Source: an optimization exercise on an open RTL-to-GDS flow (aim: a short achievable clock period and few clock cycles per item). Production flows keep margins and buffers that such runs may drop.
Where RTL was checked, it was by simulation tests only, not by an equivalence proof against the original.
Not every run is shown, and edits may drop behaviour that the tests do not exercise.
For run 2, only the layout was checked, not whether the RTL still works.
Power is estimated from default activity; no workload was simulated.

File: design/flow/design.v
module ALU_Control (
  input  [2:0] io_ALU_OP,
  input  [2:0] io_Func3,
  input        io_Func7,
  output [4:0] io_ALU_CTRL_OUT
);
  wire op0 = io_ALU_OP[0];
  wire op1 = io_ALU_OP[1];
  wire op2 = io_ALU_OP[2];
  wire [8:0] priEin;
  assign priEin[0] = op0 & op1 & ~op2;
  assign priEin[1] = ~op0 & op1 & ~op2;
  assign priEin[2] = ~op0 & ~op1 & ~op2 & ~io_Func7;
  assign priEin[3] = ~op0 & ~op1 & ~op2 & io_Func7;
  assign priEin[4] = ~op0 & ~op1 & ~op2;
  assign priEin[8] = op0 & ~op1 & ~op2;
  assign priEin[7] = priEin[8] & io_Func3[0] & ~io_Func3[1] & io_Func3[2];
  assign priEin[5] = priEin[7] & ~io_Func7;
  assign priEin[6] = priEin[7] & io_Func7;
  reg [3:0] PriEnc;
  always @(*) begin
    if      (priEin[0]) PriEnc = 4'd0;
    else if (priEin[1]) PriEnc = 4'd1;
    else if (priEin[2]) PriEnc = 4'd2;
    else if (priEin[3]) PriEnc = 4'd3;
    else if (priEin[4]) PriEnc = 4'd4;
    else if (priEin[5]) PriEnc = 4'd5;
    else if (priEin[6]) PriEnc = 4'd6;
    else if (priEin[7]) PriEnc = 4'd7;
    else if (priEin[8]) PriEnc = 4'd8;
    else                PriEnc = 4'd9;
  end
  wire [4:0] tempA = {2'b00, io_Func3};
  wire [4:0] tempB = {2'b01, io_Func3};
  reg  [4:0] out;
  always @(*) begin
    case (PriEnc)
      4'd0: out = 5'h1f;
      4'd1: out = {2'b10, io_Func3};
      4'd2: out = tempA;
      4'd3: out = tempB;
      4'd4: out = tempA;
      4'd5: out = tempA;
      4'd6: out = tempB;
      4'd7: out = tempA;
      4'd8: out = tempA;
      default: out = 5'd0;
    endcase
  end
  assign io_ALU_CTRL_OUT = out;
endmodule
module R5_ALU (
  input  [31:0] io_inA,
  input  [31:0] io_inB,
  input  [4:0]  io_ALU_CTRL,
  output        io_Branch_Out,
  output [31:0] io_OUT
);
  wire signed [31:0] sA = io_inA;
  wire signed [31:0] sB = io_inB;
  wire [4:0]  sh = io_inB[4:0];
  wire [31:0] add_addi = io_inA + io_inB;
  wire [31:0] sll_slli = io_inA << sh;
  wire [31:0] slt_slti = {31'd0, sA < sB};
  wire [31:0] sltu_sltui_bltu = {31'd0, io_inA < io_inB};
  wire [31:0] xor_xori = io_inA ^ io_inB;
  wire [31:0] srl_srli = io_inA >> sh;
  wire [31:0] or_ori = io_inA | io_inB;
  wire [31:0] and_andi = io_inA & io_inB;
  wire [31:0] sub = io_inA - io_inB;
  wire [31:0] sra_srai = sA >>> sh;
  wire [31:0] beq = {31'd0, io_inA == io_inB};
  wire [31:0] bne = {31'd0, io_inA != io_inB};
  wire [31:0] blt = slt_slti;
  wire [31:0] bge = {31'd0, sA >= sB};
  wire [31:0] bgeu = {31'd0, io_inA >= io_inB};
  wire [31:0] jal_jalr = io_inA;
  reg [31:0] out;
  always @(*) begin
    case (io_ALU_CTRL)
      5'd0:  out = add_addi;
      5'd1:  out = sll_slli;
      5'd2:  out = slt_slti;
      5'd3:  out = sltu_sltui_bltu;
      5'd4:  out = xor_xori;
      5'd5:  out = srl_srli;
      5'd6:  out = or_ori;
      5'd7:  out = and_andi;
      5'd8:  out = sub;
      5'd13: out = sra_srai;
      5'd16: out = beq;
      5'd17: out = bne;
      5'd20: out = blt;
      5'd21: out = bge;
      5'd22: out = sltu_sltui_bltu;
      5'd23: out = bgeu;
      5'd31: out = jal_jalr;
      default: out = 32'd0;
    endcase
  end
  assign io_OUT = out;
  assign io_Branch_Out = (out == 32'd1) & (io_ALU_CTRL[4:3] == 2'd2);
endmodule
module R5_Control (
  input  [6:0] io_INS,
  output       io_operand_B_sel,
  output [1:0] io_operand_A_sel,
  output       io_RegWrite,
  output       io_MemWrite,
  output       io_MemToReg,
  output [1:0] io_Extend_sel,
  output       io_MemRead,
  output       io_Branch,
  output [1:0] io_Next_PC_sel,
  output [2:0] io_ALU_OP
);
  wire R_type = io_INS == 7'h33;
  wire Load   = io_INS == 7'h03;
  wire Store  = io_INS == 7'h23;
  wire Branch = io_INS == 7'h63;
  wire I_type = io_INS == 7'h13;
  wire JALR   = io_INS == 7'h67;
  wire JAL    = io_INS == 7'h6f;
  wire LUI    = io_INS == 7'h37;
  assign io_operand_B_sel = Load | Store | I_type | LUI;
  assign io_operand_A_sel = {(~LUI & ~JALR & JAL) | (~LUI & JALR & ~JAL) | (LUI & ~JALR & ~JAL),
                             LUI & ~JALR & ~JAL};
  assign io_RegWrite   = LUI | JAL | JALR | I_type | Load | R_type;
  assign io_MemWrite   = Store;
  assign io_MemToReg   = Load;
  assign io_Extend_sel = {Store, LUI};
  assign io_MemRead    = Load;
  assign io_Branch     = Branch;
  assign io_Next_PC_sel = {(~Branch & ~JAL & JALR) | (~Branch & JAL & ~JALR),
                           (~Branch & ~JAL & JALR) | (Branch & ~JAL & ~JALR)};
  assign io_ALU_OP = {~R_type & ~Branch & ~I_type & ~JALR & ~JAL,
                      ~R_type & ~Load & ~Store & ~I_type,
                      ~R_type & ~Load & ~Branch & ~LUI};
endmodule
module IM_GEN (
  input  [31:0] io_INS,
  input  [31:0] io_PC,
  output [31:0] io_S_imm,
  output [31:0] io_SB_imm,
  output [31:0] io_U_imm,
  output [31:0] io_UJ_type,
  output [31:0] io_I_imm
);
  wire [6:0] highV = io_INS[31:25];
  wire [4:0] lowV  = io_INS[11:7];
  assign io_I_imm = {{20{io_INS[31]}}, io_INS[31:20]};
  assign io_S_imm = {{20{highV[6]}}, highV, lowV};
  assign io_U_imm = {io_INS[31:12], 12'd0};
  wire [12:0] temp1 = {highV[6], lowV[0], highV[5:0], lowV[4:1], 1'b0};
  assign io_SB_imm = {{19{temp1[12]}}, temp1} + io_PC;
  wire [20:0] temp2 = {io_INS[31], io_INS[19:12], io_INS[20], io_INS[30:21], 1'b0};
  assign io_UJ_type = {{11{temp2[20]}}, temp2} + io_PC;
endmodule
module JALR (
  input  [31:0] io_IM_mux_Out,
  input  [31:0] io_REG_rd1,
  output [31:0] io_out
);
  assign io_out = 32'hfffffffe & (io_REG_rd1 + io_IM_mux_Out);
endmodule
module R5_PC (
  input         clock,
  input         reset,
  input  [1:0]  io_NextPC_sel,
  input         io_ALU_branch,
  input         io_CTRL_branch,
  input  [31:0] io_JALR_target,
  input  [31:0] io_IM_SBtype,
  input  [31:0] io_IM_UJtype,
  output [31:0] io_NextPC_out,
  output [31:0] io_PC_out
);
  reg [31:0] PC_REG;
  assign io_NextPC_out = PC_REG + 32'd4;
  reg [31:0] nxt;
  always @(*) begin
    case (io_NextPC_sel)
      2'd0: nxt = io_NextPC_out;
      2'd1: nxt = (io_ALU_branch & io_CTRL_branch) ? io_IM_SBtype : io_NextPC_out;
      2'd2: nxt = io_IM_UJtype;
      default: nxt = io_JALR_target;
    endcase
  end
  always @(posedge clock) begin
    if (reset) PC_REG <= 32'd0;
    else       PC_REG <= nxt;
  end
  assign io_PC_out = PC_REG;
endmodule
module REG_32bit (
  input         clock,
  input         reset,
  input  [4:0]  io_REG_Write_Addr,
  input  [4:0]  io_REG_Read1_Addr,
  input  [4:0]  io_REG_Read2_Addr,
  input         io_REG_Write,
  input  [31:0] io_REG_WRITE_DATA,
  output [31:0] io_REG_READ1,
  output [31:0] io_REG_READ2
);
  wire [31:0] rf [0:31];
  assign rf[0] = 32'd0;
  genvar g;
  generate
    for (g = 1; g < 32; g = g + 1) begin : r
      reg [31:0] q;
      always @(posedge clock) begin
        if (reset)
          q <= 32'd0;
        else if (io_REG_Write && io_REG_Write_Addr == g)
          q <= io_REG_WRITE_DATA;
      end
      assign rf[g] = q;
    end
  endgenerate
  assign io_REG_READ1 = rf[io_REG_Read1_Addr];
  assign io_REG_READ2 = rf[io_REG_Read2_Addr];
endmodule
module RiscV_Main (
  input         clock,
  input         reset,
  output [19:0] imem_addr,
  input  [31:0] imem_data,
  output [7:0]  dmem_addr,
  output        dmem_re,
  input  [31:0] dmem_rdata,
  output        dmem_we,
  output [31:0] dmem_wdata,
  output        ret_valid,
  output [31:0] ret_pc,
  output        ret_we,
  output [4:0]  ret_rd,
  output [31:0] ret_wdata
);
  wire [31:0] PC_out, NextPC_out, JALR_out;
  wire [31:0] S_imm, SB_imm, U_imm, UJ_type, I_imm;
  wire        operand_B_sel, RegWrite, MemWrite, MemToReg, MemRead, Branch;
  wire [1:0]  operand_A_sel, Extend_sel, Next_PC_sel;
  wire [2:0]  ALU_OP;
  wire [4:0]  ALU_CTRL_OUT;
  wire [31:0] REG_READ1, REG_READ2, ALU_OUT;
  wire        Branch_Out;
  wire [31:0] INS = imem_data;
  reg [31:0] IM_MUX;
  always @(*) begin
    case (Extend_sel)
      2'd0: IM_MUX = I_imm;
      2'd1: IM_MUX = U_imm;    
      2'd2: IM_MUX = S_imm;    
      default: IM_MUX = 32'd0;
    endcase
  end
  reg [31:0] OP_MUX_A;
  always @(*) begin
    case (operand_A_sel)
      2'd0: OP_MUX_A = REG_READ1;
      2'd1: OP_MUX_A = PC_out;
      2'd2: OP_MUX_A = NextPC_out;
      default: OP_MUX_A = 32'd0;   
    endcase
  end
  wire [31:0] WRITE_DATA = MemToReg ? dmem_rdata : ALU_OUT;
  R5_PC PC (
    .clock(clock), .reset(reset),
    .io_NextPC_sel(Next_PC_sel), .io_ALU_branch(Branch_Out), .io_CTRL_branch(Branch),
    .io_JALR_target(JALR_out), .io_IM_SBtype(SB_imm), .io_IM_UJtype(UJ_type),
    .io_NextPC_out(NextPC_out), .io_PC_out(PC_out));
  JALR JALR (.io_IM_mux_Out(IM_MUX), .io_REG_rd1(REG_READ1), .io_out(JALR_out));
  IM_GEN IMGEN (.io_INS(INS), .io_PC(PC_out), .io_S_imm(S_imm), .io_SB_imm(SB_imm),
    .io_U_imm(U_imm), .io_UJ_type(UJ_type), .io_I_imm(I_imm));
  R5_Control CTRL (.io_INS(INS[6:0]), .io_operand_B_sel(operand_B_sel),
    .io_operand_A_sel(operand_A_sel), .io_RegWrite(RegWrite), .io_MemWrite(MemWrite),
    .io_MemToReg(MemToReg), .io_Extend_sel(Extend_sel), .io_MemRead(MemRead),
    .io_Branch(Branch), .io_Next_PC_sel(Next_PC_sel), .io_ALU_OP(ALU_OP));
  ALU_Control ALU_CTRL (.io_ALU_OP(ALU_OP), .io_Func3(INS[14:12]), .io_Func7(INS[30]),
    .io_ALU_CTRL_OUT(ALU_CTRL_OUT));
  REG_32bit REG (.clock(clock), .reset(reset),
    .io_REG_Write_Addr(INS[11:7]), .io_REG_Read1_Addr(INS[19:15]),
    .io_REG_Read2_Addr(INS[24:20]), .io_REG_Write(RegWrite),
    .io_REG_WRITE_DATA(WRITE_DATA), .io_REG_READ1(REG_READ1), .io_REG_READ2(REG_READ2));
  R5_ALU ALU (.io_inA(OP_MUX_A), .io_inB(operand_B_sel ? IM_MUX : REG_READ2),
    .io_ALU_CTRL(ALU_CTRL_OUT), .io_Branch_Out(Branch_Out), .io_OUT(ALU_OUT));
  assign imem_addr  = PC_out[21:2];
  assign dmem_addr  = ALU_OUT[9:2];
  assign dmem_we    = MemWrite;
  assign dmem_re    = MemRead;
  assign dmem_wdata = REG_READ2;
  assign ret_valid = ~reset;
  assign ret_pc    = PC_out;
  assign ret_we    = RegWrite & (INS[11:7] != 5'd0);
  assign ret_rd    = INS[11:7];
  assign ret_wdata = WRITE_DATA;
endmodule
File: design/flow/run.sh
#!/bin/bash
# synth_recipe.tcl (not shown) runs the flow's synth.tcl, then flattens the netlist and writes it again
# the make line also repeats each setting of config.mk as NAME=value (left out here)
make -C /OpenROAD-flow-scripts/flow DESIGN_CONFIG=/design/flow/config.mk WORK_HOME=/design/flow/orfs CLKGATE_MAP_FILE= SYNTH_SCRIPT=/design/flow/synth_recipe.tcl finish
File: design/flow/config.mk
export PLATFORM = sky130hd
export DESIGN_NAME = RiscV_Main
export DESIGN_NICKNAME = RiscV_Main
export VERILOG_FILES = /design/flow/design.v
export SDC_FILE = /design/flow/constraint.sdc
export NUM_CORES = 4
export LEC_CHECK = 0
export CAP_MARGIN = 20
export CORE_MARGIN = 2
export CORE_UTILIZATION = 30
export PLACE_DENSITY = 0.5
export SETUP_SLACK_MARGIN = 0.5
export SLEW_MARGIN = 20
File: design/flow/constraint.sdc
create_clock -name core_clock -period 12.0 [get_ports {clock}]
set_input_delay 2.4000 -clock core_clock [delete_from_list [all_inputs] [get_ports {clock}]]
set_output_delay 2.4000 -clock core_clock [all_outputs]
set_load 0.01 [all_outputs]
==> results.cfg, run 1 <==
[sta]
post-route-min-period_ns = 11.68
finalWorstSetupSlack_ns = 0.324
timing_hold_violations_final = 0
holdWs_ns = 0.470
skew_ns = 0.0961
final_max_slew_viol_count = 0

[worst_setup_path]
rr_endpoint = PC.PC_REG[27]
startpoint = imem_data[15]
slowest_stage = a2111oi_1
cp-start-kind = primary input
cpPeakStageDelay_ns = 0.75
crit_fanout = 13
r2r_setup_slack_ns = 4.26
crit_buf_inv = 9
r2r_cells = 25
r2r-start = PC.PC_REG[2]
crit_required_ns = 9.60

[synthesis]
yosysMostFrequentCell = dfxtp_1
synth-compound-area-share = 0.296
synth_top_cell_area_share = 0.307
netlist_top_cells_count = 1,023 x dfxtp_1, 855 x nand3_1, 844 x nand2_1, 572 x clkbuf_1, 530 x o21ai_0
synth.cell_area_um2 = 66600
synth_fp_nets = 9026
synth_ff_type = dfxtp_1
synth.area.mux_share = 0.0139
synth-seq-cells = 1023
synth-simple-area-share = 0.262

[grt]
grt_antenna_before_repair = 58
grt_pass1_vias = 75200
grt_start_max_net_pins = 198
grt_pass1_wl_um = 687000
gr-total-overflow = 0
grt_util_all_layers = 0.442

[floorplanning]
start_util = 0.301
num_rows = 173
io_pins = 199
die_height_um = 475

[place]
place_area_um2 = 74900
dp_hpwl_um = 365000

[routing]
drt-pass1-iter-count = 9
wire_per_inst_um = 43.4
wirelength_met1_um = 191000

[clock_network]
cts_setup_buffers = 14
htree_levels = 3
cts_tree = built

[finish]
area_growth_pct = 20.4
final_common_cell = dfxtp_1

[pwr]
power.density_nw_per_um2 = 106
p_sw_mw = 2.40
sw_frac_of_total = 0.283
pwr-share-clk = 0.494
peakVddDrop_mv = 0.130

[status]
outcome = timing/DRC/antenna clean

[worst_hold_path]
min_from = REG.r[23].q[31]
Testbench counts for the RTL of run 1, summed over its fixed seeds: cycles 48,000, instrs 48,000.
[run 1: worst min-delay path by stage]
stage / endpoint / slack (ns) / depth (start not counted)
floorplan: REG.r[1].q[31] / 0.44 / 2
CTS: REG.r[8].q[28] / 0.47 / 2
global placement: REG.r[2].q[31] / 0.45 / 2
detailed placement: REG.r[8].q[28] / 0.46 / 2
global route: REG.r[15].q[14] / 0.49 / 2
finish: REG.r[23].q[31] / 0.47 / 2
[run 1: metrics by stage]
stage               TNS, ns  std cells
floorplan                 0       8784
global placement     -0.152      11700
detailed placement  -0.0364      11700
CTS                       0      12000
global route              0      12000
finish                    0      12000
[run 1: power by group through the flow]
stage	Sequential (mW)	Combinational (mW)	Clock [mW]
3_3_place_gp	3.48	0.826	0
5_1_grt	3.41	0.887	4.32
4_1_cts	3.41	0.831	4.19
6_report	3.41	0.894	4.21
3_5_place_dp	3.48	0.824	0
2_1_floorplan	3.48	0.401	0
[run 1: area by class of cell]
type / instances / area (um^2)
clock buffer: 166 / 3460
multi-input combinational: 6704 / 42700
sequential: 1023 / 20500
inverter: 147 / 562
tap: 2975 / 3720
clock inverter: 59 / 963
timing repair buffer: 932 / 8270
fill: 23200 / 141000
antenna: 43 / 108
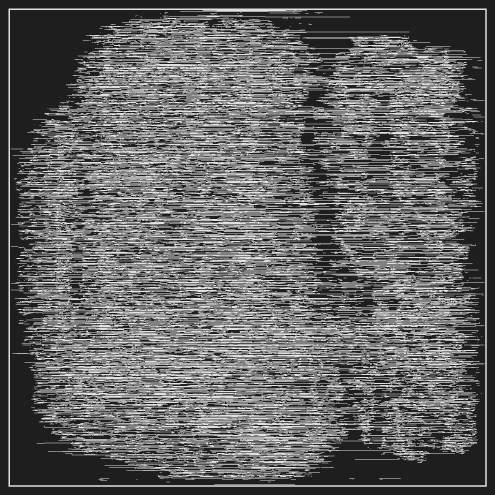
(run_1/layer_met1.png)
Drawn at 1 px/um.
wire length on this layer = 191 mm
main direction = horizontal
share of all routed wire = 37%
Detailed Route WL: 523,000 um
Vias: 83,600
GR Layer Usage met1: 0.536

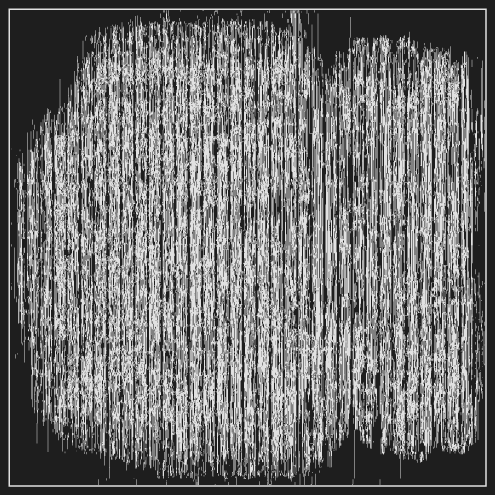
(run_1/layer_met2.png)
Drawn at 1 px/um.
share of all routed wire = 40%
nets with wire on the layer = 7,315
wire length on this layer = 210 mm
main direction = vertical
longest straight run = 231 um
met2 usage: 0.633

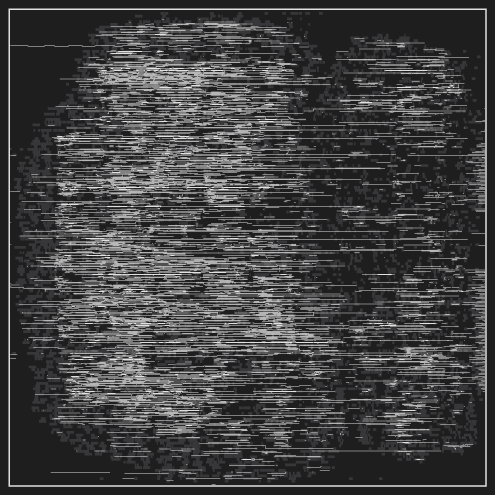
(run_1/layer_met3.png)
Drawn at 1 px/um.
longest straight run = 377 um
main direction = horizontal
met3 usage: 0.144

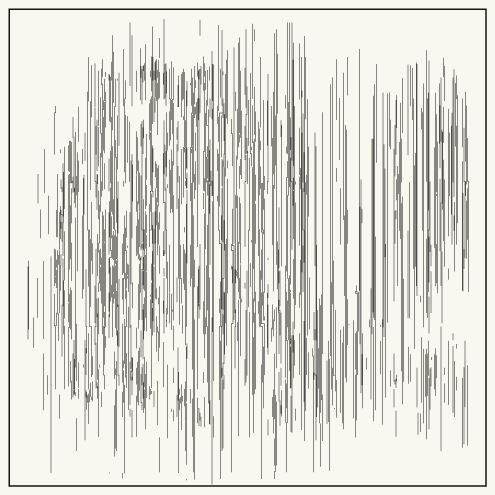
(run_1/layer_met4.png)
Drawn at 1 px/um.
main direction = vertical
longest straight run = 405 um

## Run 2: files that changed since run 1, shown whole
removed: design/flow/run.sh
==> design/flow/design.v <==
module RiscV_Main (
  input         clock,
  input         reset,
  output [19:0] imem_addr,
  input  [31:0] imem_data,
  output [7:0]  dmem_addr,
  output        dmem_re,
  input  [31:0] dmem_rdata,
  output        dmem_we,
  output [31:0] dmem_wdata,
  output        ret_valid,
  output [31:0] ret_pc,
  output        ret_we,
  output [4:0]  ret_rd,
  output [31:0] ret_wdata
);
  reg [31:0] pc_f;
  reg        rst_q;              
  reg        d_v;
  reg [31:0] d_ir, d_pc;
  reg        d_hit, d_ftk;       
  reg [1:0]  d_ctr;              
  reg        bt_v   [0:63];
  reg [5:0]  bt_tag [0:63];      
  reg [15:0] bt_tgt [0:63];      
  reg        bt_j   [0:63];      
  reg [1:0]  bt_ctr [0:63];
  reg        x_v;
  reg [31:0] x_pc, x_a, x_b, x_pre, x_alt;
  reg [4:0]  x_rd;
  reg        x_we, x_fa, x_fb, x_ld, x_br, x_jalr, x_pred;
  reg [1:0]  x_ctr;
  reg        u_v, u_tk;          
  reg [5:0]  u_idx;
  reg [1:0]  u_ctr;
  reg [2:0]  x_f3;
  reg        x_add, x_sub, x_sll, x_srl, x_sra, x_slt, x_sltu, x_xor, x_or, x_and, x_pres;
  reg        w_v, w_we;
  reg [31:0] w_pc, w_res;
  reg [4:0]  w_rd;
  reg [7:0]  m_addr;
  reg        m_re, m_we;
  reg [31:0] m_wdata;
  wire [31:0] rf [0:31];
  assign rf[0] = 32'd0;
  genvar g;
  generate
    for (g = 1; g < 32; g = g + 1) begin : r
      reg [31:0] q;
      always @(posedge clock) begin
        if (rst_q)
          q <= 32'd0;
        else if (w_v && w_we && w_rd == g)
          q <= w_res;
      end
      assign rf[g] = q;
    end
  endgenerate
  wire [5:0]  f_idx = pc_f[7:2];
  wire        f_hit = bt_v[f_idx] & (bt_tag[f_idx] == pc_f[13:8]) & ~rst_q;
  wire [1:0]  f_ctr = bt_ctr[f_idx];
  wire        f_tk  = f_hit & (bt_j[f_idx] | f_ctr[1]);
  wire [31:0] f_tgt = {pc_f[31:16], bt_tgt[f_idx]};
  wire [6:0] d_op  = d_ir[6:0];
  wire [4:0] d_rd  = d_ir[11:7];
  wire [4:0] d_rs1 = d_ir[19:15];
  wire [4:0] d_rs2 = d_ir[24:20];
  wire [2:0] d_f3  = d_ir[14:12];
  wire       d_f7  = d_ir[30];
  wire d_isR   = d_op == 7'h33;
  wire d_isI   = d_op == 7'h13;
  wire d_isLUI = d_op == 7'h37;
  wire d_isLD  = d_op == 7'h03;
  wire d_isST  = d_op == 7'h23;
  wire d_isBR  = d_op == 7'h63;
  wire d_isJAL = d_op == 7'h6f;
  wire d_isJR  = d_op == 7'h67;
  wire d_regw  = d_isR | d_isI | d_isLUI | d_isLD | d_isJAL | d_isJR;
  wire d_we    = d_regw & (d_rd != 5'd0);
  wire d_use1  = d_isR | d_isI | d_isLD | d_isST | d_isBR | d_isJR;
  wire d_use2  = d_isR | d_isST | d_isBR;
  wire [31:0] d_immI = {{20{d_ir[31]}}, d_ir[31:20]};
  wire [31:0] d_immS = {{20{d_ir[31]}}, d_ir[31:25], d_ir[11:7]};
  wire [31:0] d_immB = {{19{d_ir[31]}}, d_ir[31], d_ir[7], d_ir[30:25], d_ir[11:8], 1'b0};
  wire [31:0] d_immU = {d_ir[31:12], 12'd0};
  wire [31:0] d_immJ = {{11{d_ir[31]}}, d_ir[31], d_ir[19:12], d_ir[20], d_ir[30:21], 1'b0};
  wire [31:0] rf1 = rf[d_rs1];
  wire [31:0] rf2 = rf[d_rs2];
  wire d_w1 = w_v & w_we & (w_rd == d_rs1);
  wire d_w2 = w_v & w_we & (w_rd == d_rs2);
  wire [31:0] d_r1 = d_w1 ? w_res : rf1;
  wire [31:0] d_r2 = d_w2 ? w_res : rf2;
  wire d_x1 = x_v & x_we & (x_rd == d_rs1);
  wire d_x2 = x_v & x_we & (x_rd == d_rs2);
  wire d_mem   = d_isLD | d_isST;
  wire stall_d = d_v & ((d_mem & d_x1) | (d_isST & d_x2));
  wire [9:0] d_agu = d_r1[9:0] + (d_isST ? d_immS[9:0] : d_immI[9:0]);
  wire [31:0] d_pc4  = d_pc + 32'd4;
  wire [31:0] d_tgtB = d_pc + d_immB;
  wire [31:0] d_tgtJ = d_pc + d_immJ;
  wire d_stat  = d_ir[31] | (d_f3 == 3'b001);    
  wire [1:0] d_cnt = d_hit ? d_ctr : {d_stat, ~d_stat};
  wire d_bpred = d_cnt[1];
  wire d_take  = d_isJAL | (d_isBR & d_bpred);
  wire [31:0] d_tgt = d_isJAL ? d_tgtJ : d_tgtB;
  wire d_bad   = d_v & ~d_isJR & (d_ftk ? (~d_take | (pc_f != d_tgt)) : d_take);
  wire d_alloc = d_v & (d_isBR | d_isJAL) & ~d_hit;
  wire d_sh    = d_f3 == 3'b101;
  wire d_alu   = d_isR | d_isI;
  wire d_r30   = d_isR & d_f7;
  wire d_add   = (d_alu & (d_f3 == 3'b000) & ~d_r30);
  wire d_sub   = d_alu & (d_f3 == 3'b000) & d_r30;
  wire d_sll   = d_alu & (d_f3 == 3'b001) & ~d_r30;
  wire d_slt   = d_alu & (d_f3 == 3'b010) & ~d_r30;
  wire d_sltu  = d_alu & (d_f3 == 3'b011) & ~d_r30;
  wire d_xor   = d_alu & (d_f3 == 3'b100) & ~d_r30;
  wire d_srl   = d_alu & d_sh & ~d_f7;
  wire d_sra   = d_alu & d_sh & d_f7;
  wire d_or    = d_alu & (d_f3 == 3'b110) & ~d_r30;
  wire d_and   = d_alu & (d_f3 == 3'b111) & ~d_r30;
  wire d_pres  = d_isLUI | d_isJAL | d_isJR;
  wire [31:0] d_bval = d_isR ? d_r2 : d_immI;
  wire [31:0] xa = x_fa ? w_res : x_a;
  wire [31:0] xb = x_fb ? w_res : x_b;
  wire [31:0] x_sum  = xa + xb;
  wire [31:0] x_dif  = xa - xb;
  wire        x_eq   = xa == xb;
  wire signed [31:0] sxa = xa;
  wire signed [31:0] sxb = xb;
  wire        x_lt   = sxa < sxb;
  wire        x_ltu  = xa < xb;
  wire [4:0]  x_sh   = xb[4:0];
  wire [31:0] x_shl  = xa << x_sh;
  wire [31:0] x_shr  = xa >> x_sh;
  wire [31:0] x_shra = sxa >>> x_sh;
  wire [31:0] x_res =
      ({32{x_add}}  & x_sum)  |
      ({32{x_sub}}  & x_dif)  |
      ({32{x_sll}}  & x_shl)  |
      ({32{x_srl}}  & x_shr)  |
      ({32{x_sra}}  & x_shra) |
      ({32{x_slt}}  & {31'd0, x_lt})  |
      ({32{x_sltu}} & {31'd0, x_ltu}) |
      ({32{x_xor}}  & (xa ^ xb)) |
      ({32{x_or}}   & (xa | xb)) |
      ({32{x_and}}  & (xa & xb)) |
      ({32{x_pres}} & x_pre);
  reg x_taken;
  always @(*) begin
    case (x_f3)
      3'b000: x_taken = x_eq;
      3'b001: x_taken = ~x_eq;
      3'b100: x_taken = x_lt;
      3'b101: x_taken = ~x_lt;
      3'b110: x_taken = x_ltu;
      3'b111: x_taken = ~x_ltu;
      default: x_taken = 1'b0;
    endcase
  end
  wire flush_x = x_v & (x_jalr | (x_br & (x_taken ^ x_pred)));
  wire [31:0] x_tgt = x_jalr ? {x_sum[31:1], 1'b0} : x_alt;
  wire redir_d = d_bad & ~flush_x;
  wire hold_d  = stall_d & ~flush_x;
  always @(posedge clock) rst_q <= reset;
  always @(posedge clock) begin
    if (reset) begin
      pc_f <= 32'd0;
      d_v  <= 1'b0;
      x_v  <= 1'b0;
      w_v  <= 1'b0;
      m_re <= 1'b0;
      m_we <= 1'b0;
      u_v  <= 1'b0;
    end else begin
      if (flush_x)      pc_f <= x_tgt;
      else if (hold_d)  pc_f <= pc_f;
      else if (redir_d) pc_f <= d_take ? d_tgt : d_pc4;
      else if (f_tk)    pc_f <= f_tgt;
      else              pc_f <= pc_f + 32'd4;
      if (!stall_d) begin
        d_ir <= imem_data;
        d_pc <= pc_f;
        d_hit <= f_hit;
        d_ftk <= f_tk;
        d_ctr <= f_ctr;
      end
      d_v <= hold_d ? d_v : ~(flush_x | redir_d);
      x_v    <= d_v & ~hold_d & ~flush_x;
      x_pc   <= d_pc;
      x_rd   <= d_rd;
      x_we   <= d_we;
      x_fa   <= d_use1 & d_x1;
      x_fb   <= (d_isR | d_isBR) & d_x2;
      x_a    <= d_r1;
      x_b    <= d_isBR ? d_r2 : d_bval;
      x_pre  <= d_isLUI ? d_immU : d_pc4;
      x_alt  <= d_bpred ? d_pc4 : d_tgtB;
      x_pred <= d_bpred;
      x_ctr  <= d_cnt;
      x_ld   <= d_isLD;
      x_br   <= d_isBR;
      x_jalr <= d_isJR;
      x_f3   <= d_f3;
      x_add  <= d_add;  x_sub <= d_sub;  x_sll <= d_sll;  x_srl <= d_srl;
      x_sra  <= d_sra;  x_slt <= d_slt;  x_sltu <= d_sltu; x_xor <= d_xor;
      x_or   <= d_or;   x_and <= d_and;  x_pres <= d_pres;
      m_re    <= d_v & d_isLD & ~hold_d & ~flush_x;
      m_we    <= d_v & d_isST & ~hold_d & ~flush_x;
      m_addr  <= d_agu[9:2];
      m_wdata <= d_r2;
      w_v   <= x_v;
      w_pc  <= x_pc;
      w_rd  <= x_rd;
      w_we  <= x_we;
      w_res <= x_ld ? dmem_rdata : x_res;
      u_v   <= x_v & x_br;
      u_tk  <= x_taken;
      u_idx <= x_pc[7:2];
      u_ctr <= x_ctr;
    end
  end
  genvar e;
  generate
    for (e = 0; e < 64; e = e + 1) begin : bt
      always @(posedge clock) begin
        if (rst_q)
          bt_v[e] <= 1'b0;
        else if (d_alloc && d_pc[7:2] == e)
          bt_v[e] <= 1'b1;
        if (d_alloc && d_pc[7:2] == e) begin
          bt_tag[e] <= d_pc[13:8];
          bt_tgt[e] <= d_tgt[15:0];
          bt_j[e]   <= d_isJAL;
        end
        if (d_alloc && d_pc[7:2] == e)
          bt_ctr[e] <= d_cnt;
        else if (u_v && u_idx == e)
          bt_ctr[e] <= u_tk ? (u_ctr == 2'd3 ? 2'd3 : u_ctr + 2'd1)
                            : (u_ctr == 2'd0 ? 2'd0 : u_ctr - 2'd1);
      end
    end
  endgenerate
  assign imem_addr  = pc_f[21:2];
  assign dmem_addr  = m_addr;
  assign dmem_re    = m_re;
  assign dmem_we    = m_we;
  assign dmem_wdata = m_wdata;
  assign ret_valid = w_v;
  assign ret_pc    = w_pc;
  assign ret_we    = w_we;
  assign ret_rd    = w_rd;
  assign ret_wdata = w_res;
endmodule
==> design/flow/flow/run.sh <==
#!/bin/bash
set -o pipefail
MARGIN=${MARGIN:-8.6}
sed -E "s/SETUP_SLACK_MARGIN=[-0-9.]+/SETUP_SLACK_MARGIN=${MARGIN}/" standard.sh > standard_margin.sh
bash standard_margin.sh > standard.log 2>&1
==> design/flow/standard.sh <==
#!/bin/bash
# synth_recipe.tcl (not shown) runs the flow's synth.tcl, then flattens the netlist and writes it again
# the make line also repeats each setting of config.mk as NAME=value (left out here)
make -C /OpenROAD-flow-scripts/flow DESIGN_CONFIG=/design/flow/config.mk WORK_HOME=/design/flow/orfs CLKGATE_MAP_FILE= SYNTH_SCRIPT=/design/flow/synth_recipe.tcl "${@:-finish}"
==> design/flow/config.mk <==
export PLATFORM = sky130hd
export DESIGN_NAME = RiscV_Main
export DESIGN_NICKNAME = RiscV_Main
export VERILOG_FILES = /design/flow/design.v
export SDC_FILE = /design/flow/constraint.sdc
export NUM_CORES = 4
export LEC_CHECK = 0
export CAP_MARGIN = 20
export CORE_MARGIN = 2
export CORE_UTILIZATION = 55
export PLACE_DENSITY = 0.65
export SETUP_SLACK_MARGIN = 5
export SLEW_MARGIN = 20
export TNS_END_PERCENT = 100
==> run 2 against run 1 <==
Effect of this change:
- the run now fails in global routing (5_1_grt)
- synthesized cell count increased by 53%
- area after synthesis increased by 110%
==> results.cfg, run 2 <==
[floorplanning]
die_height_um = 506
start_util = 0.553
num_rows = 184
io_pins = 199
die_x_um = 506

[status]
outcome = aborted with a tool error
stop_stage = global routing (5_1_grt)
error = [ERROR GRT-0232] Routing congestion too high. Check the congestion heatmap in the GUI.

[synthesis]
synth_warnings = 6
synth_fp_nets = 13600
synth_top_cell_area_share = 0.426
yosysTopAreaCell = edfxtp_1
synth_edf_count = 1967
syn_area_per_cell_um2 = 10.3
yosysMostFrequentCell = nand2_1
synth-seq-cells = 3062
async_flop_share = 0
synth_ff_type = edfxtp_1
netlist_top_cells_count = 2,597 x nand2_1, 1,967 x edfxtp_1, 1,324 x a21oi_1, 1,095 x dfxtp_1, 1,007 x clkbuf_1
synth.cell_area_um2 = 139000
netlist_instances = 13400
synth_cell_types = 114
synthTopCellsByArea = edfxtp_1 43%, dfxtp_1 16%, nand2_1 7.0%
synth-seq-area-share = 0.584

[clock_network]
htree_levels = 5
cts_root_buf = clkbuf_16
numCtsBuffers = 321
postCtsHoldBufs = 0
clk_path_buf_depth = 4
cts_setup_buffers = 521
cts_sinks = 3062
cts_resized = 2140

[place]
dp_hpwl_um = 429000
pre_cts_slack_ns = 5.15
place_area_um2 = 146000
dp.cells = 16300
io_buffers = 198
place_congestion = 1.05

[grt]
grt_util_all_layers = 0.661
grt_start_max_net_pins = 182
gr-total-overflow = 1
-- run 2: cells by family after synthesis --
| group | synth area share |
|---|---|
| AO/OA/AOI/OAI | 0.192 |
| adder cells (fa/ha/maj) | 0.0152 |
| flip-flops | 0.584 |
| multiplexers | 0.0157 |
| XOR/XNOR | 0.0127 |
| buffers and inverters | 0.0387 |
| AND/OR/NAND/NOR | 0.142 |
-- run 2: layer usage --
| layer | track usage | GRT overflow |
|---|---|---|
| met2 | 0.826 | 0 |
| met5 | 0.225 | 0 |
| met4 | 0.662 | 0 |
| met3 | 0.460 | 0 |
| met1 | 0.687 | 1 |
-- run 2: how the worst min path moves through the flow --
stage,to,slack (ns)
2_1_floorplan,u_ctr[0],0.40
3_3_place_gp,w_pc[11],0.40
3_5_place_dp,w_pc[10],0.41
4_1_cts,w_pc[14],0.39
-- run 2: power by group through the flow --
stage | clock network [mW] | registers, mW | logic [mW]
4_1_cts | 10.3 | 11.7 | 3.98
3_3_place_gp | 0 | 12.0 | 2.99
3_5_place_dp | 0 | 12.0 | 3.01
2_1_floorplan | 0 | 11.9 | 1.64
--- run 3 (changed files replaced; the others as in run 2) ---
==> design/flow/design.v <==
module RiscV_Main (
  input         clock,
  input         reset,
  output [19:0] imem_addr,
  input  [31:0] imem_data,
  output [7:0]  dmem_addr,
  output        dmem_re,
  input  [31:0] dmem_rdata,
  output        dmem_we,
  output [31:0] dmem_wdata,
  output        ret_valid,
  output [31:0] ret_pc,
  output        ret_we,
  output [4:0]  ret_rd,
  output [31:0] ret_wdata
);
  reg [31:0] pc_fn;              
  wire [31:0] pc_f = ~pc_fn;
  reg        rst_q;              
  reg        d_v;
  reg [31:0] d_ir, d_pc;
  reg [31:0] d_pc4;
  reg [11:0] d_loB, d_loJ;
  reg        d_cB, d_cJ, d_ncB, d_ncJ;
  reg [19:0] d_hip, d_him;       
  reg [31:0] d_rf1, d_rf2;
  reg        l_v;
  reg [4:0]  l_rd;
  reg [31:0] l_val;
  reg        d_hit, d_ftk;       
  reg [1:0]  d_ctr;              
  reg        x_v;
  reg [31:0] x_pc, x_a, x_b, x_pre, x_alt;
  reg [4:0]  x_rd;
  reg        x_we, x_ld, x_br;
  reg [2:0]  x_f3;
  reg [1:0]  x_ctr;
  reg        x_add, x_sub, x_sll, x_srl, x_sra, x_slt, x_sltu, x_xor, x_or, x_and, x_pres;
  reg        x_c_eq, x_c_ne, x_c_lt, x_c_ge, x_c_ltu, x_c_geu, x_c_all;
  reg        x_jr;               
  reg        j_pend;             
  reg [31:0] j_tgt;
  reg        w_vn, w_wen;
  wire       w_v  = ~w_vn;
  wire       w_we = ~w_wen;
  reg [4:0]  w_rdn;
  wire [4:0] w_rd = ~w_rdn;
  reg [31:0] w_res;              
  reg [31:0] w_pc;
  reg [19:0] o_ia;               
  reg        o_v, o_we;          
  reg [4:0]  o_rd;               
  reg [31:0] o_wd;               
  reg        u_v, u_tk;          
  reg [4:0]  u_idx;
  reg [1:0]  u_ctr;
  reg [7:0]  m_addr;
  reg        m_re, m_we;
  reg [31:0] m_wdata;
  reg        bt_v   [0:31];
  reg [4:0]  bt_tag [0:31];      
  reg [11:0] bt_tgt [0:31];      
  reg        bt_j   [0:31];      
  reg        bt_tk  [0:31];      
  reg [1:0]  bt_ctr [0:31];
  wire [31:0] rf [0:31];
  assign rf[0] = 32'd0;
  genvar g;
  generate
    for (g = 1; g < 32; g = g + 1) begin : r
      reg [31:0] q;
      always @(posedge clock) begin
        if (rst_q)
          q <= 32'd0;
        else if (w_v && w_we && w_rd == g)
          q <= w_res;
      end
      assign rf[g] = q;
    end
  endgenerate
  wire [4:0]  f_idx = pc_f[6:2];
  wire [31:0] f_dec = 32'd1 << f_idx;
  wire [31:0] f_vm, f_tm;
  genvar fe;
  generate
    for (fe = 0; fe < 32; fe = fe + 1) begin : fm
      wire m = bt_tag[fe] == pc_f[11:7];
      assign f_vm[fe] = bt_v[fe] & m;
      assign f_tm[fe] = bt_tk[fe] & m;
    end
  endgenerate
  wire        f_hit = |(f_dec & f_vm) & ~rst_q;
  wire        f_tk  = |(f_dec & f_tm) & ~rst_q;
  wire [1:0]  f_ctr = bt_ctr[f_idx];
  wire [31:0] f_tgt = {pc_f[31:12], bt_tgt[f_idx]};
  wire [31:0] f_pc4 = {pc_f[31:2] + 30'd1, pc_f[1:0]};
  wire [11:0] f_immB = {imem_data[7], imem_data[30:25], imem_data[11:8], 1'b0};
  wire [11:0] f_immJ = {imem_data[20], imem_data[30:21], 1'b0};
  wire [12:0] f_loB  = {1'b0, pc_f[11:0]} + {1'b0, f_immB};
  wire [12:0] f_loJ  = {1'b0, pc_f[11:0]} + {1'b0, f_immJ};
  wire        f_sB   = imem_data[31];                        
  wire [8:0]  f_hJ   = {imem_data[31], imem_data[19:12]};    
  wire        f_ncB  = f_loB[12] == f_sB;
  wire        f_ncJ  = f_loJ[12] ? (f_hJ == 9'h1ff) : (f_hJ == 9'h000);
  wire [31:0] f_rf1 = rf[imem_data[19:15]];
  wire [31:0] f_rf2 = rf[imem_data[24:20]];
  wire [6:0] d_op  = d_ir[6:0];
  wire [4:0] d_rd  = d_ir[11:7];
  wire [4:0] d_rs1 = d_ir[19:15];
  wire [4:0] d_rs2 = d_ir[24:20];
  wire [2:0] d_f3  = d_ir[14:12];
  wire       d_f7  = d_ir[30];
  wire d_isR   = d_op == 7'h33;
  wire d_isI   = d_op == 7'h13;
  wire d_isLUI = d_op == 7'h37;
  wire d_isLD  = d_op == 7'h03;
  wire d_isST  = d_op == 7'h23;
  wire d_isBR  = d_op == 7'h63;
  wire d_isJAL = d_op == 7'h6f;
  wire d_isJR  = d_op == 7'h67;
  wire d_regw  = d_isR | d_isI | d_isLUI | d_isLD | d_isJAL | d_isJR;
  wire d_we    = d_regw & (d_rd != 5'd0);
  wire [31:0] d_immI = {{20{d_ir[31]}}, d_ir[31:20]};
  wire [31:0] d_immS = {{20{d_ir[31]}}, d_ir[31:25], d_ir[11:7]};
  wire [31:0] d_immU = {d_ir[31:12], 12'd0};
  wire d_w1 = w_v & w_we & (w_rd == d_rs1);
  wire d_w2 = w_v & w_we & (w_rd == d_rs2);
  wire d_l1 = l_v & (l_rd == d_rs1);
  wire d_l2 = l_v & (l_rd == d_rs2);
  wire [31:0] d_r1 = d_w1 ? w_res : d_l1 ? l_val : d_rf1;
  wire [31:0] d_r2 = d_w2 ? w_res : d_l2 ? l_val : d_rf2;
  wire d_x1 = x_v & x_we & (x_rd == d_rs1);
  wire d_x2 = x_v & x_we & (x_rd == d_rs2);
  wire d_mem   = d_isLD | d_isST;
  wire stall_d = d_v & d_mem & d_x1;
  wire [9:0] d_agu = d_r1[9:0] + (d_isST ? d_immS[9:0] : d_immI[9:0]);
  wire d_stat  = d_ir[31] | (d_f3 == 3'b001);    
  wire [1:0] d_cnt = d_hit ? d_ctr : {d_stat, ~d_stat};
  wire d_bpred = d_cnt[1];
  wire d_take  = d_isJAL | (d_isBR & d_bpred);
  wire [19:0] d_hiB  = d_cB ? (d_ir[31] ? d_pc[31:12] : d_hip) : (d_ir[31] ? d_him : d_pc[31:12]);
  wire [19:0] d_hiJ  = d_pc[31:12] + {{11{d_ir[31]}}, d_ir[19:12]} + {19'd0, d_cJ};
  wire [31:0] d_tgtB = {d_hiB, d_loB};
  wire [31:0] d_tgtJ = {d_hiJ, d_loJ};
  wire [31:0] d_tgt  = d_isJAL ? d_tgtJ : d_tgtB;
  wire        d_same = d_isJAL ? (d_ncJ & (pc_f[11:0] == d_loJ)) : (d_ncB & (pc_f[11:0] == d_loB));
  wire d_bad   = d_v & ~d_isJR & (d_ftk ? (~d_take | ~d_same) : d_take);
  wire d_alloc = d_v & (d_isBR | d_isJAL) & ~d_hit;
  wire d_sh    = d_f3 == 3'b101;
  wire d_alu   = d_isR | d_isI;
  wire d_r30   = d_isR & d_f7;
  wire d_add   = d_alu & (d_f3 == 3'b000) & ~d_r30;
  wire d_sub   = d_alu & (d_f3 == 3'b000) & d_r30;
  wire d_sll   = d_alu & (d_f3 == 3'b001) & ~d_r30;
  wire d_slt   = d_alu & (d_f3 == 3'b010) & ~d_r30;
  wire d_sltu  = d_alu & (d_f3 == 3'b011) & ~d_r30;
  wire d_xor   = d_alu & (d_f3 == 3'b100) & ~d_r30;
  wire d_srl   = d_alu & d_sh & ~d_f7;
  wire d_sra   = d_alu & d_sh & d_f7;
  wire d_or    = d_alu & (d_f3 == 3'b110) & ~d_r30;
  wire d_and   = d_alu & (d_f3 == 3'b111) & ~d_r30;
  wire d_pres  = d_isLUI | d_isJAL;
  wire [2:0] d_mc = d_bpred ? {d_f3[2:1], ~d_f3[0]} : d_f3;    
  wire signed [31:0] sxa = x_a;
  wire signed [31:0] sxb = x_b;
  wire [31:0] x_sum  = x_a + x_b;
  wire [31:0] x_dif  = x_a - x_b;
  wire        x_eq   = x_a == x_b;
  wire        x_ltu  = x_a < x_b;
  wire        x_lt   = sxa < sxb;
  wire [4:0]  x_sh   = x_b[4:0];
  wire [31:0] x_shl  = x_a << x_sh;
  wire [31:0] x_shr  = x_a >> x_sh;
  wire [31:0] x_shra = sxa >>> x_sh;
  wire [31:0] x_res =
      ({32{x_add}}  & x_sum)  |
      ({32{x_sub}}  & x_dif)  |
      ({32{x_sll}}  & x_shl)  |
      ({32{x_srl}}  & x_shr)  |
      ({32{x_sra}}  & x_shra) |
      ({32{x_slt}}  & {31'd0, x_lt})  |
      ({32{x_sltu}} & {31'd0, x_ltu}) |
      ({32{x_xor}}  & (x_a ^ x_b)) |
      ({32{x_or}}   & (x_a | x_b)) |
      ({32{x_and}}  & (x_a & x_b)) |
      ({32{x_pres}} & x_pre);
  reg x_taken;
  always @(*) begin
    case (x_f3)
      3'b000: x_taken = x_eq;
      3'b001: x_taken = ~x_eq;
      3'b100: x_taken = x_lt;
      3'b101: x_taken = ~x_lt;
      3'b110: x_taken = x_ltu;
      3'b111: x_taken = ~x_ltu;
      default: x_taken = 1'b0;
    endcase
  end
  wire flush_x = x_v & ((x_c_eq & x_eq) | (x_c_ne & ~x_eq) | (x_c_lt & x_lt) | (x_c_ge & ~x_lt) |
                        (x_c_ltu & x_ltu) | (x_c_geu & ~x_ltu) | x_c_all | x_jr);
  wire [31:0] w_nxt = x_ld ? dmem_rdata : x_res;
  wire kill_d = flush_x | j_pend;
  wire go_d   = d_v & ~stall_d & ~kill_d;
  reg [31:0] pc_e;               
  always @(*) begin
    if (stall_d)      pc_e = d_pc;
    else if (d_bad)   pc_e = d_take ? d_tgt : d_pc4;
    else if (f_tk)    pc_e = f_tgt;
    else              pc_e = f_pc4;
  end
  wire [31:0] pc_n = j_pend ? j_tgt : flush_x ? x_alt : pc_e;
  always @(posedge clock) rst_q <= reset;
  always @(posedge clock) begin
    if (reset) begin
      pc_fn  <= 32'hffffffff;
      o_ia   <= 20'd0;
      d_v    <= 1'b0;
      x_v    <= 1'b0;
      w_vn   <= 1'b1;
      o_v    <= 1'b0;
      m_re   <= 1'b0;
      m_we   <= 1'b0;
      u_v    <= 1'b0;
      j_pend <= 1'b0;
      l_v    <= 1'b0;
    end else begin
      pc_fn  <= ~pc_n;
      o_ia   <= pc_n[21:2];
      d_v    <= ~(kill_d | stall_d | d_bad);
      x_v    <= go_d;
      w_vn   <= ~x_v;
      o_v    <= x_v;
      m_re   <= go_d & d_isLD;
      m_we   <= go_d & d_isST;
      u_v    <= x_v & x_br;
      j_pend <= x_v & x_jr;
      l_v    <= w_v & w_we;
    end
  end
  always @(posedge clock) begin
    d_ir   <= imem_data;
    d_pc   <= pc_f;
    d_pc4  <= f_pc4;
    d_loB  <= f_loB[11:0];
    d_loJ  <= f_loJ[11:0];
    d_cB   <= f_loB[12];
    d_cJ   <= f_loJ[12];
    d_ncB  <= f_ncB;
    d_ncJ  <= f_ncJ;
    d_hip  <= pc_f[31:12] + 20'd1;
    d_him  <= pc_f[31:12] - 20'd1;
    d_rf1  <= rst_q ? 32'd0 : f_rf1;
    d_rf2  <= rst_q ? 32'd0 : f_rf2;
    l_rd   <= w_rd;
    l_val  <= w_res;
    d_hit  <= f_hit;
    d_ftk  <= f_tk;
    d_ctr  <= f_ctr;
    x_pc   <= d_pc;
    x_rd   <= d_rd;
    x_we   <= d_we;
    x_a    <= d_x1 ? w_nxt : d_r1;
    x_b    <= (d_isR | d_isBR) ? (d_x2 ? w_nxt : d_r2) : d_immI;
    x_pre  <= d_isLUI ? d_immU : d_pc4;
    x_alt  <= d_bpred ? d_pc4 : d_tgtB;
    x_ctr  <= d_cnt;
    x_ld   <= d_isLD;
    x_br   <= d_isBR;
    x_jr   <= d_isJR;
    x_c_eq  <= d_isBR & (d_mc == 3'b000);
    x_c_ne  <= d_isBR & (d_mc == 3'b001);
    x_c_all <= d_isBR & (d_mc[2:1] == 2'b01) & d_bpred;
    x_c_lt  <= d_isBR & (d_mc == 3'b100);
    x_c_ge  <= d_isBR & (d_mc == 3'b101);
    x_c_ltu <= d_isBR & (d_mc == 3'b110);
    x_c_geu <= d_isBR & (d_mc == 3'b111);
    x_f3   <= d_f3;
    x_add  <= d_add;  x_sub <= d_sub;  x_sll <= d_sll;  x_srl <= d_srl;
    x_sra  <= d_sra;  x_slt <= d_slt;  x_sltu <= d_sltu; x_xor <= d_xor;
    x_or   <= d_or;   x_and <= d_and;  x_pres <= d_pres | d_isJR;
    m_addr  <= d_agu[9:2];
    m_wdata <= d_x2 ? w_nxt : d_r2;
    w_pc  <= x_pc;
    w_rdn <= ~x_rd;
    w_wen <= ~x_we;
    if (x_we) w_res <= w_nxt;
    o_wd  <= w_nxt;
    o_we  <= x_we;
    o_rd  <= x_rd;
    j_tgt <= {x_sum[31:1], 1'b0};
    u_tk  <= x_taken;
    u_idx <= x_pc[6:2];
    u_ctr <= x_ctr;
  end
  genvar e;
  generate
    for (e = 0; e < 32; e = e + 1) begin : bt
      always @(posedge clock) begin
        if (rst_q)
          bt_v[e] <= 1'b0;
        else if (d_alloc && d_pc[6:2] == e)
          bt_v[e] <= 1'b1;
        if (rst_q)
          bt_tk[e] <= 1'b0;
        else if (d_alloc && d_pc[6:2] == e)
          bt_tk[e] <= d_isJAL | d_cnt[1];
        else if (u_v && u_idx == e)
          bt_tk[e] <= bt_v[e] & (bt_j[e] | (u_tk ? (u_ctr != 2'd0) : (u_ctr == 2'd3)));
        if (d_alloc && d_pc[6:2] == e) begin
          bt_tag[e] <= d_pc[11:7];
          bt_tgt[e] <= d_tgt[11:0];
          bt_j[e]   <= d_isJAL;
        end
        if (d_alloc && d_pc[6:2] == e)
          bt_ctr[e] <= d_cnt;
        else if (u_v && u_idx == e)
          bt_ctr[e] <= u_tk ? (u_ctr == 2'd3 ? 2'd3 : u_ctr + 2'd1)
                            : (u_ctr == 2'd0 ? 2'd0 : u_ctr - 2'd1);
      end
    end
  endgenerate
  assign imem_addr  = o_ia;
  assign dmem_addr  = m_addr;
  assign dmem_re    = m_re;
  assign dmem_we    = m_we;
  assign dmem_wdata = m_wdata;
  assign ret_valid = o_v;
  assign ret_pc    = w_pc;
  assign ret_we    = o_we;
  assign ret_rd    = o_rd;
  assign ret_wdata = o_wd;
endmodule
==> design/flow/flow/run.sh <==
#!/bin/bash
set -o pipefail
export BUFFER_PORTS_ARGS="-buffer_cell sky130_fd_sc_hd__buf_6"
sed -E "s/SETUP_SLACK_MARGIN=[-0-9.]+/SETUP_SLACK_MARGIN=8.2/" standard.sh > standard_a.sh
sed -E "s/SETUP_SLACK_MARGIN=[-0-9.]+/SETUP_SLACK_MARGIN=7.5/" standard.sh > standard_b.sh
bash standard_a.sh synth floorplan place cts > standard_a.log 2>&1 || exit 1
bash standard_b.sh > standard_b.log 2>&1
==> design/flow/config.mk <==
export PLATFORM = sky130hd
export DESIGN_NAME = RiscV_Main
export DESIGN_NICKNAME = RiscV_Main
export VERILOG_FILES = /design/flow/design.v
export SDC_FILE = /design/flow/constraint.sdc
export NUM_CORES = 4
export LEC_CHECK = 0
export CAP_MARGIN = 20
export CELL_PAD_IN_SITES_DETAIL_PLACEMENT = 1
export CORE_MARGIN = 2
export CORE_UTILIZATION = 35
export GPL_ROUTABILITY_DRIVEN = 1
export PLACE_DENSITY = 0.5
export SETUP_SLACK_MARGIN = 5
export SLEW_MARGIN = 20
export TNS_END_PERCENT = 100
==> run 3 against run 2 <==
Effect of this change:
- the run now finishes clean
- synthesized cell count decreased by 13%
- area after synthesis decreased by 22%
==> results.cfg, run 3 <==
[clock_network]
cts_resized = 508
numCtsBuffers = 277
cts_setup_buffers = 98
htree_levels = 5
clk_path_buf_depth = 4
cts_sinks = 2396
cts_root_buf = clkbuf_16
postCtsHoldBufs = 0

[synthesis]
synth_warnings = 7
synth-seq-area-share = 0.509
synth_ff_type = dfxtp_1
synth_top_cell_area_share = 0.321
netlist_instances = 11700
synth_fp_nets = 11900
synth-seq-cells = 2396
synth_cell_types = 103
yosysTopAreaCell = dfxtp_1
synth.cell_area_um2 = 108000
synthTopCellsByArea = dfxtp_1 32%, edfxtp_1 19%, nand2_1 9.0%
synth_edf_count = 672
yosysMostFrequentCell = nand2_1
netlist_top_cells_count = 2,568 x nand2_1, 1,724 x dfxtp_1, 1,274 x a21oi_1, 824 x clkbuf_1, 672 x edfxtp_1
syn_area_per_cell_um2 = 9.17
async_flop_share = 0

[place]
place_congestion = 0.969
place_area_um2 = 115000
dp.cells = 15400
dp_hpwl_um = 360000
io_buffers = 198
pre_cts_slack_ns = 6.42

[routing]
drc = 0
wirelength_met1_um = 237000
wl_met2_um = 249000

[floorplanning]
die_height_um = 558
die_x_um = 558
start_util = 0.352
io_pins = 199

[worst_setup_path]
r2r_setup_slack_ns = 7.93
crit_end = x_b[13]
path_cells = buf_12, buf_12, mux2i_1, o21ai_0, a32oi_2, o22ai_1, o21a_1, nor2_1, a21oi_1, o32ai_2, mux2i_1, o21ba_2
r2r_cells = 12
cp.arrival_ns = 4.94
critical_path_depth = 12

[pwr]
finalPower_mw = 18.5

[status]
outcome = timing/DRC/antenna clean

[sta]
finalWorstSetupSlack_ns = 7.93
rsz0062_at_grt = no
fin_crit_sh = 0.339
timing_hold_violations_final = 0

[worst_hold_path]
min_path_type = flip-flop to flip-flop

[grt]
gr-total-overflow = 0
grt_start_max_net_pins = 226
grt_util_all_layers = 0.380
grt-busiest-layer = met2
grt_use_met1 = 0.488

[finish]
final_cell_mix = 2,533 x nand2_1, 1,624 x dfxtp_1, 1,243 x a21oi_1
largest_register_ff_count = 992
top_register = r.q
drive_gt1_frac = 0.149
Testbench counts for the RTL of run 3, summed over its fixed seeds: cycles 50,391, instrs 48,000.
-- run 3: area by class of cell --
class / instances / area share
Antenna cell: 43 / 0.000842
Clock buffer: 388 / 0.0614
Clock inverter: 110 / 0.00972
Inverter: 269 / 0.00822
Multi-Input combinational cell: 8095 / 0.399
Sequential cell: 2396 / 0.430
Tap cell: 4100 / 0.0402
Timing Repair Buffer: 633 / 0.0504
-- run 3: worst min path at each step --
stage / depth (start not counted) / endpoint
detailed placement: 0 / w_pc[12]
CTS: 0 / w_pc[30]
finish: 0 / w_pc[6]
floorplan: 0 / u_ctr[0]
global placement: 0 / u_ctr[1]
global route: 0 / w_pc[26]
-- run 3: power by group --
group	internal, mW	switching (mW)	total (mW)
Clock	4.96	3.72	8.68
Combinational	0.354	0.872	1.23
Sequential	8.47	0.139	8.61
Total	13.8	4.73	18.5
-- run 3: kinds of logic after synthesis --
| family | after synthesis | synth area share |
|---|---|---|
| simple gates | 3949 | 0.154 |
| buf+inv | 1234 | 0.0452 |
| compound gates | 3364 | 0.211 |
| flops | 2396 | 0.509 |
| xor+xnor | 363 | 0.0296 |
| fa+ha+maj | 157 | 0.0187 |
| mux | 261 | 0.0321 |
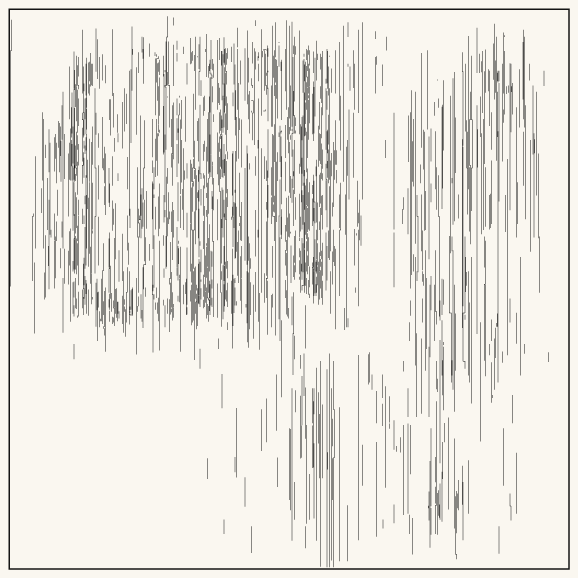
(run_3/layer_met4.png)
Drawn at 1 px/um.
nets with wire on the layer = 449
main direction = vertical
longest straight run = 251 um
share of all routed wire = 7.6%
wire length on this layer = 46.4 mm
Detailed Route WL: 614,000 um
Vias: 107,000

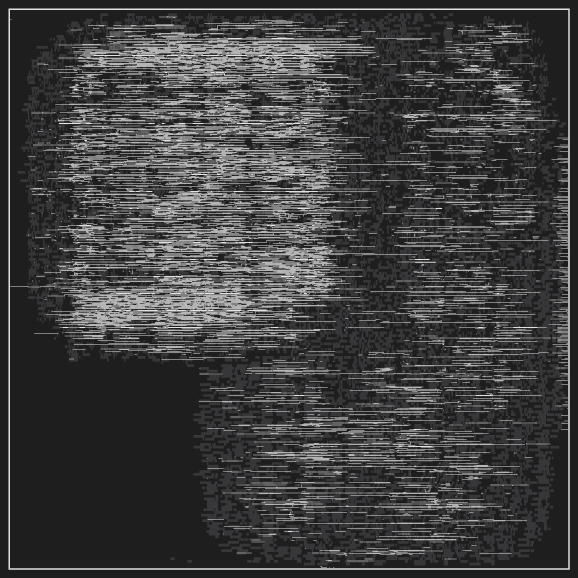
(run_3/layer_met3.png)
Drawn at 1 px/um.
main direction = horizontal
share of all routed wire = 13%
nets with wire on the layer = 1,626
met3 usage: 0.134

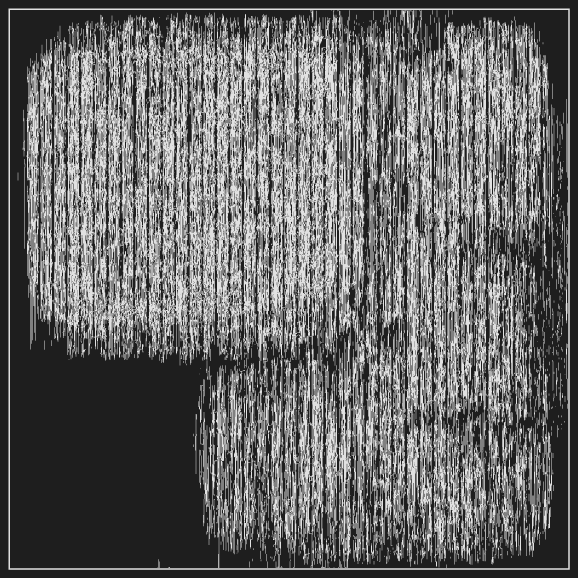
(run_3/layer_met2.png)
Drawn at 1 px/um.
main direction = vertical
longest straight run = 173 um
wire length on this layer = 249 mm
share of all routed wire = 41%
met2 usage: 0.538

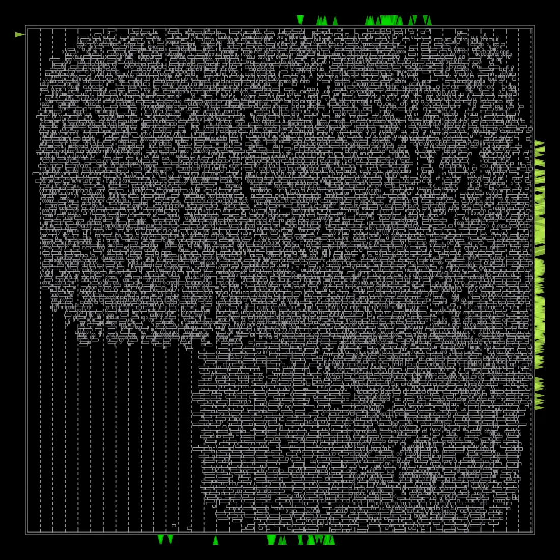
(run_3/placement.png)
Core Area: 306,000 um^2
# fillers: 34,400
site row count: 203

==> run 4: changes to the inputs <==
--- a/design/flow/design.v
+++ b/design/flow/design.v
@@ -20,8 +20,9 @@
   reg        d_v;
   reg [31:0] d_ir, d_pc;
   reg [31:0] d_pc4;
-  reg [11:0] d_loB, d_loJ;
-  reg        d_cB, d_cJ, d_ncB, d_ncJ;
+  reg [11:0] d_lo;               
+  reg        d_c, d_nc;
+  reg        d_pJAL, d_pBR, d_pJR, d_pstat;    
   reg [19:0] d_hip, d_him;       
   reg [31:0] d_rf1, d_rf2;
   reg        l_v;
@@ -101,6 +102,7 @@
   wire        f_sB   = imem_data[31];                        
   wire [8:0]  f_hJ   = {imem_data[31], imem_data[19:12]};    
   wire        f_ncB  = f_loB[12] == f_sB;
+  wire        f_jal  = imem_data[6:0] == 7'h6f;
   wire        f_ncJ  = f_loJ[12] ? (f_hJ == 9'h1ff) : (f_hJ == 9'h000);
   wire [31:0] f_rf1 = rf[imem_data[19:15]];
   wire [31:0] f_rf2 = rf[imem_data[24:20]];
@@ -134,17 +136,15 @@
   wire d_mem   = d_isLD | d_isST;
   wire stall_d = d_v & d_mem & d_x1;
   wire [9:0] d_agu = d_r1[9:0] + (d_isST ? d_immS[9:0] : d_immI[9:0]);
-  wire d_stat  = d_ir[31] | (d_f3 == 3'b001);    
-  wire [1:0] d_cnt = d_hit ? d_ctr : {d_stat, ~d_stat};
+  wire [1:0] d_cnt = d_hit ? d_ctr : {d_pstat, ~d_pstat};
   wire d_bpred = d_cnt[1];
-  wire d_take  = d_isJAL | (d_isBR & d_bpred);
-  wire [19:0] d_hiB  = d_cB ? (d_ir[31] ? d_pc[31:12] : d_hip) : (d_ir[31] ? d_him : d_pc[31:12]);
-  wire [19:0] d_hiJ  = d_pc[31:12] + {{11{d_ir[31]}}, d_ir[19:12]} + {19'd0, d_cJ};
-  wire [31:0] d_tgtB = {d_hiB, d_loB};
-  wire [31:0] d_tgtJ = {d_hiJ, d_loJ};
-  wire [31:0] d_tgt  = d_isJAL ? d_tgtJ : d_tgtB;
-  wire        d_same = d_isJAL ? (d_ncJ & (pc_f[11:0] == d_loJ)) : (d_ncB & (pc_f[11:0] == d_loB));
-  wire d_bad   = d_v & ~d_isJR & (d_ftk ? (~d_take | ~d_same) : d_take);
+  wire d_take  = d_pJAL | (d_pBR & d_bpred);
+  wire [19:0] d_hiB  = d_c ? (d_ir[31] ? d_pc[31:12] : d_hip) : (d_ir[31] ? d_him : d_pc[31:12]);
+  wire [19:0] d_hiJ  = d_pc[31:12] + {{11{d_ir[31]}}, d_ir[19:12]} + {19'd0, d_c};
+  wire [31:0] d_tgtB = {d_hiB, d_lo};
+  wire [31:0] d_tgt  = {d_pJAL ? d_hiJ : d_hiB, d_lo};
+  wire        d_same = d_nc & (pc_f[11:0] == d_lo);
+  wire d_bad   = d_v & ~d_pJR & (d_ftk ? (~d_take | ~d_same) : d_take);
   wire d_alloc = d_v & (d_isBR | d_isJAL) & ~d_hit;
   wire d_sh    = d_f3 == 3'b101;
   wire d_alu   = d_isR | d_isI;
@@ -241,12 +241,13 @@
     d_ir   <= imem_data;
     d_pc   <= pc_f;
     d_pc4  <= f_pc4;
-    d_loB  <= f_loB[11:0];
-    d_loJ  <= f_loJ[11:0];
-    d_cB   <= f_loB[12];
-    d_cJ   <= f_loJ[12];
-    d_ncB  <= f_ncB;
-    d_ncJ  <= f_ncJ;
+    d_lo   <= f_jal ? f_loJ[11:0] : f_loB[11:0];
+    d_c    <= f_jal ? f_loJ[12] : f_loB[12];
+    d_nc   <= f_jal ? f_ncJ : f_ncB;
+    d_pJAL <= f_jal;
+    d_pBR  <= imem_data[6:0] == 7'h63;
+    d_pJR  <= imem_data[6:0] == 7'h67;
+    d_pstat <= imem_data[31] | (imem_data[14:12] == 3'b001);    
     d_hip  <= pc_f[31:12] + 20'd1;
     d_him  <= pc_f[31:12] - 20'd1;
     d_rf1  <= rst_q ? 32'd0 : f_rf1;
==> design/flow/flow/run.sh (replaced) <==
#!/bin/bash
set -o pipefail
export BUFFER_PORTS_ARGS="-buffer_cell sky130_fd_sc_hd__buf_6"
# clock tree: smaller sink clusters and no extra buffers along its wires, so
# that it has one level fewer (same settings for every register)
export CTS_ARGS="-sink_clustering_enable -repair_clock_nets -sink_clustering_size 25 -sink_clustering_max_diameter 100 -distance_between_buffers 1000 -branching_point_buffers_distance 1000"
sed -E "s/SETUP_SLACK_MARGIN=[-0-9.]+/SETUP_SLACK_MARGIN=8.2/" standard.sh > standard_a.sh
sed -E "s/SETUP_SLACK_MARGIN=[-0-9.]+/SETUP_SLACK_MARGIN=7.5/" standard.sh > standard_b.sh
bash standard_a.sh synth floorplan place cts > standard_a.log 2>&1 || exit 1
bash standard_b.sh > standard_b.log 2>&1
==> run 4 against run 3 <==
Effect of this change:
- core utilization shrank 1.9 points
- sequential power down 2%
- count of clock-buffer cells in the layout is 232 lower
- critical path depth is 3 lower
- critical endpoint is now d_rf1[31]
- maximum frequency fell by 0.71%
==> results.cfg, run 4 <==
[synthesis]
yosysMostFrequentCell = nand2_1
synth-simple-area-share = 0.155
netlist_top_cells_count = 2,393 x nand2_1, 1,715 x dfxtp_1, 1,256 x a21oi_1, 827 x clkbuf_1, 672 x edfxtp_1
synth_cell_types = 98
synth-compound-area-share = 0.208
synth-adder-area-share = 0.0187
synth_top_family_by_area = compound AO/OA/AOI/OAI gates
netlist_instances = 11600
synth_top_cell_area_share = 0.320
synth_fp_nets = 11800
synth-seq-cells = 2387
synth_edf_count = 672
synth.area.mux_share = 0.0376
synth.cell_area_um2 = 107000
synth_xor_area_frac = 0.0282
yosysTopAreaCell = dfxtp_1
synth-seq-area-share = 0.508
async_flop_share = 0
synth_warnings = 7
synth_ff_type = dfxtp_1
syn_area_per_cell_um2 = 9.26
synthTopCellsByArea = dfxtp_1 32%, edfxtp_1 19%, nand2_1 8.4%

[pwr]
power_frac_seq = 0.589
sw_frac_of_total = 0.265
seq_power_mw = 8.46
leakagePower_nw = 40.9
p_sw_mw = 3.81
combinationalPowerShare = 0.065
finalPower_mw = 14.4
pwr-share-clk = 0.347
power.density_nw_per_um2 = 118
comb-power_mw = 0.930
internal-power_mw = 10.6
powerClk_mw = 4.98
power-top-group = sequential cells

[floorplanning]
start_util = 0.351
dieArea_um2 = 311000
num_rows = 203
die_x_um = 558
io_pins = 199
die_height_um = 558
core_um2 = 306000

[finish]
final_nets = 11600
largest_register_ff_count = 992
reg_top3 = r.q x992, bt_tgt x384, bt_tag x160
final_area_um2 = 122000
final_util = 0.399
drive_gt1_frac = 0.135
final_cell_mix = 2,363 x nand2_1, 1,594 x dfxtp_1, 1,238 x a21oi_1
top_register = r.q

[worst_setup_path]
cpPeakStageDelay_ns = 0.79
critPathKind = primary input to flip-flop
path_cells = buf_6, nor2_1, nand2_1, nor2_4, buf_4, a222oi_1, nand3_1, nor3_1, nor2_1
crit_fanout = 26
slowest_stage = buf_4
cp.arrival_ns = 4.91
crit_path_end_kind = flip-flop

[routing]
drc = 0
first_iter_violations = 19100
ant_nets = 0

[clock_network]
clk_path_buf_depth = 3
cts_root_buf = clkbuf_16
cts_sinks = 2387
worstSkewPairLatency_ns = 0.95
cts_setup_buffers = 112
postCtsHoldBufs = 0
numCtsBuffers = 119
htree_levels = 3
cts_resized = 544

[sta]
fin_crit_sh = 0.342
holdWs_ns = 0.333
timing_hold_violations_final = 0
skew_ns = 0.0817
final_max_slew_viol_count = 0
rsz0062_at_grt = no
post-route-min-period_ns = 4.10
finalWorstSetupSlack_ns = 7.90
slew_headroom = 0.151

[place]
place_congestion = 0.970
place_area_um2 = 115000
dp_hpwl_um = 380000
io_buffers = 198
dp.cells = 15300
pre_cts_slack_ns = 6.38

[status]
outcome = timing/DRC/antenna clean

[grt]
grt_util_all_layers = 0.385
grt_antenna_before_repair = 53
gr-total-overflow = 0
grt_start_max_net_pins = 94
grt_pass1_vias = 102000

[worst_hold_path]
min_path_type = flip-flop to flip-flop

[run]
max_cap_viol_count = 0
Testbench counts for the RTL of run 4, summed over its fixed seeds: cycles 50,391, instrs 48,000.
==> run 4: layer usage <==
layer / track usage / vias up / routed length (um)
met2: 0.546 / 8480 / 252000
met3: 0.141 / 2445 / 81900
met1: 0.492 / 53500 / 238000
met5: 0.0170 / - / 984
li1: - / 41500 / -
met4: 0.236 / 44 / 46400
==> run 4: layout make-up <==
| class | instances | area [um^2] | area share |
|---|---|---|---|
| repair buffers | 670 | 6550 | 0.0537 |
| inverters | 245 | 983 | 0.00807 |
| multi-input cells | 7981 | 50600 | 0.415 |
| repair inverters | 1 | 5.00 | 0.0000411 |
| clock inverters | 42 | 541 | 0.00443 |
| diodes | 47 | 118 | 0.000965 |
| well taps | 4100 | 5130 | 0.0421 |
| flip-flops and latches | 2387 | 54800 | 0.450 |
| clock buffers | 156 | 3170 | 0.0260 |
==> run 4: worst paths after layout <==
path	from	endpoint	slack [ns]	cells after the start
worst min register to register	x_pc[15]	w_pc[15]	0.33	0
worst max-delay path	imem_data[16]	d_rf1[31]	7.90	9
worst min-delay path	x_pc[15]	w_pc[15]	0.33	0
worst max register to register	x_a[16]	pc_fn[12]	7.98	16
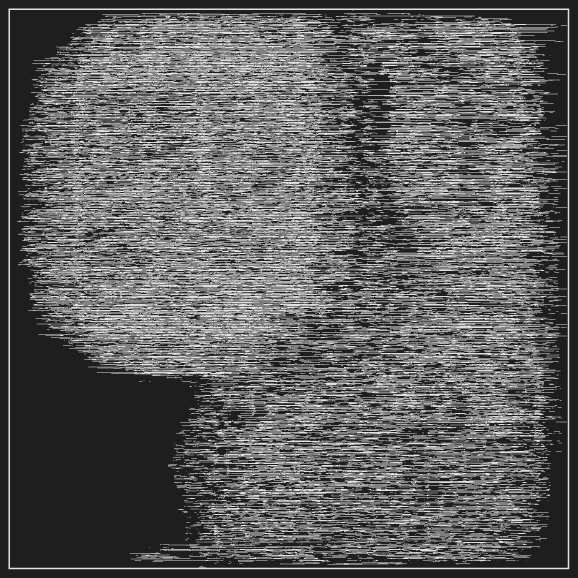
(run_4/layer_met1.png)
Drawn at 1 px/um.
longest straight run = 133 um
share of all routed wire = 38%
wire length on this layer = 238 mm
nets with wire on the layer = 10,874
main direction = horizontal
Vias: 106,000
GR Layer Usage met1: 0.492
Detailed Route WL: 620,000 um

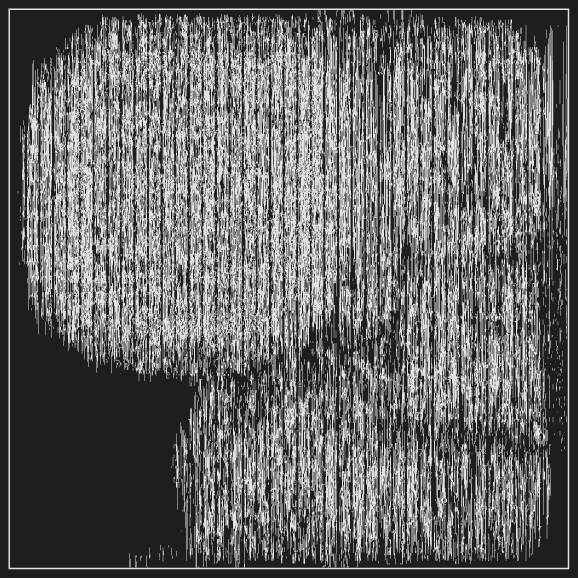
(run_4/layer_met2.png)
Drawn at 1 px/um.
share of all routed wire = 41%
main direction = vertical
longest straight run = 176 um
wire length on this layer = 252 mm
nets with wire on the layer = 9,996
met2 usage: 0.546

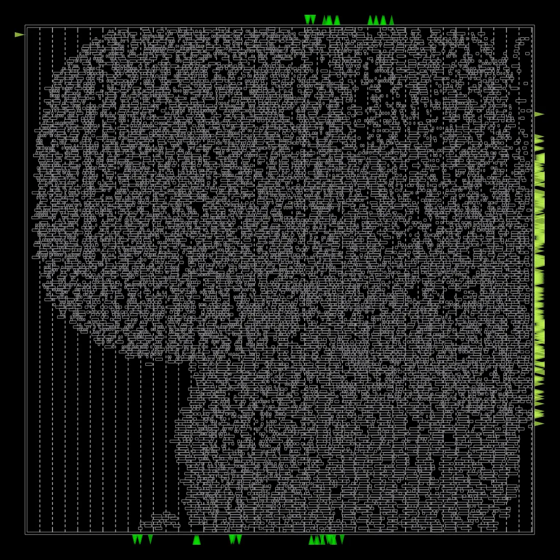
(run_4/placement.png)
sequential cell area share: 0.450
# fillers: 34,200

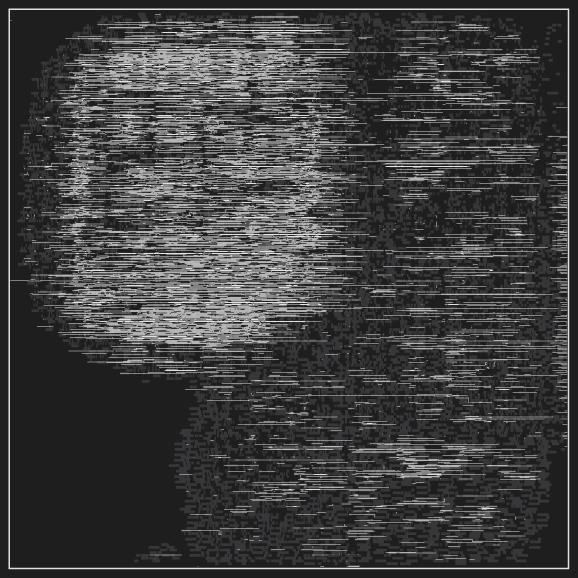
(run_4/layer_met3.png)
Drawn at 1 px/um.
nets with wire on the layer = 1,641
main direction = horizontal
wire length on this layer = 81.9 mm
share of all routed wire = 13%
longest straight run = 260 um
met3 usage: 0.141

## static timing again, ports no longer ideal
No port has a modelled driver above. Below, the same layouts with a new extraction and two added sets of constraints.
Step 1 (the two cells are an assumption about what drives the block):
set clk [get_ports {clock}]
set_driving_cell -lib_cell sky130_fd_sc_hd__clkbuf_16 $clk
set_driving_cell -lib_cell sky130_fd_sc_hd__buf_2 [delete_from_list [all_inputs] $clk]
Step 2 times the ports against the registers' clock, not the clock port: input delays grow and output delays shrink by t, the midpoint of the rising clock arrivals with the driver on.
Slacks: ideal / step 1 / step 2; pairs: ideal / step 1.
run	t (ns)	setup slack, ns	worst data-port slew with drivers (ns)
run 1	0.895	0.324 / 0.296 / 0.296	0.23
run 3	1.012	7.926 / 7.704 / 6.692	0.51
run 4	1.008	7.897 / 7.882 / 6.875	0.22
After both steps setup and hold are still met in every run listed. For run 3, which loses most, drivers alone change the setup slack by -0.222 ns; drivers and shift together by -1.234 ns.
